Context: an optimization exercise on an open-source flow, tuned for small area. The choices shown serve that exercise and are no tape-out recipe.
At most, simulation tests tie the RTL to the original design; equivalence was not proved.
The series may have gaps, and a smaller design here may also do less where the tests do not look.
For runs 4 and 5, only the layout was checked, not whether the RTL still works.

run_1/port_trees.png
Scale: 1 px per micron.
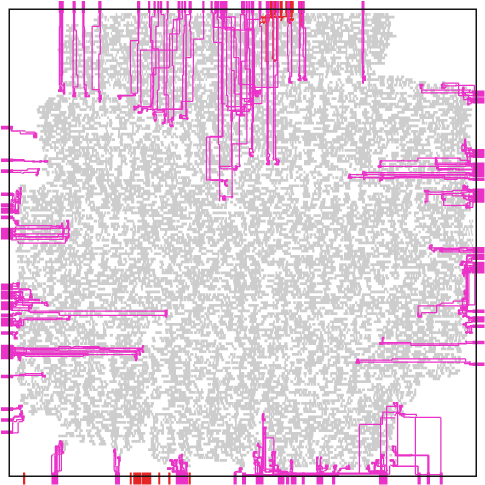
run_1/congestion_map.png
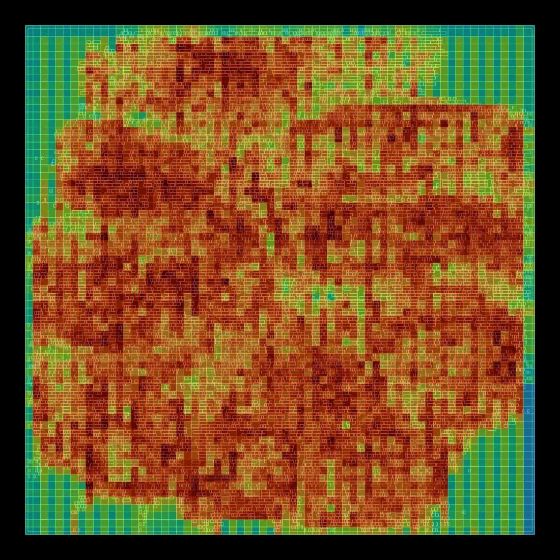
run_1/m4.png
Scale: 1 px per micron.
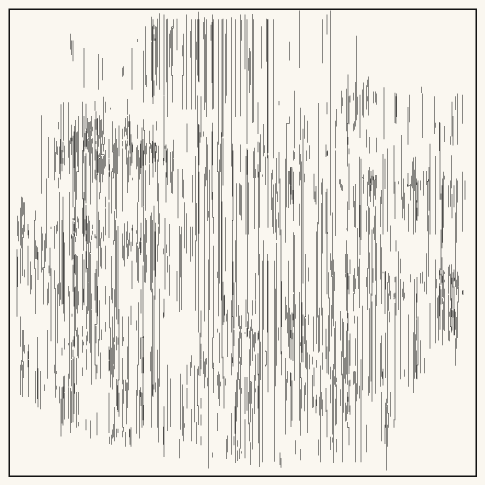
==> flow/design.v, too long to show whole: its modules and the start of the top module <==
// module fa: 4 lines
// module ha: 4 lines
// module gxor: 3 lines
// module gxnor: 3 lines
// module gor: 3 lines
// module gnand: 3 lines
// module ga21o: 3 lines
// module gand: 3 lines
// module ga22o: 3 lines
// module go22a: 3 lines
// module go22ai: 3 lines
// module go21ai: 3 lines
// module pe_tree: 1932 lines
// module add3x: 217 lines
// module mul_unit: 550 lines
// module add_rc: 20 lines
// module sub_rc: 23 lines
// module inc_rc: 14 lines
// module dec_rc: 15 lines
// module add3p1_rc: 22 lines
// module npu_core: 325 lines
module npu_core (
    input  wire                  start,
    input  wire [31:0]    kernel_baseaddr,
    input  wire [31:0]    feature_baseaddr,
    input  wire [31:0]    output_baseaddr,
    input  wire [31:0]    feature_width,
    input  wire [31:0]    feature_height,
    input  wire [31:0]    feature_chin,
    input  wire [31:0]    feature_chout,
    input  wire [31:0]    output_width,
    input  wire [31:0]    output_height,
    input  wire [7:0]            kernel_size,
    input  wire [7:0]            stride,
    input  wire                  has_bias,
    input  wire                  has_relu,
    input  wire                  conv_mode,
    output wire                  busy,
    output wire [14:0] fram_raddr,
    input  wire [31:0]      fram_rdata,
    output wire [14:0] fram_waddr,
    output wire [31:0]      fram_wdata,
    output wire                    fram_we,
    output wire [9:0]     kram_raddr,
    output wire                            kram_slot,
    input  wire [8*32-1:0]  kram_rdata,
    output wire                  compute_done,
    output wire                  exception,
    input  wire                  clk,
    input  wire                  rst_n
);
  // ...
==> flow/flow/run.sh <==
#!/bin/bash
# The standard layout (standard.sh: the standard flow's own ORFS run, standard synthesis
# included), with two changes made through ORFS's own variables:
# * the port buffers are the smallest buffer cell (every port still gets one);
# * the floorplan step drops synthesis buffers instead of upsizing cells on
#   unplaced timing.
# Each tool's output is in orfs/logs/; make's own output goes to standard.log.
export BUFFER_PORTS_ARGS="-buffer_cell sky130_fd_sc_hd__buf_1"
export REMOVE_ABC_BUFFERS=1
bash standard.sh > standard.log 2>&1
==> flow/standard.sh <==
#!/bin/bash
# synth_recipe.tcl (not shown) runs the flow's synth.tcl, then flattens the netlist and writes it again
# the make line also repeats each setting of config.mk as NAME=value (left out here)
make -C /OpenROAD-flow-scripts/flow DESIGN_CONFIG=/design/flow/config.mk WORK_HOME=/design/flow/orfs CLKGATE_MAP_FILE= SYNTH_SCRIPT=/design/flow/synth_recipe.tcl "${@:-finish}"
==> flow/config.mk <==
export PLATFORM = sky130hd
export DESIGN_NAME = npu_core
export DESIGN_NICKNAME = npu_core
export VERILOG_FILES = /design/flow/design.v
export SDC_FILE = /design/flow/constraint.sdc
export NUM_CORES = 8
export LEC_CHECK = 0
export CAP_MARGIN = 20
export CORE_MARGIN = 2
export CORE_UTILIZATION = 50
export CTS_CLUSTER_DIAMETER = 80
export CTS_CLUSTER_SIZE = 35
export PLACE_DENSITY = 0.65
export SLEW_MARGIN = 20
export SYNTH_HIERARCHICAL = 1
==> flow/constraint.sdc <==
create_clock -name core_clock -period 13.0 [get_ports {clk}]
set_input_delay 2.6000 -clock core_clock [delete_from_list [all_inputs] [get_ports {clk}]]
set_output_delay 2.6000 -clock core_clock [all_outputs]
set_load 0.01 [all_outputs]
==> summary.txt, run 1 <==
Area growth, synth to finish: 8.71%
Critical Path AT: 11.63 ns
Worst Path Max Fanout: 38
Layout multi-input combinational cell count: 8,625
Maximum clock frequency: 91.4 MHz
Non-CTS inverters: 139
Global-route wire length before repair: 696,000 microns
Number of fill cells in the layout: 18,721
Fraction of standard cell area in multi-input logic: 0.751
Total congestion overflow after global routing: 0
Clock sink count: 738
Metal-1 WL: 169,000 microns
Final Instance Area: 116,000 sq um
Status: timing/DRC/antenna clean
Slowest stage cell on the critical path: sky130_fd_sc_hd__clkinv_2
Buffering overhead: 0.0425
Most used cells in the layout excluding fill and tap cells: sky130_fd_sc_hd__fa_1 (2,079), sky130_fd_sc_hd__o21ai_1 (2,050), sky130_fd_sc_hd__o22a_1 (2,048), sky130_fd_sc_hd__nand2_1 (547), sky130_fd_sc_hd__dfxtp_1 (508)
Cell depth of the worst setup path: 26
Fraction of standard cell area that is sequential: 0.146
Row count: 169
Footprint of the multi-input gates: 86,900 sq um
Combined flip-flop and latch cell area: 16,800 sq um
Avg Vias per Cell: 7.45
Total met2 wirelength after detailed routing: 202,000 microns
Aggregate negative setup slack: 0 ns
Die Y-Extent: 465 microns
Worst slack after detailed placement: 1.77 ns
Reg2Reg Depth: 25
Top Family by Delay on Critical Path: adder cells
Vias in the first global route: 103,205
Number of instances in the synthesized netlist: 9,858
Non-filler cells, final: 13,347
Count of maximum capacitance violations: 0
Largest stage delay on the critical path: 0.85 ns
Initial standard-cell utilization of the core: 0.502
Antenna diodes: 58
Clock Buffer Count: 62
DIE WIDTH: 465 microns
Uppermost routed layer: met5
Number of I/O port buffers: 484
Clock-cell share: 0.0239
Post-cts repair resize count: 0
Slew of the pin with the lowest slew margin: 1.24 ns
Yosys warning total: 13
Number of remaining DRC errors: 0
Top cell category: multi-input gates
Hold/Removal Path Class: reg -> reg
Worst R2R Setup Slack: 3.02 ns
Layout buffer count excluding clock buffers: 850
Setup violators final: 0
Final WS setup: 2.06 ns
Placed cell count: 13,172
Number of buffers on the longest clock path: 3
Clk_skew: 0.0537 ns
TritonCTS buffer count: 61
I/O pin cnt: 675
Final net count: 13,301
Synth Area per Inst: 10.8 sq um
Root buffer selected by CTS: sky130_fd_sc_hd__clkbuf_16
Clk slew on worst S/H paths: 0.10 ns
Post-CTS Setup Repair Bufs: 0
Syn Std Cell Area: 106,000 sq um
-- port_trees.png (at the start) --
| port | color | bits | direction | end cells | buffers | wire |
|---|---|---|---|---|---|---|
| `kram_rdata` | magenta | 256 | input | 384 | 256 | 16,700 microns |
| `output_baseaddr` | red | 32 | input | 15 | 15 | 357 microns |

-- congestion_map.png (at the start) --
most used routing layer: met2
met3 track demand over resource in global routing: 0.160

-- m4.png (at the start) --
nets with wire on the layer: 624
main direction: vertical
wire length on this layer: 39.8 mm
Vias: 99,460
aggregate routed wire length: 481,000 microns

run_1/m1.png
Scale: 1 px per micron. Cells faint in the background.
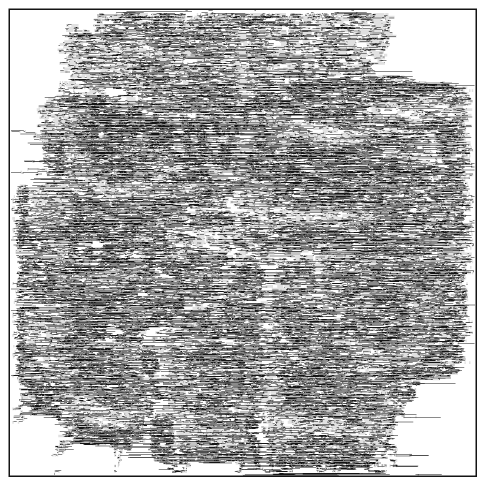

--- run 2 (diff from run 1) ---
--- a/flow/config.mk
+++ b/flow/config.mk
@@ -8,8 +8,8 @@
 export CAP_MARGIN = 20
 export CORE_MARGIN = 2
-export CORE_UTILIZATION = 50
+export CORE_UTILIZATION = 40
 export CTS_CLUSTER_DIAMETER = 80
 export CTS_CLUSTER_SIZE = 35
-export PLACE_DENSITY = 0.65
+export PLACE_DENSITY = 0.6
 export SLEW_MARGIN = 20
 export SYNTH_HIERARCHICAL = 1
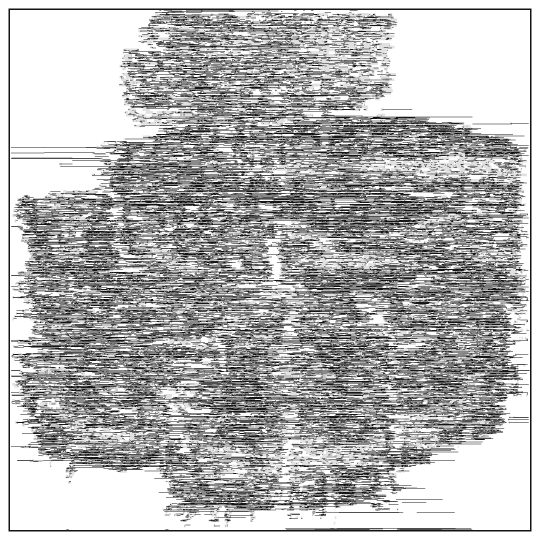
run_2/m1.png
Scale: 1 px per micron. Cells faint in the background.
main direction: horizontal
share of all routed wire: 37%
nets with wire on the layer: 12,100
wire length on this layer: 181 mm
longest straight run: 117 microns
met1 GRT Util: 0.447
aggregate routed wire length: 495,000 microns
Vias: 98,266

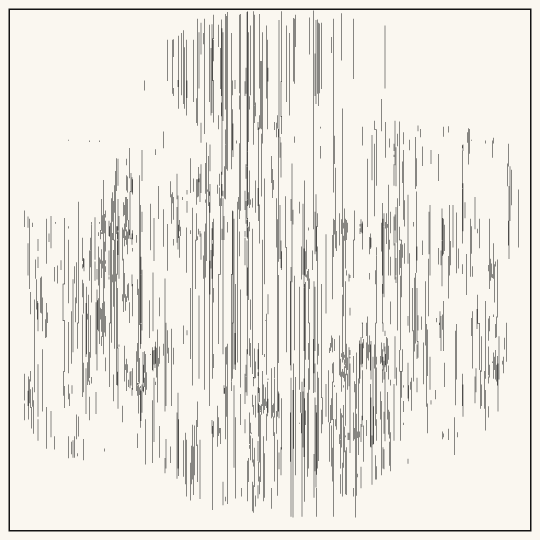
run_2/m4.png
Scale: 1 px per micron.
share of all routed wire: 7.3%
nets with wire on the layer: 570
longest straight run: 218 microns

==> summary.txt, run 2 <==
Clock-cell share: 0.0234 (-0.000568)
Final net count: 13,313 (+0.090%)
Top Family by Delay on Critical Path: adder cells
Post-CTS Setup Repair Bufs: 0 (unchanged)
Area growth, synth to finish: 9.59%
Initial standard-cell utilization of the core: 0.402 (-0.101)
Most used cells in the layout excluding fill and tap cells: sky130_fd_sc_hd__fa_1 (2,079), sky130_fd_sc_hd__o21ai_1 (2,051), sky130_fd_sc_hd__o22a_1 (2,048), sky130_fd_sc_hd__nand2_1 (546), sky130_fd_sc_hd__dfxtp_1 (508)
Root buffer selected by CTS: sky130_fd_sc_hd__clkbuf_16
Number of I/O port buffers: 484 (unchanged)
Layout buffer count excluding clock buffers: 853 (+0.35%)
Status: timing/DRC/antenna clean
Top cell category: multi-input gates
Slew of the pin with the lowest slew margin: 1.28 ns (+0.0444 ns)
Setup violators final: 0 (unchanged)
Die Y-Extent: 520 microns (+12%)
Clock Buffer Count: 74 (+19%)
Met3 track demand over resource in global routing: 0.125 (-0.0355)
Synth Area per Inst: 10.8 sq um (unchanged)
Total congestion overflow after global routing: 0 (unchanged)
Footprint of the multi-input gates: 86,900 sq um (about the same)
Fraction of standard cell area in multi-input logic: 0.745 (-0.00604)
Layout multi-input combinational cell count: 8,625 (unchanged)
I/O pin cnt: 675 (unchanged)
Worst R2R Setup Slack: 3.25 ns (+0.23 ns)
Count of maximum capacitance violations: 0 (unchanged)
Non-filler cells, final: 14,087 (+5.5%)
Slowest stage cell on the critical path: sky130_fd_sc_hd__fa_1
Critical Path AT: 11.12 ns (-0.51 ns)
Metal-1 WL: 181,000 microns (+7.1%)
Avg Vias per Cell: 6.98 (-6.4%)
Aggregate negative setup slack: 0 ns (unchanged)
Hold/Removal Path Class: reg -> reg
Number of buffers on the longest clock path: 3 (unchanged)
Global-route wire length before repair: 714,000 microns (+2.6%)
Row count: 189 (+12%)
Maximum clock frequency: 95.3 MHz (+4.3%)
Non-CTS inverters: 139 (unchanged)
Most used routing layer: met2
Yosys warning total: 13 (unchanged)
--- run 3 (diff from run 2) ---
--- a/flow/config.mk
+++ b/flow/config.mk
@@ -11,5 +11,5 @@
 export CTS_CLUSTER_DIAMETER = 80
 export CTS_CLUSTER_SIZE = 35
-export PLACE_DENSITY = 0.6
+export PLACE_DENSITY = 0.7
 export SLEW_MARGIN = 20
 export SYNTH_HIERARCHICAL = 1
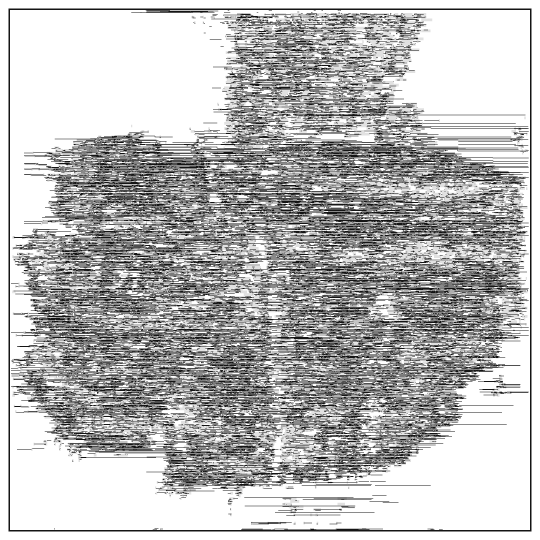
run_3/m1.png
Scale: 1 px per micron. Cells faint in the background.
met1 GRT Util: 0.420
aggregate routed wire length: 482,000 microns

==> summary.txt, run 3 <==
Setup violators final: 0 (unchanged)
Metal-1 WL: 165,000 microns (-8.9%)
Nature of the critical path startpoint: primary input
Number of buffers on the longest clock path: 3 (unchanged)
Top Family by Delay on Critical Path: adder cells
Ratio of cells with drive above 1 in the final layout: 0.0538
Number of I/O port buffers: 484 (unchanged)
Top cell category: multi-input gates
Worst R2R Setup Slack: 2.73 ns (-0.52 ns)
Placed standard-cell area: 113,000 sq um
Most used routing layer: met2
Fin util: 0.438
WL per Instance: 34.3 microns
Fraction of standard cell area in multi-input logic: 0.749 (+0.00369)
Die outline area: 270,000 sq um
Die Y-Extent: 520 microns (unchanged)
Hold Fails Final Rpt: 0
Post-detail-place hpwl: 316,000 microns
Met2 capacity usage during global routing: 0.495
1st-pass router iterations: 11
Clk slew on worst S/H paths: 0.10 ns
Aggregate negative setup slack: 0 ns (unchanged)
Most used cells in the layout excluding fill and tap cells: sky130_fd_sc_hd__fa_1 (2,079), sky130_fd_sc_hd__o21ai_1 (2,050), sky130_fd_sc_hd__o22a_1 (2,048), sky130_fd_sc_hd__nand2_1 (547), sky130_fd_sc_hd__dfxtp_1 (508)
Synth Area per Inst: 10.8 sq um (unchanged)
Crit path capture type: register
Post-CTS Setup Repair Bufs: 0 (unchanged)
Core box area: 265,000 sq um
Clock Latency Late Sink: 0.78 ns
Final count of pins violating max slew: 0
Cell repeated most along the worst path: sky130_fd_sc_hd__fa_1
Yosys warning total: 13 (unchanged)
First-iteration detailed-routing DRC count: 17,185
Vias in the first global route: 103,819
Buffering overhead: 0.0396
Number of fill cells in the layout: 24,746
Avg Vias per Cell: 7.13 (+2.3%)
WS Path Type: in -> reg
Root buffer selected by CTS: sky130_fd_sc_hd__clkbuf_16
Global-route total usage across every layer: 0.346
Headroom to the max-slew limit: 0.155
I/O pin cnt: 675 (unchanged)
Combined flip-flop and latch cell area: 16,800 sq um
Total congestion overflow after global routing: 0 (unchanged)
Layout multi-input combinational cell count: 8,625 (unchanged)
Non-CTS inverters: 139 (unchanged)
Layout buffer count excluding clock buffers: 823 (-3.5%)
Count of maximum capacitance violations: 0 (unchanged)
Clk_skew: 0.0777 ns
Antenna Nets Post-Route: 0
Worst slack after detailed placement: 1.59 ns
Uppermost routed layer: met5
Final net count: 13,283 (-0.23%)
Status: timing/DRC/antenna clean
Maximum clock frequency: 91.1 MHz (-4.4%)
Slew of the pin with the lowest slew margin: 1.27 ns (-0.0129 ns)
Clock-cell share: 0.0224 (-0.000921)
Total met2 wirelength after detailed routing: 200,000 microns
Fraction of standard cell area that is sequential: 0.145
Syn Std Cell Area: 106,000 sq um
Smallest hold slack: 0.342 ns
DIE WIDTH: 520 microns
Row count: 189 (unchanged)
Number of instances in the synthesized netlist: 9,858
Detailed route wirelength on metal3: 76,100 microns
Final Instance Area: 116,000 sq um
Met3 track demand over resource in global routing: 0.153 (+0.0279)
Footprint of the multi-input gates: 86,900 sq um (about the same)
Clock Buffer Count: 77 (+4.1%)
Area growth, synth to finish: 9.06%
Placed cell count: 13,858
Critical Path AT: 11.63 ns (+0.51 ns)
Routability Congestion: 0.969
Non-filler cells, final: 14,032 (-0.39%)
Well tap count: 3,533
Initial antenna violation count: 94
Period utilisation layout: 0.845
Setup repair after global routing missed its margin: no
Hold/Removal Path Class: reg -> reg
Time the final worst path needs with I/O delays and setup: 10.98 ns
Reg2Reg Depth: 26
Maximum number of pins on one net before global-route repair: 166
TritonCTS buffer count: 70
Antenna diodes: 44
Post-cts repair resize count: 0
Global-route wire length before repair: 700,000 microns (-1.9%)
Initial standard-cell utilization of the core: 0.402 (unchanged)
Slowest stage cell on the critical path: sky130_fd_sc_hd__clkinv_1
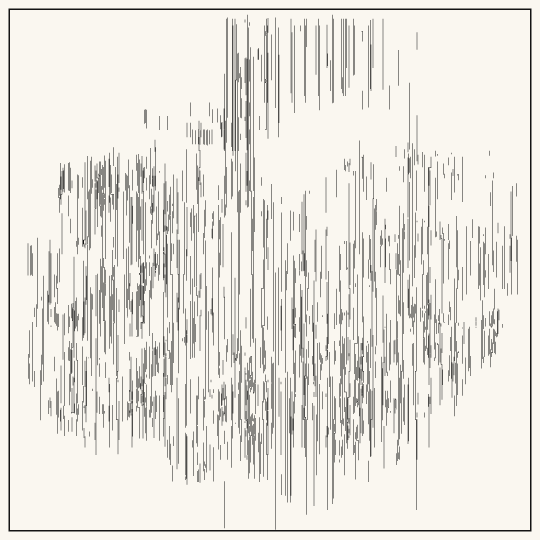
run_3/m4.png
Scale: 1 px per micron.
nets with wire on the layer: 731
wire length on this layer: 40.6 mm
longest straight run: 257 microns
main direction: vertical
Vias: 100,107

--- run 4 (changed files replaced; the others as in run 3) ---
removed: flow/flow/run.sh
removed: flow/standard.sh
==> flow/design.v <==
`timescale 1ns/1ps
`timescale 1ns/1ps
module pe (
    input [31:0] x,
    input [31:0] weight,
    input in_valid,
    input flush,
    input out_en,
    input calc_bias,
    input calc_relu,
    output wire [31:0] result_out,
    output reg out_valid_r,
    output reg illegal_uop,
    input clk,
    input rst_n
);
wire signed [31:0] x_signed;
wire signed [31:0] weight_signed;
reg signed [31:0] result_nxt, result_r_signed;
reg out_valid;
assign x_signed = x;
assign weight_signed = weight;
assign result_out = result_r_signed;
always @* begin
    result_nxt = '0;
    out_valid = '0;
    illegal_uop = '0;
    casez ({flush, in_valid, calc_bias, calc_relu, out_en})
        5'b1????: begin
            result_nxt = '0;
            out_valid = '0; 
        end 
        5'b00000: begin
            result_nxt = result_r_signed;
            out_valid = out_valid_r;
        end 
        5'b00001: begin
            result_nxt = result_r_signed;
            out_valid = '1;
        end
        5'b00010: begin
            result_nxt = result_r_signed[32-1] ? '0 : result_r_signed;
            out_valid = '0;
        end
        5'b00011: begin
            result_nxt = result_r_signed[32-1] ? '0 : result_r_signed;
            out_valid = '1;
        end
        5'b001??, 5'b01?1?: begin
            illegal_uop = '1;
        end
        5'b01000: begin
            result_nxt = result_r_signed + x_signed * weight_signed;
        end
        5'b01001: begin
            result_nxt = result_r_signed + x_signed * weight_signed;
            out_valid = '1;
        end
        5'b01100: begin
            result_nxt = result_r_signed + weight_signed;
        end
        5'b01101: begin
            result_nxt = result_r_signed + weight_signed;
            out_valid = '1;
        end
    endcase
end
always @(posedge clk or negedge rst_n) begin
    if (!rst_n) begin
        result_r_signed <= '0;
    end
    else begin
        result_r_signed <= result_nxt;
    end
end
always @(posedge clk or negedge rst_n) begin
    if (!rst_n) begin
        out_valid_r <= '0;
    end
    else begin
        out_valid_r <= out_valid;
    end
end
endmodule
`timescale 1ns/1ps
module cu (
    input [8*32-1:0] kernel_data,
    input [31:0] feature_data,
    input [31:0] valid_pe_num,
    input [8-1:0] in_valid  ,
    input [8-1:0] out_en    ,
    input [8-1:0] calc_bias ,
    input [8-1:0] calc_relu ,
    input               flush     ,
    input [14:0] wb_baseaddr,
    input [31:0]      wb_ch_offset,
    output logic wb_busy,
    input last_uop,
    output logic [31:0] result_out,
    output logic [14:0] wb_addr,
    output logic result_out_valid,
    output logic illegal_uop,
    output logic compute_done,
    input wire clk,
    input wire rst_n
);
    localparam IDLE = 2'b00;
    localparam OUTPUT = 2'b01; 
    reg [31:0] counter;
    reg [1:0] state;
    reg [31:0] local_ch_offset_r;
    reg [31:0] local_valid_pe_num;
    reg local_tlast;
    reg [31:0] kernel_data_sync  [8-1:0];
    reg [31:0] feature_data_sync  ;
    reg [8-1:0] in_valid_sync  ;
    reg [8-1:0] out_en_sync    ;
    reg [8-1:0] calc_bias_sync ;
    reg [8-1:0] calc_relu_sync ;
    reg               flush_sync     ;
    reg               last_uop_sync  ;
    reg [14:0]  wb_baseaddr_sync;
    reg [31:0]       wb_ch_offset_sync;
    reg [31:0] result_r [8-1:0];
    reg [14:0]   wb_addr_r;
    wire [31:0] pe_result [8-1:0];
    wire [8-1:0]  pe_out_valid   ;
    wire [8-1:0]  pe_illegal_uop ;
    assign illegal_uop = |pe_illegal_uop;
    assign wb_busy = state != IDLE;
    assign wb_addr = wb_addr_r;
    always @(posedge clk or negedge rst_n) begin
        if (!rst_n) begin
            for (int i = 0; i < 8; i++) begin
                kernel_data_sync[i] <= '0;
            end
            feature_data_sync <= '0;
            in_valid_sync  <= '0;
            out_en_sync    <= '0;
            calc_bias_sync <= '0;
            calc_relu_sync <= '0;
            flush_sync     <= '0;
            last_uop_sync  <= '0;
            wb_baseaddr_sync <= '0;
            wb_ch_offset_sync <= '0;
        end
        else begin
            for (int i = 0; i < 8; i++) begin
                kernel_data_sync[i] <= kernel_data[i*32 +: 32];
            end
            feature_data_sync <= feature_data;
            in_valid_sync  <= in_valid;
            out_en_sync    <= out_en;
            calc_bias_sync <= calc_bias;
            calc_relu_sync <= calc_relu;
            flush_sync     <= flush;
            last_uop_sync  <= last_uop;
            wb_baseaddr_sync <= wb_baseaddr;
            wb_ch_offset_sync <= wb_ch_offset;
        end 
    end
    genvar i;
    generate
        for (i = 0; i < 8; i = i + 1) begin : pe_array
            pe u_pe (
                .x(feature_data_sync),
                .weight(kernel_data_sync[i]),
                .in_valid(in_valid_sync[i]),
                .flush(flush_sync),
                .out_en(out_en_sync[i]),
                .calc_bias(calc_bias_sync[i]),
                .calc_relu(calc_relu_sync[i]),
                .result_out(pe_result[i]),
                .out_valid_r(pe_out_valid[i]),
                .illegal_uop(pe_illegal_uop[i]),
                .clk(clk),
                .rst_n(rst_n)
            );
        end
    endgenerate
    always_ff @(posedge clk or negedge rst_n) begin
        if (~rst_n) begin
            for (int i = 0; i < 8; i++) begin
                result_r[i] <= '0;
            end
            counter <= 0;
            state <= IDLE;
            result_out <= '0;
            result_out_valid <= '0;
            wb_addr_r <= '0;
            local_ch_offset_r <= '0;
            local_valid_pe_num <= '0;
            local_tlast <= '0;
            compute_done <= '0;
        end
        else begin
            case (state)
                IDLE: begin
                    wb_addr_r <= wb_baseaddr_sync;
                    compute_done <= '0;
                    if (|pe_out_valid) begin
                        for (int i = 0; i < 8; i++) begin
                            result_r[i] <= pe_result[i];
                        end
                        counter <= 0;
                        state <= OUTPUT;
                        local_ch_offset_r <= wb_ch_offset_sync;
                        local_valid_pe_num <= valid_pe_num;
                        local_tlast <= last_uop_sync;
                    end
                end
                OUTPUT: begin
                    if (counter == 0) begin
                        result_out <= result_r[counter];
                        wb_addr_r  <= wb_addr_r;
                        result_out_valid <= 1;
                        counter <= counter + 1;
                        compute_done <= '0;
                    end
                    else if (counter < local_valid_pe_num) begin
                        result_out <= result_r[counter];
                        wb_addr_r  <= wb_addr_r + local_ch_offset_r;
                        result_out_valid <= 1;
                        counter <= counter + 1;
                        compute_done <= '0;
                    end
                    else begin
                        result_out <= '0;
                        result_out_valid <= 0;
                        state <= IDLE;
                        compute_done <= local_tlast;
                    end
                end
            endcase
        end
    end
endmodule
`timescale 1ns/1ps
module decoder (
    input [14:0] feature_baseaddr,
    input [15:0] kernel_baseaddr,
    input [31:0] feature_chin,
    input [31:0] feature_chout,
    input [31:0] feature_width,
    input [31:0] feature_height,
    input [7:0] kernel_sizeh,
    input [7:0] kernel_sizew,
    input has_bias,
    input has_relu,
    input [14:0] wb_baseaddr,
    input [31:0]      wb_ch_offset,
    input inst_valid,
    input tlast,
    output decoder_ready,
    output reg [31:0] valid_pe_num,
    output reg [8-1:0] in_valid  ,
    output reg [8-1:0] out_en    ,
    output reg [8-1:0] calc_bias ,
    output reg [8-1:0] calc_relu ,
    output reg               flush     ,
    output [14:0] cu_wb_baseaddr,
    output [31:0]      cu_wb_ch_offset,
    output reg last_uop,
    input wb_busy,
    output logic [14:0] fram_addr,
    output logic [9:0] kram_addr,
    output logic which_slot,     
    input wire clk,
    input wire rst_n
);
localparam IDLE     = 3'd0;
localparam DECODE   = 3'd1;
localparam MAC      = 3'd2;
localparam BIAS     = 3'd3;
localparam RELU     = 3'd4;
localparam OUTPUT   = 3'd5;
localparam FLUSH    = 3'd6;
reg [2:0] state;
reg [2:0] next_state;
reg [14:0]  feature_baseaddr_r;
reg [15:0]  kernel_baseaddr_r;
reg [31:0]       feature_chin_r;
reg [31:0]       feature_chout_r;
reg [31:0]       feature_width_r;
reg [31:0]       feature_height_r;
reg [7:0]       kernel_sizeh_r;
reg [7:0]       kernel_sizew_r;
reg                     has_bias_r;
reg                     has_relu_r;
reg [14:0]  wb_baseaddr_r;
reg [31:0]       wb_ch_offset_r;
reg [32-1:0] kernel_flat_offset;
reg [32-1:0] feature_flat_offset;
reg tlast_r;
reg [32-1:0] ch_cnt;
reg [32-1:0] col_cnt;
reg [32-1:0] row_cnt;
always @(posedge clk or negedge rst_n) begin
    if (!rst_n) begin
        feature_baseaddr_r  <= '0;
        kernel_baseaddr_r   <= '0;
        feature_chin_r      <= '0;
        feature_chout_r     <= '0;
        feature_width_r     <= '0;
        feature_height_r    <= '0;
        kernel_sizeh_r      <= '0;
        kernel_sizew_r      <= '0;
        has_bias_r          <= '0;
        has_relu_r          <= '0;
        wb_baseaddr_r       <= '0;
        wb_ch_offset_r      <= '0;
        kernel_flat_offset  <= '0;
        feature_flat_offset <= '0;
        tlast_r             <= '0;
    end
    else if (inst_valid & decoder_ready) begin
        feature_baseaddr_r  <= feature_baseaddr;
        kernel_baseaddr_r   <= kernel_baseaddr;
        feature_chin_r      <= feature_chin;
        feature_chout_r     <= feature_chout;
        feature_width_r     <= feature_width;
        feature_height_r    <= feature_height;
        kernel_sizeh_r      <= kernel_sizeh;
        kernel_sizew_r      <= kernel_sizew;
        has_bias_r          <= has_bias;
        has_relu_r          <= has_relu;
        wb_baseaddr_r       <= wb_baseaddr;
        wb_ch_offset_r      <= wb_ch_offset;
        kernel_flat_offset  <= kernel_sizew * kernel_sizeh;
        feature_flat_offset <= feature_width * feature_height;
        tlast_r             <= tlast;
    end
end
always @(posedge clk or negedge rst_n) begin
    if (!rst_n) begin
        ch_cnt    <= '0;
        col_cnt   <= '0;
        row_cnt   <= '0;
    end
    else if (state == FLUSH) begin
        ch_cnt    <= '0;
        col_cnt   <= '0;
        row_cnt   <= '0;
    end
    else if (state == MAC) begin
        if (col_cnt == kernel_sizew_r - 1) begin
            col_cnt <= '0;
            if (row_cnt == kernel_sizeh_r - 1) begin
                row_cnt <= '0;
                if (ch_cnt < feature_chin_r) begin
                    ch_cnt <= ch_cnt + 1;
                end
            end
            else begin
                row_cnt <= row_cnt + 1;
            end
        end
        else begin
            col_cnt <= col_cnt + 1;
        end
    end
end
always @(*) begin
    case(state)
        IDLE: begin
            if(inst_valid & decoder_ready) begin
                next_state = DECODE;
            end
            else begin
                next_state = IDLE;
            end
        end
        DECODE: begin
            next_state = MAC;
        end
        MAC: begin
            if ( ch_cnt == feature_chin_r - 1 
                && row_cnt == kernel_sizeh_r - 1 
                && col_cnt == kernel_sizew_r - 1 ) begin
                if(has_bias) begin
                    next_state = BIAS;
                end else if(has_relu) begin
                    next_state = RELU;
                end else begin
                    next_state = OUTPUT;
                end
            end
            else begin
                next_state = MAC;
            end
        end
        BIAS: begin
            if(has_relu) begin
                next_state = RELU;
            end else begin
                next_state = OUTPUT;
            end
        end
        RELU: begin
            next_state = OUTPUT;
        end
        OUTPUT: begin
            if (wb_busy) begin
                next_state = OUTPUT;
            end
            else begin
                next_state = FLUSH;
            end
        end
        FLUSH: begin
            next_state = IDLE;
        end
        default: begin
            next_state = IDLE;
        end
    endcase
end
always @(posedge clk or negedge rst_n) begin
    if(~rst_n) begin
        state <= IDLE;
    end else begin
        state <= next_state;
    end
end
always @(posedge clk or negedge rst_n) begin
    if (!rst_n) begin
        in_valid      <= '0;
        out_en        <= '0;
        calc_bias     <= '0;
        calc_relu     <= '0;
        flush         <= '0; 
        last_uop      <= '0;  
    end
    else begin
        case (state)
            IDLE: begin
                in_valid      <= '0;
                out_en        <= '0;
                calc_bias     <= '0;
                calc_relu     <= '0;
                flush         <= '0; 
                last_uop      <= '0;  
            end
            DECODE: begin
                in_valid      <= '0;
                out_en        <= '0;
                calc_bias     <= '0;
                calc_relu     <= '0;
                flush         <= '0;
                last_uop      <= '0; 
            end
            MAC: begin
                in_valid      <= '1;
                out_en        <= '0;
                calc_bias     <= '0;
                calc_relu     <= '0;
                flush         <= '0; 
                last_uop      <= '0;
            end
            BIAS: begin
                in_valid      <= '1;
                out_en        <= '0;
                calc_bias     <= '1;
                calc_relu     <= '0;
                flush         <= '0; 
                last_uop      <= '0;
            end
            RELU: begin
                in_valid      <= '0;
                out_en        <= '0;
                calc_bias     <= '0;
                calc_relu     <= '1;
                flush         <= '0; 
                last_uop      <= '0;
            end
            OUTPUT: begin
                if (!wb_busy) begin
                    in_valid      <= '0;
                    out_en        <= '1;
                    calc_bias     <= '0;
                    calc_relu     <= '0;
                    flush         <= '0;
                    last_uop      <= tlast_r; 
                end
                else begin
                    in_valid      <= '0;
                    out_en        <= '0;
                    calc_bias     <= '0;
                    calc_relu     <= '0;
                    flush         <= '0;
                    last_uop      <= tlast_r; 
                end
            end
            FLUSH: begin
                in_valid      <= '0;
                out_en        <= '0;
                calc_bias     <= '0;
                calc_relu     <= '0;
                flush         <= '1; 
                last_uop      <= tlast_r;
            end
        endcase
    end
end
always @(posedge clk or negedge rst_n) begin
    if (!rst_n) begin
        valid_pe_num <= '0;
    end
    else if (feature_chout_r < 8) begin
        valid_pe_num <= feature_chout_r;
    end
    else begin
        valid_pe_num <= 8;
    end
end
assign decoder_ready = (state == IDLE);
assign which_slot = kernel_baseaddr_r[16-1];
wire [31:0] k_offset = ch_cnt * kernel_flat_offset + row_cnt * kernel_sizew_r + col_cnt;
wire [31:0] f_offset = ch_cnt * feature_flat_offset + row_cnt * feature_width_r + col_cnt;
assign fram_addr = feature_baseaddr_r + f_offset;
assign kram_addr = kernel_baseaddr_r[9:0] + k_offset;
assign cu_wb_baseaddr = wb_baseaddr_r;
assign cu_wb_ch_offset = wb_ch_offset_r;
endmodule
`timescale 1ns/1ps
module instgen (
    input [31:0] feature_baseaddr,
    input [31:0] kernel_baseaddr,
    input [31:0] feature_width,
    input [31:0] feature_height,
    input [31:0] feature_chin,
    input [31:0] feature_chout,
    input [7:0] kernel_sizeh,
    input [7:0] kernel_sizew,
    input has_bias,
    input has_relu,
    input [7:0] stride,
    input [31:0] output_baseaddr,
    input [31:0] output_width,
    input [31:0] output_height,
    input csrcmd_valid,
    output instgen_ready,
    output reg [14:0]   stride_feature_baseaddr,
    output reg [15:0]   stride_kernel_baseaddr,
    output reg [31:0]        stride_feature_chin,
    output reg [31:0]        stride_feature_chout,
    output reg [31:0]        stride_feature_width,
    output reg [31:0]        stride_feature_height,
    output reg [7:0]                stride_kernel_sizeh,
    output reg [7:0]                stride_kernel_sizew,
    output reg                      stride_has_bias,
    output reg                      stride_has_relu,
    output reg [14:0]   stride_wb_baseaddr,
    output reg [31:0]        stride_wb_ch_offset,
    output inst_valid,
    output reg tlast,
    input  decoder_ready,
    input wire clk,
    input wire rst_n
);
localparam IDLE     = 3'd0;
localparam INIT     = 3'd1;
localparam EXEC     = 3'd2;
localparam DONE     = 3'd3;
reg [2:0] state;
reg [2:0] next_state;
reg [31:0]       feature_baseaddr_r;
reg [31:0]       kernel_baseaddr_r;
reg [31:0]       feature_chin_r;
reg [31:0]       feature_chout_r;
reg [31:0]       feature_width_r;
reg [31:0]       feature_height_r;
reg [7:0]               kernel_sizeh_r;
reg [7:0]               kernel_sizew_r;
reg                     has_bias_r;
reg                     has_relu_r;
reg [7:0]               stride_r;
reg [31:0]       wb_baseaddr_r;
reg [31:0]       output_width_r;
reg [31:0]       output_height_r;
reg [31:0]       position_x, position_x_nxt;
reg [31:0]       position_y, position_y_nxt;
reg [31:0]       feature_flat_offset;
reg [14:0]  wbaddr_offset;
reg conv_done;
assign instgen_ready = (state == IDLE);
assign inst_valid = (state == EXEC);
always @(posedge clk or negedge rst_n) begin
    if (!rst_n) begin
        feature_baseaddr_r  <= '0;
        kernel_baseaddr_r   <= '0;
        feature_chin_r      <= '0;
        feature_chout_r     <= '0;
        feature_width_r     <= '0;
        feature_height_r    <= '0;
        kernel_sizeh_r      <= '0;
        kernel_sizew_r      <= '0;
        has_bias_r          <= '0;
        has_relu_r          <= '0;
        stride_r            <= '0;
        wb_baseaddr_r       <= '0;
        output_width_r      <= '0;
        output_height_r     <= '0;
        feature_flat_offset <= '0;
    end
    else if (csrcmd_valid && instgen_ready) begin
        feature_baseaddr_r  <= feature_baseaddr;
        kernel_baseaddr_r   <= kernel_baseaddr;
        feature_chin_r      <= feature_chin;
        feature_chout_r     <= feature_chout;
        feature_width_r     <= feature_width;
        feature_height_r    <= feature_height;
        kernel_sizeh_r      <= kernel_sizeh;
        kernel_sizew_r      <= kernel_sizew;
        has_bias_r          <= has_bias;
        has_relu_r          <= has_relu;
        stride_r            <= stride;
        wb_baseaddr_r       <= output_baseaddr;
        output_width_r      <= output_width;
        output_height_r     <= output_height;
        feature_flat_offset <= feature_width * feature_height;
    end
end
always @(posedge clk or negedge rst_n) begin
    if (!rst_n) begin
        position_x <= '0;
        position_y <= '0;
    end
    else begin
        position_x <= position_x_nxt;
        position_y <= position_y_nxt;
    end
end
always @(posedge clk or negedge rst_n) begin
    if (!rst_n) begin
        wbaddr_offset <= '0;
    end
    else if (state != EXEC) begin
        wbaddr_offset <= '0;
    end
    else if(inst_valid && decoder_ready) begin
        wbaddr_offset <= wbaddr_offset + 1;
    end
end
always @* begin
    position_x_nxt = '0;
    position_y_nxt = '0;
    conv_done = '0;
    casez (state)
        IDLE: begin
            position_x_nxt = '0;
            position_y_nxt = '0;
        end
        INIT: begin
            position_x_nxt = kernel_sizew_r - 1;
            position_y_nxt = kernel_sizeh_r - 1;
        end
        EXEC: begin
            if(inst_valid && decoder_ready) begin
                position_x_nxt = position_x + stride_r;
                if (position_x_nxt >= feature_width_r) begin
                    position_x_nxt = kernel_sizew_r - 1;
                    position_y_nxt = position_y + stride_r;
                    if (position_y_nxt >= feature_height_r) begin
                        conv_done = 1;
                    end
                end
                else begin
                    position_y_nxt = position_y;
                end
            end
            else begin
                position_x_nxt = position_x;
                position_y_nxt = position_y;
            end
        end
        default: begin
            position_x_nxt = '0;
            position_y_nxt = '0;
        end
    endcase
end
always_ff @(posedge clk or negedge rst_n) begin
    if (~rst_n) begin
        state <= IDLE;
    end else begin
        state <= next_state;
    end
end
always @* begin
    tlast = '0;
    casez (state)
        IDLE: begin
            if (csrcmd_valid & instgen_ready) begin
                next_state = INIT;
            end else begin
                next_state = IDLE;
            end
        end
        INIT: begin
            next_state = EXEC;
        end
        EXEC: begin
            if (conv_done & decoder_ready) begin
                next_state = DONE;
                tlast = '1;
            end else begin
                next_state = EXEC;
            end
        end
        DONE: begin
            if (decoder_ready) begin
                next_state = IDLE;
            end
            else begin
                next_state = DONE;
            end
        end
        default: 
            next_state = IDLE;
    endcase
end
wire [31:0] f_offset = (position_y - kernel_sizeh_r + 1) * feature_width_r + position_x - kernel_sizew_r + 1; 
always @* begin
    stride_feature_baseaddr = feature_baseaddr_r[2+:15] + f_offset;
    stride_kernel_baseaddr = kernel_baseaddr_r[2+:16];
    stride_feature_chin = feature_chin_r;
    stride_feature_chout = feature_chout_r;
    stride_feature_width = feature_width_r;
    stride_feature_height = feature_height_r;
    stride_kernel_sizeh = kernel_sizeh_r;
    stride_kernel_sizew = kernel_sizew_r;
    stride_has_bias = has_bias_r;
    stride_has_relu = has_relu_r;
    stride_wb_baseaddr = wb_baseaddr_r[2+:15] + wbaddr_offset;
    stride_wb_ch_offset = output_width_r * output_height_r;
end
endmodule
`timescale 1ns/1ps
module npu_core (
    input  wire                  start,
    input  wire [31:0]    kernel_baseaddr,
    input  wire [31:0]    feature_baseaddr,
    input  wire [31:0]    output_baseaddr,
    input  wire [31:0]    feature_width,
    input  wire [31:0]    feature_height,
    input  wire [31:0]    feature_chin,
    input  wire [31:0]    feature_chout,
    input  wire [31:0]    output_width,
    input  wire [31:0]    output_height,
    input  wire [7:0]            kernel_size,
    input  wire [7:0]            stride,
    input  wire                  has_bias,
    input  wire                  has_relu,
    input  wire                  conv_mode,    
    output wire                  busy,
    output wire [14:0] fram_raddr,
    input  wire [31:0]      fram_rdata,
    output wire [14:0] fram_waddr,
    output wire [31:0]      fram_wdata,
    output wire                    fram_we,
    output wire [9:0]     kram_raddr,
    output wire                            kram_slot,
    input  wire [8*32-1:0]  kram_rdata,
    output wire                  compute_done,
    output wire                  exception,
    input  wire                  clk,
    input  wire                  rst_n
);
wire [7:0] kernel_sizeh = conv_mode ? kernel_size : 8'd1;
wire [7:0] kernel_sizew = kernel_size;
wire instgen_ready;
wire [14:0]   stride_feature_baseaddr;
wire [15:0]   stride_kernel_baseaddr;
wire [31:0]        stride_feature_chin;
wire [31:0]        stride_feature_chout;
wire [31:0]        stride_feature_width;
wire [31:0]        stride_feature_height;
wire [7:0]                stride_kernel_sizeh;
wire [7:0]                stride_kernel_sizew;
wire                      stride_has_bias;
wire                      stride_has_relu;
wire inst_valid;
wire tlast;
wire decoder_ready;
wire [14:0]   stride_wb_baseaddr;
wire [31:0]        stride_wb_ch_offset;
wire  [31:0] valid_pe_num;
wire  [8-1:0] in_valid  ;
wire  [8-1:0] out_en    ;
wire  [8-1:0] calc_bias ;
wire  [8-1:0] calc_relu ;
wire                flush     ;
wire  [14:0] cu_wb_baseaddr;
wire  [31:0]      cu_wb_ch_offset;
wire wb_busy;
wire last_uop;
wire [14:0] shared_fram_addr;
wire [9:0] shared_kram_addr;
wire which_slot;
wire [31:0] result_out;
wire [14:0] wb_addr;
wire result_out_valid;
wire illegal_uop;
wire bank_conflict;
instgen u_instgen(
    .feature_baseaddr       (feature_baseaddr),
    .kernel_baseaddr        (kernel_baseaddr),
    .feature_width          (feature_width),
    .feature_height         (feature_height),
    .feature_chin           (feature_chin),
    .feature_chout          (feature_chout),
    .kernel_sizeh           (kernel_sizeh),
    .kernel_sizew           (kernel_sizew),
    .has_bias               (has_bias),
    .has_relu               (has_relu),
    .stride                 (stride),
    .output_baseaddr        (output_baseaddr),
    .output_height          (output_height),
    .output_width           (output_width),
    .csrcmd_valid           (start),
    .instgen_ready          (instgen_ready),
    .stride_feature_baseaddr    (stride_feature_baseaddr),
    .stride_kernel_baseaddr     (stride_kernel_baseaddr),
    .stride_feature_chin        (stride_feature_chin),
    .stride_feature_chout       (stride_feature_chout),
    .stride_feature_width       (stride_feature_width),
    .stride_feature_height      (stride_feature_height),
    .stride_kernel_sizeh        (stride_kernel_sizeh),
    .stride_kernel_sizew        (stride_kernel_sizew),
    .stride_has_bias            (stride_has_bias),
    .stride_has_relu            (stride_has_relu),
    .stride_wb_baseaddr         (stride_wb_baseaddr),
    .stride_wb_ch_offset        (stride_wb_ch_offset),
    .inst_valid                 (inst_valid),
    .tlast                      (tlast),
    .decoder_ready              (decoder_ready),
    .clk                        (clk),
    .rst_n                      (rst_n)
);
decoder u_decoder(
    .feature_baseaddr   (stride_feature_baseaddr),
    .kernel_baseaddr    (stride_kernel_baseaddr),
    .feature_chin       (stride_feature_chin),
    .feature_chout      (stride_feature_chout),
    .feature_width      (stride_feature_width),
    .feature_height     (stride_feature_height),
    .kernel_sizeh       (stride_kernel_sizeh),
    .kernel_sizew       (stride_kernel_sizew),
    .has_bias           (stride_has_bias),
    .has_relu           (stride_has_relu),
    .wb_baseaddr        (stride_wb_baseaddr),
    .wb_ch_offset       (stride_wb_ch_offset),
    .inst_valid         (inst_valid),
    .tlast              (tlast),
    .decoder_ready      (decoder_ready),
    .valid_pe_num       (valid_pe_num),
    .in_valid           (in_valid),
    .out_en             (out_en),
    .calc_bias          (calc_bias),
    .calc_relu          (calc_relu),
    .flush              (flush),
    .cu_wb_baseaddr     (cu_wb_baseaddr),
    .cu_wb_ch_offset    (cu_wb_ch_offset),
    .wb_busy            (wb_busy),
    .last_uop           (last_uop),
    .fram_addr          (shared_fram_addr),
    .kram_addr          (shared_kram_addr),
    .which_slot         (which_slot),
    .clk                (clk),
    .rst_n              (rst_n)
);
cu u_cu(
    .kernel_data    (kram_rdata),
    .feature_data   (fram_rdata),
    .valid_pe_num   (valid_pe_num),
    .in_valid       (in_valid),
    .out_en         (out_en),
    .calc_bias      (calc_bias),
    .calc_relu      (calc_relu),
    .flush          (flush),
    .wb_baseaddr    (cu_wb_baseaddr),
    .wb_ch_offset   (cu_wb_ch_offset),
    .wb_busy        (wb_busy),
    .last_uop       (last_uop),
    .result_out     (result_out),
    .wb_addr        (wb_addr),
    .result_out_valid   (result_out_valid),
    .illegal_uop    (illegal_uop),
    .compute_done   (compute_done),
    .clk    (clk),
    .rst_n  (rst_n)
);
assign bank_conflict = (shared_fram_addr[15-1 -: 2] == wb_addr[15-1 -: 2]) && result_out_valid;
assign fram_raddr = shared_fram_addr;
assign fram_waddr = wb_addr;
assign fram_wdata = result_out;
assign fram_we    = result_out_valid;
assign kram_raddr = shared_kram_addr;
assign kram_slot  = which_slot;
assign exception  = illegal_uop | bank_conflict;
assign busy       = ~instgen_ready;
endmodule
==> flow/run.sh <==
#!/bin/bash
# synth_recipe.tcl (not shown) runs the flow's synth.tcl, then flattens the netlist and writes it again
# the make line also repeats each setting of config.mk as NAME=value (left out here)
make -C /OpenROAD-flow-scripts/flow DESIGN_CONFIG=/design/flow/config.mk WORK_HOME=/design/flow/orfs CLKGATE_MAP_FILE= SYNTH_SCRIPT=/design/flow/synth_recipe.tcl finish
==> flow/config.mk <==
export PLATFORM = sky130hd
export DESIGN_NAME = npu_core
export DESIGN_NICKNAME = npu_core
export VERILOG_FILES = /design/flow/design.v
export SDC_FILE = /design/flow/constraint.sdc
export NUM_CORES = 8
export LEC_CHECK = 0
export CAP_MARGIN = 20
export CORE_MARGIN = 2
export CORE_UTILIZATION = 40
export PLACE_DENSITY = 0.6
export SLEW_MARGIN = 20
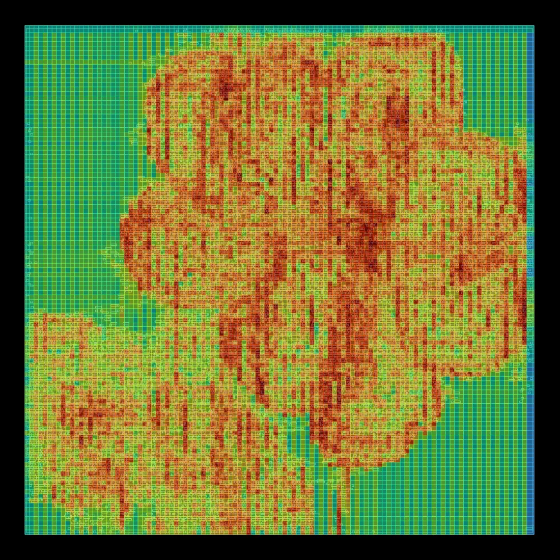
run_4/congestion_map.png
met3 track demand over resource in global routing: 0.0491
WL per Instance: 22.5 microns
global-route total usage across every layer: 0.254
fin util: 0.438
met2 capacity usage during global routing: 0.407

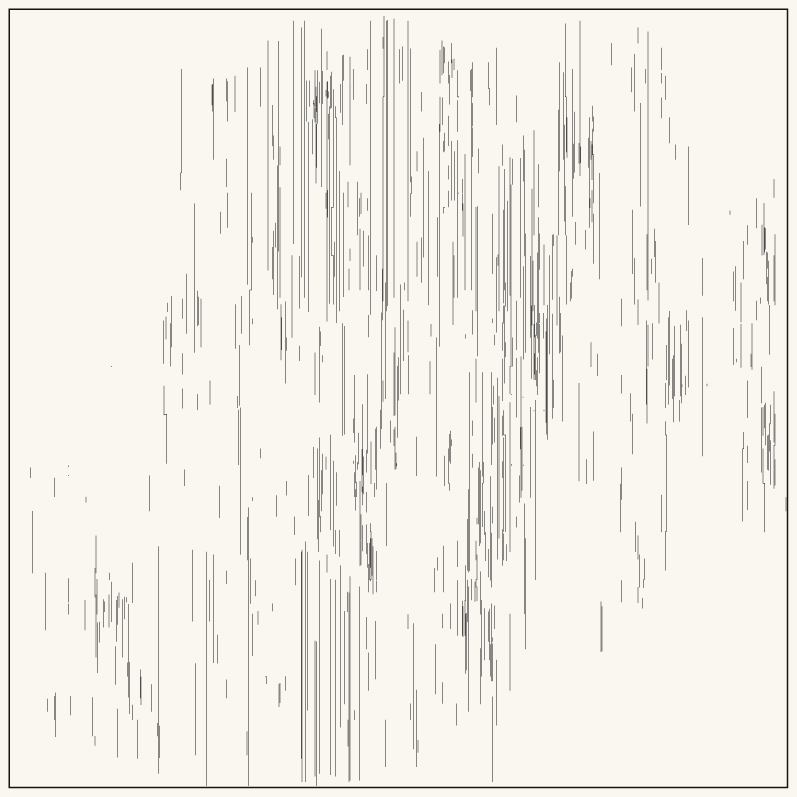
run_4/m4.png
Scale: 1 px per micron.
share of all routed wire: 4.6%
nets with wire on the layer: 394
main direction: vertical
longest straight run: 294 microns
wire length on this layer: 35.0 mm

==> summary.txt, run 4 <==
Status: timing/DRC/antenna clean
Reg2Reg Depth: 32 (+23%)
Total congestion overflow after global routing: 0 (unchanged)
Layout buffer count excluding clock buffers: 880 (+6.9%)
Number of fill cells in the layout: 57,850 (+130%)
Worst slack after detailed placement: 2.42 ns (+0.822 ns)
Met1 GRT Util: 0.341 (-0.0794)
Well tap count: 7,837 (+120%)
Number of instances in the synthesized netlist: 25,919 (+160%)
Final net count: 32,390 (+140%)
Cell repeated most along the worst path: sky130_fd_sc_hd__fa_1
Area growth, synth to finish: 9.11% (about the same)
Global-route wire length before repair: 1,170,000 microns (+68%)
Crit path capture type: output port
Fraction of standard cell area in multi-input logic: 0.674 (-0.0751)
Fraction of standard cell area that is sequential: 0.153 (+0.00776)
Post-detail-place hpwl: 576,000 microns (+82%)
Layout multi-input combinational cell count: 17,991 (+110%)
Metal-1 WL: 319,000 microns (+94%)
Most used routing layer: met2
Worst R2R Setup Slack: 3.52 ns (+0.79 ns)
Placed standard-cell area: 253,000 sq um (+120%)
Non-filler cells, final: 33,862 (+140%)
Uppermost routed layer: met5
Setup repair after global routing missed its margin: no
Final Instance Area: 261,000 sq um (+120%)
Buffering overhead: 0.0327 (-0.00689)
Vias in the first global route: 189,065 (+82%)
I/O pin cnt: 675 (unchanged)
Clock-cell share: 0.0289 (+0.00643)
Row count: 283 (+50%)
Maximum clock frequency: 85.5 MHz (-6.1%)
Placed cell count: 33,408 (+140%)
Initial antenna violation count: 76 (-19%)
Time the final worst path needs with I/O delays and setup: 11.69 ns (+0.713 ns)
Hold/Removal Path Class: reg -> reg
Yosys warning total: 8 (-5)
Period utilisation layout: 0.900 (+0.0549)
Avg Vias per Cell: 5.26 (-26%)
Hold Fails Final Rpt: 0 (unchanged)
Initial standard-cell utilization of the core: 0.402 (about the same)
Headroom to the max-slew limit: 0.126 (-0.0293)
Antenna diodes: 62 (+41%)
Number of I/O port buffers: 585 (+21%)
Syn Std Cell Area: 239,000 sq um (+120%)
Combined flip-flop and latch cell area: 39,800 sq um (+140%)
Aggregate negative setup slack: 0 ns (unchanged)
Post-CTS Setup Repair Bufs: 0 (unchanged)
Share of the yosys chip area belonging to registers: 0.166
Slew of the pin with the lowest slew margin: 1.31 ns (+0.0439 ns)
Die outline area: 603,000 sq um (+120%)
Total met2 wirelength after detailed routing: 346,000 microns (+73%)
Footprint of the multi-input gates: 176,000 sq um (+100%)
Nature of the critical path startpoint: register
Smallest hold slack: 0.371 ns (+0.0288 ns)
WS Path Type: reg -> out
Vias: 177,991 (+78%)
Aggregate routed wire length: 762,000 microns (+58%)
Post-cts repair resize count: 0 (unchanged)
Clk_skew: 0.112 ns (+0.0345 ns)
Clock Latency Late Sink: 1.03 ns (+0.25 ns)
Number of buffers on the longest clock path: 4 (+1)
Synth Area per Inst: 9.22 sq um (-15%)
Top Family by Delay on Critical Path: adder cells
Top cell category: multi-input gates
Core box area: 595,000 sq um (+120%)
Root buffer selected by CTS: sky130_fd_sc_hd__clkbuf_16
Final count of pins violating max slew: 0 (unchanged)
Die Y-Extent: 777 microns (+49%)
Setup violators final: 0 (unchanged)
Critical Path AT: 9.09 ns (-2.54 ns)
Clk slew on worst S/H paths: 0.06 ns (-0.04 ns)
TritonCTS buffer count: 210 (+200%)
--- run 5: outline of the changes from run 4 ---
flow/design.v: 903 -> 2925 lines; modules unchanged: 0
  fa: new, 4 lines
  ha: new, 4 lines
  gxor: new, 3 lines
  gxnor: new, 3 lines
  gor: new, 3 lines
  gnand: new, 3 lines
  ga22o: new, 3 lines
  ga22oi: new, 3 lines
  ga21oi: new, 3 lines
  pe_tree: new, 1957 lines
  mul_unit: new, 550 lines
  add_rc: new, 20 lines
  sub_rc: new, 23 lines
  inc_rc: new, 14 lines
  dec_rc: new, 15 lines
  npu_core: edited, 164 -> 315 lines
  removed: pe, cu, decoder, instgen
==> module gor as of run 5 <==
module gor (input a, input b, output y);
  assign y = a | b;
endmodule
==> module add_rc as of run 5 <==
module add_rc #(parameter W = 15, parameter N = 15) (
    input  [W-1:0] a,
    input  [N-1:0] b,
    input          ci,
    output [W-1:0] s
);
    wire [W:0] c;
    assign c[0] = ci;
    genvar i;
    generate
        for (i = 0; i < W; i = i + 1) begin : bits
            if (i < N) begin : f
                fa u (.a(a[i]), .b(b[i]), .c(c[i]), .s(s[i]), .co(c[i+1]));
            end
            else begin : h
                ha u (.a(a[i]), .b(c[i]), .s(s[i]), .co(c[i+1]));
            end
        end
    endgenerate
endmodule
==> module ga22o as of run 5 <==
module ga22o (input a1, input a2, input b1, input b2, output y);
  assign y = (a1 & a2) | (b1 & b2);
endmodule
==> module sub_rc as of run 5 <==
module sub_rc #(parameter W = 10, parameter N = 4) (
    input  [W-1:0] a,
    input  [N-1:0] b,
    output [W-1:0] s,
    output         nb
);
    wire [W:0] c;
    assign c[0] = 1'b1;
    genvar i;
    generate
        for (i = 0; i < W; i = i + 1) begin : bits
            if (i < N) begin : f
                wire bn = ~b[i];
                fa u (.a(a[i]), .b(bn), .c(c[i]), .s(s[i]), .co(c[i+1]));
            end
            else begin : d
                gxnor ux (.a(a[i]), .b(c[i]), .y(s[i]));
                gor   uo (.a(a[i]), .b(c[i]), .y(c[i+1]));
            end
        end
    endgenerate
    assign nb = ~c[W];
endmodule
==> module ha as of run 5 <==
module ha (input a, input b, output s, output co);
  assign s = a ^ b;
  assign co = a & b;
endmodule
==> module gxor as of run 5 <==
module gxor (input a, input b, output y);
  assign y = a ^ b;
endmodule
==> module ga22oi as of run 5 <==
module ga22oi (input a1, input a2, input b1, input b2, output y);
  assign y = ~((a1 & a2) | (b1 & b2));
endmodule
==> module inc_rc as of run 5 <==
module inc_rc #(parameter W = 10) (
    input  [W-1:0] a,
    output [W-1:0] s
);
    wire [W:0] c;
    assign s[0] = ~a[0];
    assign c[1] = a[0];
    genvar i;
    generate
        for (i = 1; i < W; i = i + 1) begin : bits
            ha u (.a(a[i]), .b(c[i]), .s(s[i]), .co(c[i+1]));
        end
    endgenerate
endmodule
==> module gnand as of run 5 <==
module gnand (input a, input b, output y);
  assign y = ~(a & b);
endmodule
==> module ga21oi as of run 5 <==
module ga21oi (input a1, input a2, input b1, output y);
  assign y = ~((a1 & a2) | b1);
endmodule
==> module dec_rc as of run 5 <==
module dec_rc #(parameter W = 10) (
    input  [W-1:0] a,
    output [W-1:0] s
);
    wire [W:0] c;    
    assign s[0] = ~a[0];
    assign c[1] = a[0];
    genvar i;
    generate
        for (i = 1; i < W; i = i + 1) begin : bits
            gxnor ux (.a(a[i]), .b(c[i]), .y(s[i]));
            gor   uo (.a(a[i]), .b(c[i]), .y(c[i+1]));
        end
    endgenerate
endmodule
==> module gxnor as of run 5 <==
module gxnor (input a, input b, output y);
  assign y = ~(a ^ b);
endmodule
==> module npu_core as of run 5 <==
module npu_core (
    input  wire                  start,
    input  wire [31:0]    kernel_baseaddr,
    input  wire [31:0]    feature_baseaddr,
    input  wire [31:0]    output_baseaddr,
    input  wire [31:0]    feature_width,
    input  wire [31:0]    feature_height,
    input  wire [31:0]    feature_chin,
    input  wire [31:0]    feature_chout,
    input  wire [31:0]    output_width,
    input  wire [31:0]    output_height,
    input  wire [7:0]            kernel_size,
    input  wire [7:0]            stride,
    input  wire                  has_bias,
    input  wire                  has_relu,
    input  wire                  conv_mode,
    output wire                  busy,
    output wire [14:0] fram_raddr,
    input  wire [31:0]      fram_rdata,
    output wire [14:0] fram_waddr,
    output wire [31:0]      fram_wdata,
    output wire                    fram_we,
    output wire [9:0]     kram_raddr,
    output wire                            kram_slot,
    input  wire [8*32-1:0]  kram_rdata,
    output wire                  compute_done,
    output wire                  exception,
    input  wire                  clk,
    input  wire                  rst_n
);
localparam IG_IDLE = 2'd0, IG_INIT = 2'd1, IG_EXEC = 2'd2, IG_DONE = 2'd3;
localparam D_IDLE = 3'd0, D_DECODE = 3'd1, D_MAC = 3'd2, D_BIAS = 3'd3,
           D_RELU = 3'd4, D_OUTPUT = 3'd5, D_FLUSH = 3'd6;
reg [1:0] ig_st;
reg [2:0] d_st;
wire start_acc = start & (ig_st == IG_IDLE);
wire ig_init   = (ig_st == IG_INIT);
wire d_idle    = (d_st == D_IDLE);
wire accept    = d_idle & (ig_st == IG_EXEC);
wire d_mac     = (d_st == D_MAC);
wire d_flush   = (d_st == D_FLUSH);
assign busy = (ig_st != IG_IDLE);
wire [3:0] kh_in = conv_mode ? kernel_size[3:0] : 4'd1;
wire [9:0] fwk_in, ey0_in;
wire       fwk_nb, ey0_nb;
sub_rc #(.W(10), .N(4)) u_fwk (.a(feature_width[9:0]),  .b(kernel_size[3:0]), .s(fwk_in), .nb(fwk_nb));
sub_rc #(.W(10), .N(4)) u_ey0 (.a(feature_height[9:0]), .b(kh_in),            .s(ey0_in), .nb(ey0_nb));
reg [3:0]  c_s, c_kw, c_kh;
reg [9:0]  c_fwk, c_kbase;
reg [10:0] c_chin;
reg        c_bias, c_relu, c_slot;
reg [3:0]  c_cl;                  
reg [14:0] c_choff;               
reg [14:0] c_dcm1;                
reg [14:0] c_sfw;                 
reg        m2, m3;                
wire [14:0] mu_y;
wire        mu_c1 = ig_init;
mul_unit u_mul (
    .a (mu_c1 ? c_choff[10:0] : c_sfw[10:0]),
    .b (mu_c1 ? c_dcm1[10:0] : m2 ? {1'b0, ey} : {7'd0, c_s}),
    .r (m2 ? {5'd0, c_fwk} : 15'd0),
    .y (mu_y)
);
always @(posedge clk) begin
    if (start_acc) begin
        c_s     <= stride[3:0];
        c_kw    <= kernel_size[3:0];
        c_kh    <= kh_in;
        c_fwk   <= fwk_in;
        c_chin  <= feature_chin[10:0];
        c_kbase <= kernel_baseaddr[11:2];
        c_slot  <= kernel_baseaddr[17];
        c_bias  <= has_bias;
        c_relu  <= has_relu;
        c_cl    <= (feature_chout[10:3] != 8'd0) ? 4'd11 : {1'b0, feature_chout[2:0]} + 4'd3;
    end
    if (start_acc)  c_choff <= {4'd0, output_width[10:0]};
    else if (mu_c1) c_choff <= mu_y;
    if (start_acc)  c_dcm1  <= {4'd0, output_height[10:0]};
    else if (m2)    c_dcm1  <= mu_y;
    if (start_acc)  c_sfw   <= {4'd0, feature_width[10:0]};
    else if (m3)    c_sfw   <= mu_y;
end
reg [9:0]  ex, ey;
reg [14:0] f_win, f_row;
wire [9:0]  exs, eys;
wire        wrapx, wrapy;
sub_rc #(.W(10), .N(4)) u_exs (.a(ex), .b(c_s), .s(exs), .nb(wrapx));
sub_rc #(.W(10), .N(4)) u_eys (.a(ey), .b(c_s), .s(eys), .nb(wrapy));
wire conv_done = wrapx & wrapy;
wire [14:0] fwin_s, frow_s;
add_rc #(.W(15), .N(4))  u_fwin (.a(f_win), .b(c_s),   .ci(1'b0), .s(fwin_s));
add_rc #(.W(15), .N(15)) u_frow (.a(f_row), .b(c_sfw), .ci(1'b0), .s(frow_s));
always @(posedge clk) begin
    if (start_acc) begin
        ex    <= fwk_in;
        ey    <= ey0_in;
        f_win <= feature_baseaddr[16:2];
        f_row <= feature_baseaddr[16:2];
    end
    else if (d_flush) begin
        if (wrapx) begin
            ex    <= c_fwk;
            ey    <= eys;
            f_win <= frow_s;
            f_row <= frow_s;
        end
        else begin
            ex    <= exs;
            f_win <= fwin_s;
        end
    end
end
always @(posedge clk or negedge rst_n) begin
    if (!rst_n) begin
        ig_st <= IG_IDLE;
        m2    <= 1'b0;
        m3    <= 1'b0;
    end
    else begin
        m2 <= ig_init;
        m3 <= m2;
        case (ig_st)
            IG_IDLE: if (start) ig_st <= IG_INIT;
            IG_INIT: ig_st <= IG_EXEC;
            IG_EXEC: if (d_idle & conv_done) ig_st <= IG_DONE;
            default: if (d_idle) ig_st <= IG_IDLE;
        endcase
    end
end
reg [3:0]  colr, rowr;
reg [10:0] chr;
reg [14:0] f;
reg [9:0]  kaddr;
reg        slot_d, tlast_d;
wire col_end  = (colr == 4'd1);
wire row_end  = (rowr == 4'd1);
wire last_mac = col_end & row_end & (chr == 11'd1);
reg [3:0] cnt;
wire wb_busy = (cnt != 4'd0);
always @(posedge clk or negedge rst_n) begin
    if (!rst_n) begin
        d_st <= D_IDLE;
    end
    else begin
        case (d_st)
            D_IDLE:   if (ig_st == IG_EXEC) d_st <= D_DECODE;
            D_DECODE: d_st <= D_MAC;
            D_MAC:    if (last_mac) d_st <= c_bias ? D_BIAS : c_relu ? D_RELU : D_OUTPUT;
            D_BIAS:   d_st <= c_relu ? D_RELU : D_OUTPUT;
            D_RELU:   d_st <= D_OUTPUT;
            D_OUTPUT: if (!wb_busy) d_st <= D_FLUSH;
            default:  d_st <= D_IDLE;
        endcase
    end
end
wire [10:0] chr_m1;
dec_rc #(.W(11)) u_chr (.a(chr), .s(chr_m1));
always @(posedge clk) begin
    if (accept) begin
        colr <= c_kw;
        rowr <= c_kh;
        chr  <= c_chin;
    end
    else if (d_mac) begin
        if (col_end) begin
            colr <= c_kw;
            if (row_end) begin
                rowr <= c_kh;
                chr  <= chr_m1;
            end
            else begin
                rowr <= rowr - 4'd1;
            end
        end
        else begin
            colr <= colr - 4'd1;
        end
    end
end
wire [14:0] f_step = !col_end ? 15'd0 : !row_end ? {5'd0, c_fwk} : c_dcm1;
wire [14:0] f_s;
wire [9:0]  kaddr_s;
add_rc #(.W(15), .N(15)) u_f (.a(f), .b(f_step), .ci(1'b1), .s(f_s));
inc_rc #(.W(10)) u_kaddr (.a(kaddr), .s(kaddr_s));
always @(posedge clk or negedge rst_n) begin
    if (!rst_n) begin
        f       <= '0;
        kaddr   <= '0;
        slot_d  <= 1'b0;
        tlast_d <= 1'b0;
    end
    else begin
        if (accept | d_flush) begin
            f     <= f_win;
            kaddr <= c_kbase;
        end
        else if (d_mac) begin
            f     <= f_s;
            kaddr <= kaddr_s;
        end
        if (accept) begin
            slot_d  <= c_slot;
            tlast_d <= conv_done;
        end
    end
end
assign fram_raddr = f;
assign kram_raddr = kaddr;
assign kram_slot  = slot_d;
reg mac_d, mac_dd, bias_d;
always @(posedge clk or negedge rst_n) begin
    if (!rst_n) begin
        mac_d  <= 1'b0;
        mac_dd <= 1'b0;
        bias_d <= 1'b0;
    end
    else begin
        mac_d  <= d_mac;
        mac_dd <= mac_d;
        bias_d <= (d_st == D_BIAS);
    end
end
wire first = mac_d & ~mac_dd;
wire [31:0] x1 = mac_d ? fram_rdata : {31'd0, bias_d};
wire [31:0] x3 = x1 + {x1[30:0], 1'b0};
reg [31:0] accn [0:8-1];    
reg [2:0]  pcn  [0:8-1];    
genvar gi;
generate
    for (gi = 0; gi < 8; gi = gi + 1) begin : pe_array
        wire [31:0] yn;
        wire [2:0]  pcon;
        pe_tree u_tree (
            .x1   (x1),
            .x3   (x3),
            .w    (kram_rdata[gi*32 +: 32]),
            .accn (accn[gi] | {32{first}}),
            .pcn  (pcn[gi] | {3{first}}),
            .yn   (yn),
            .pcon (pcon)
        );
        always @(posedge clk) begin
            accn[gi] <= yn;
            pcn[gi]  <= pcon;
        end
    end
endgenerate
reg [14:0] wbc, wa, choff_w;
reg [3:0]  cl_w;
reg        relu_w, tlast_w, done_r;
reg [31:0] dout_n;
reg [31:0] wbuf [0:5];
wire we = cnt[3] | cnt[2];
wire cnt_end = (cnt == cl_w);
wire [14:0] wbc_s, wa_s;
inc_rc #(.W(15)) u_wbc (.a(wbc), .s(wbc_s));
add_rc #(.W(15), .N(15)) u_wa (.a(wa), .b(choff_w), .ci(1'b0), .s(wa_s));
always @(posedge clk or negedge rst_n) begin
    if (!rst_n) begin
        cnt     <= 4'd0;
        done_r  <= 1'b0;
        cl_w    <= 4'd0;
        tlast_w <= 1'b0;
    end
    else begin
        if (d_flush)
            cnt <= 4'd1;
        else if (wb_busy)
            cnt <= cnt_end ? 4'd0 : cnt + 4'd1;
        done_r <= cnt_end & tlast_w & wb_busy;
        if (d_flush) begin
            cl_w    <= c_cl;
            tlast_w <= tlast_d;
        end
    end
end
always @(posedge clk) begin
    if (start_acc)
        wbc <= output_baseaddr[16:2];
    else if (d_flush)
        wbc <= wbc_s;
    if (d_flush) begin
        wa      <= wbc;
        choff_w <= c_choff;
        relu_w  <= c_relu;
    end
    else if (we) begin
        wa <= wa_s;
    end
    if (cnt == 4'd3)
        dout_n <= accn[0];
    else if (cnt == 4'd4)
        dout_n <= accn[1];
    else
        dout_n <= wbuf[0];
end
integer bi;
always @(posedge clk) begin
    for (bi = 0; bi < 5; bi = bi + 1) begin
        if (cnt == 4'd4)
            wbuf[bi] <= accn[bi + 2];
        else
            wbuf[bi] <= wbuf[bi + 1];
    end
    wbuf[5] <= accn[7];
end
wire relu_zero = relu_w & ~dout_n[31];
assign fram_wdata   = ~dout_n & {32{~relu_zero}};
assign fram_waddr   = wa;
assign fram_we      = we;
assign compute_done = done_r;
assign exception    = we & (f[14:13] == wa[14:13]);
endmodule
==> module fa as of run 5 <==
module fa (input a, input b, input c, output s, output co);
  assign s = a ^ b ^ c;
  assign co = (a & b) | (a & c) | (b & c);
endmodule
--- a/flow/config.mk
+++ b/flow/config.mk
@@ -11,2 +11,3 @@
 export PLACE_DENSITY = 0.6
 export SLEW_MARGIN = 20
+export SYNTH_HIERARCHICAL = 1
==> summary.txt, run 5 <==
Number of I/O port buffers: 484 (-17%)
Final net count: 13,499 (-58%)
Antenna diodes: 21 (-66%)
Placed cell count: 14,598 (-56%)
Final Instance Area: 134,000 sq um (-49%)
Row count: 199 (-30%)
Post-cts repair resize count: 0 (unchanged)
Fraction of standard cell area that is sequential: 0.130 (-0.0224)
Top Family by Delay on Critical Path: adder cells
Core box area: 294,000 sq um (-50%)
Initial standard-cell utilization of the core: 0.403 (+0.000872)
Aggregate negative setup slack: 0 ns (unchanged)
TritonCTS buffer count: 97 (-54%)
Metal-1 WL: 193,000 microns (-40%)
Total met2 wirelength after detailed routing: 224,000 microns (-35%)
Most used routing layer: met2
Clock Latency Late Sink: 0.81 ns (-0.22 ns)
Syn Std Cell Area: 119,000 sq um (-50%)
Total congestion overflow after global routing: 0 (unchanged)
Cell repeated most along the worst path: sky130_fd_sc_hd__fa_1
Crit path capture type: register
Period utilisation layout: 0.885 (-0.0144)
Non-filler cells, final: 14,803 (-56%)
Footprint of the multi-input gates: 99,000 sq um (-44%)
Die Y-Extent: 548 microns (-29%)
Fraction of standard cell area in multi-input logic: 0.740 (+0.0662)
Number of buffers on the longest clock path: 3 (-1)
Maximum clock frequency: 86.9 MHz (+1.6%)
Met3 track demand over resource in global routing: 0.115 (+0.0655)
Vias: 98,942 (-44%)
Die outline area: 301,000 sq um (-50%)
I/O pin cnt: 675 (unchanged)
Post-CTS Setup Repair Bufs: 0 (unchanged)
Reg2Reg Depth: 25 (-22%)
Hold/Removal Path Class: reg -> reg
Aggregate routed wire length: 512,000 microns (-33%)
Number of instances in the synthesized netlist: 10,272 (-60%)
Nature of the critical path startpoint: primary input
Worst slack after detailed placement: 0.724 ns (-1.69 ns)
Status: timing/DRC/antenna clean
Well tap count: 3,919 (-50%)
Area growth, synth to finish: 12.9%
Placed standard-cell area: 130,000 sq um (-49%)
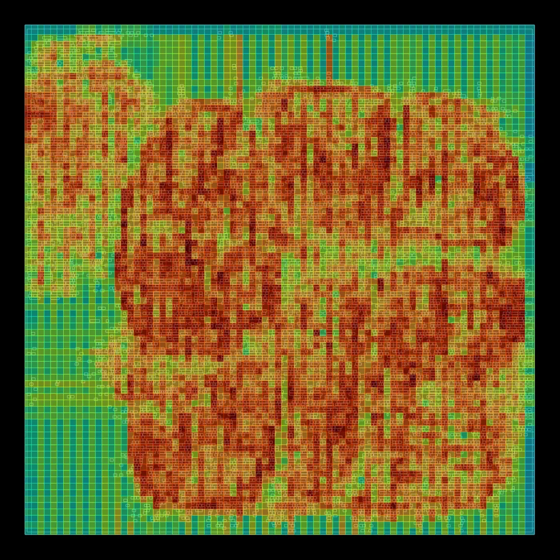
run_5/congestion_map.png
WL per Instance: 34.6 microns
global-route total usage across every layer: 0.334

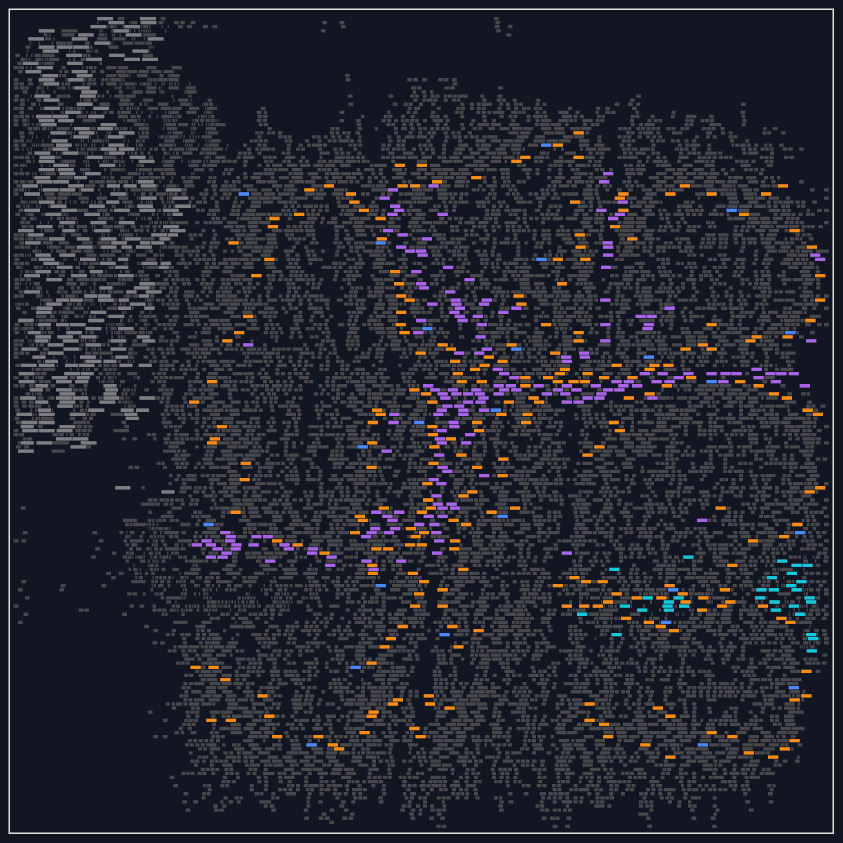
run_5/ff_map.png
Scale: 1.5 px per micron.
| signal | color | placed flops |
|---|---|---|
| `wbuf` | purple | 192 |
| `accn` | orange | 256 |
| `pcn` | blue | 24 |
| `dout_n` | cyan | 32 |

[afterwards: timing with drivers on the ports]
In the flow no input, the clock included, has a driving cell. The finished layouts below were timed again as built, in two steps.
Step 1: set_driving_cell puts a clkbuf_16 on clk and a buf_2 on each other input, an assumption about the parent block.
Step 2 moves the port delays by t, midway between the first and last clock arrival at a register: inputs arrive t later, outputs are due t later. That takes back most of the time a late clock gives input paths.
Slacks: no drivers / after step 1 / after step 2; pairs: no drivers / after step 1.
run	shift t [ns]	slack for setup (ns)	worst setup path at the end
run 1	0.869	2.057 / 2.124 / 1.255	input to register
run 2	0.832	2.508 / 2.516 / 1.684	input to register
run 3	0.839	2.020 / 2.051 / 1.212	input to register
run 4	1.089	1.306 / 1.171 / 2.261	register to output
run 5	0.879	1.494 / 1.575 / 0.695	input to register
After both steps setup and hold are still met in every run listed. For run 2, which loses most, drivers alone change the setup slack by +0.008 ns; drivers and shift together by -0.824 ns.
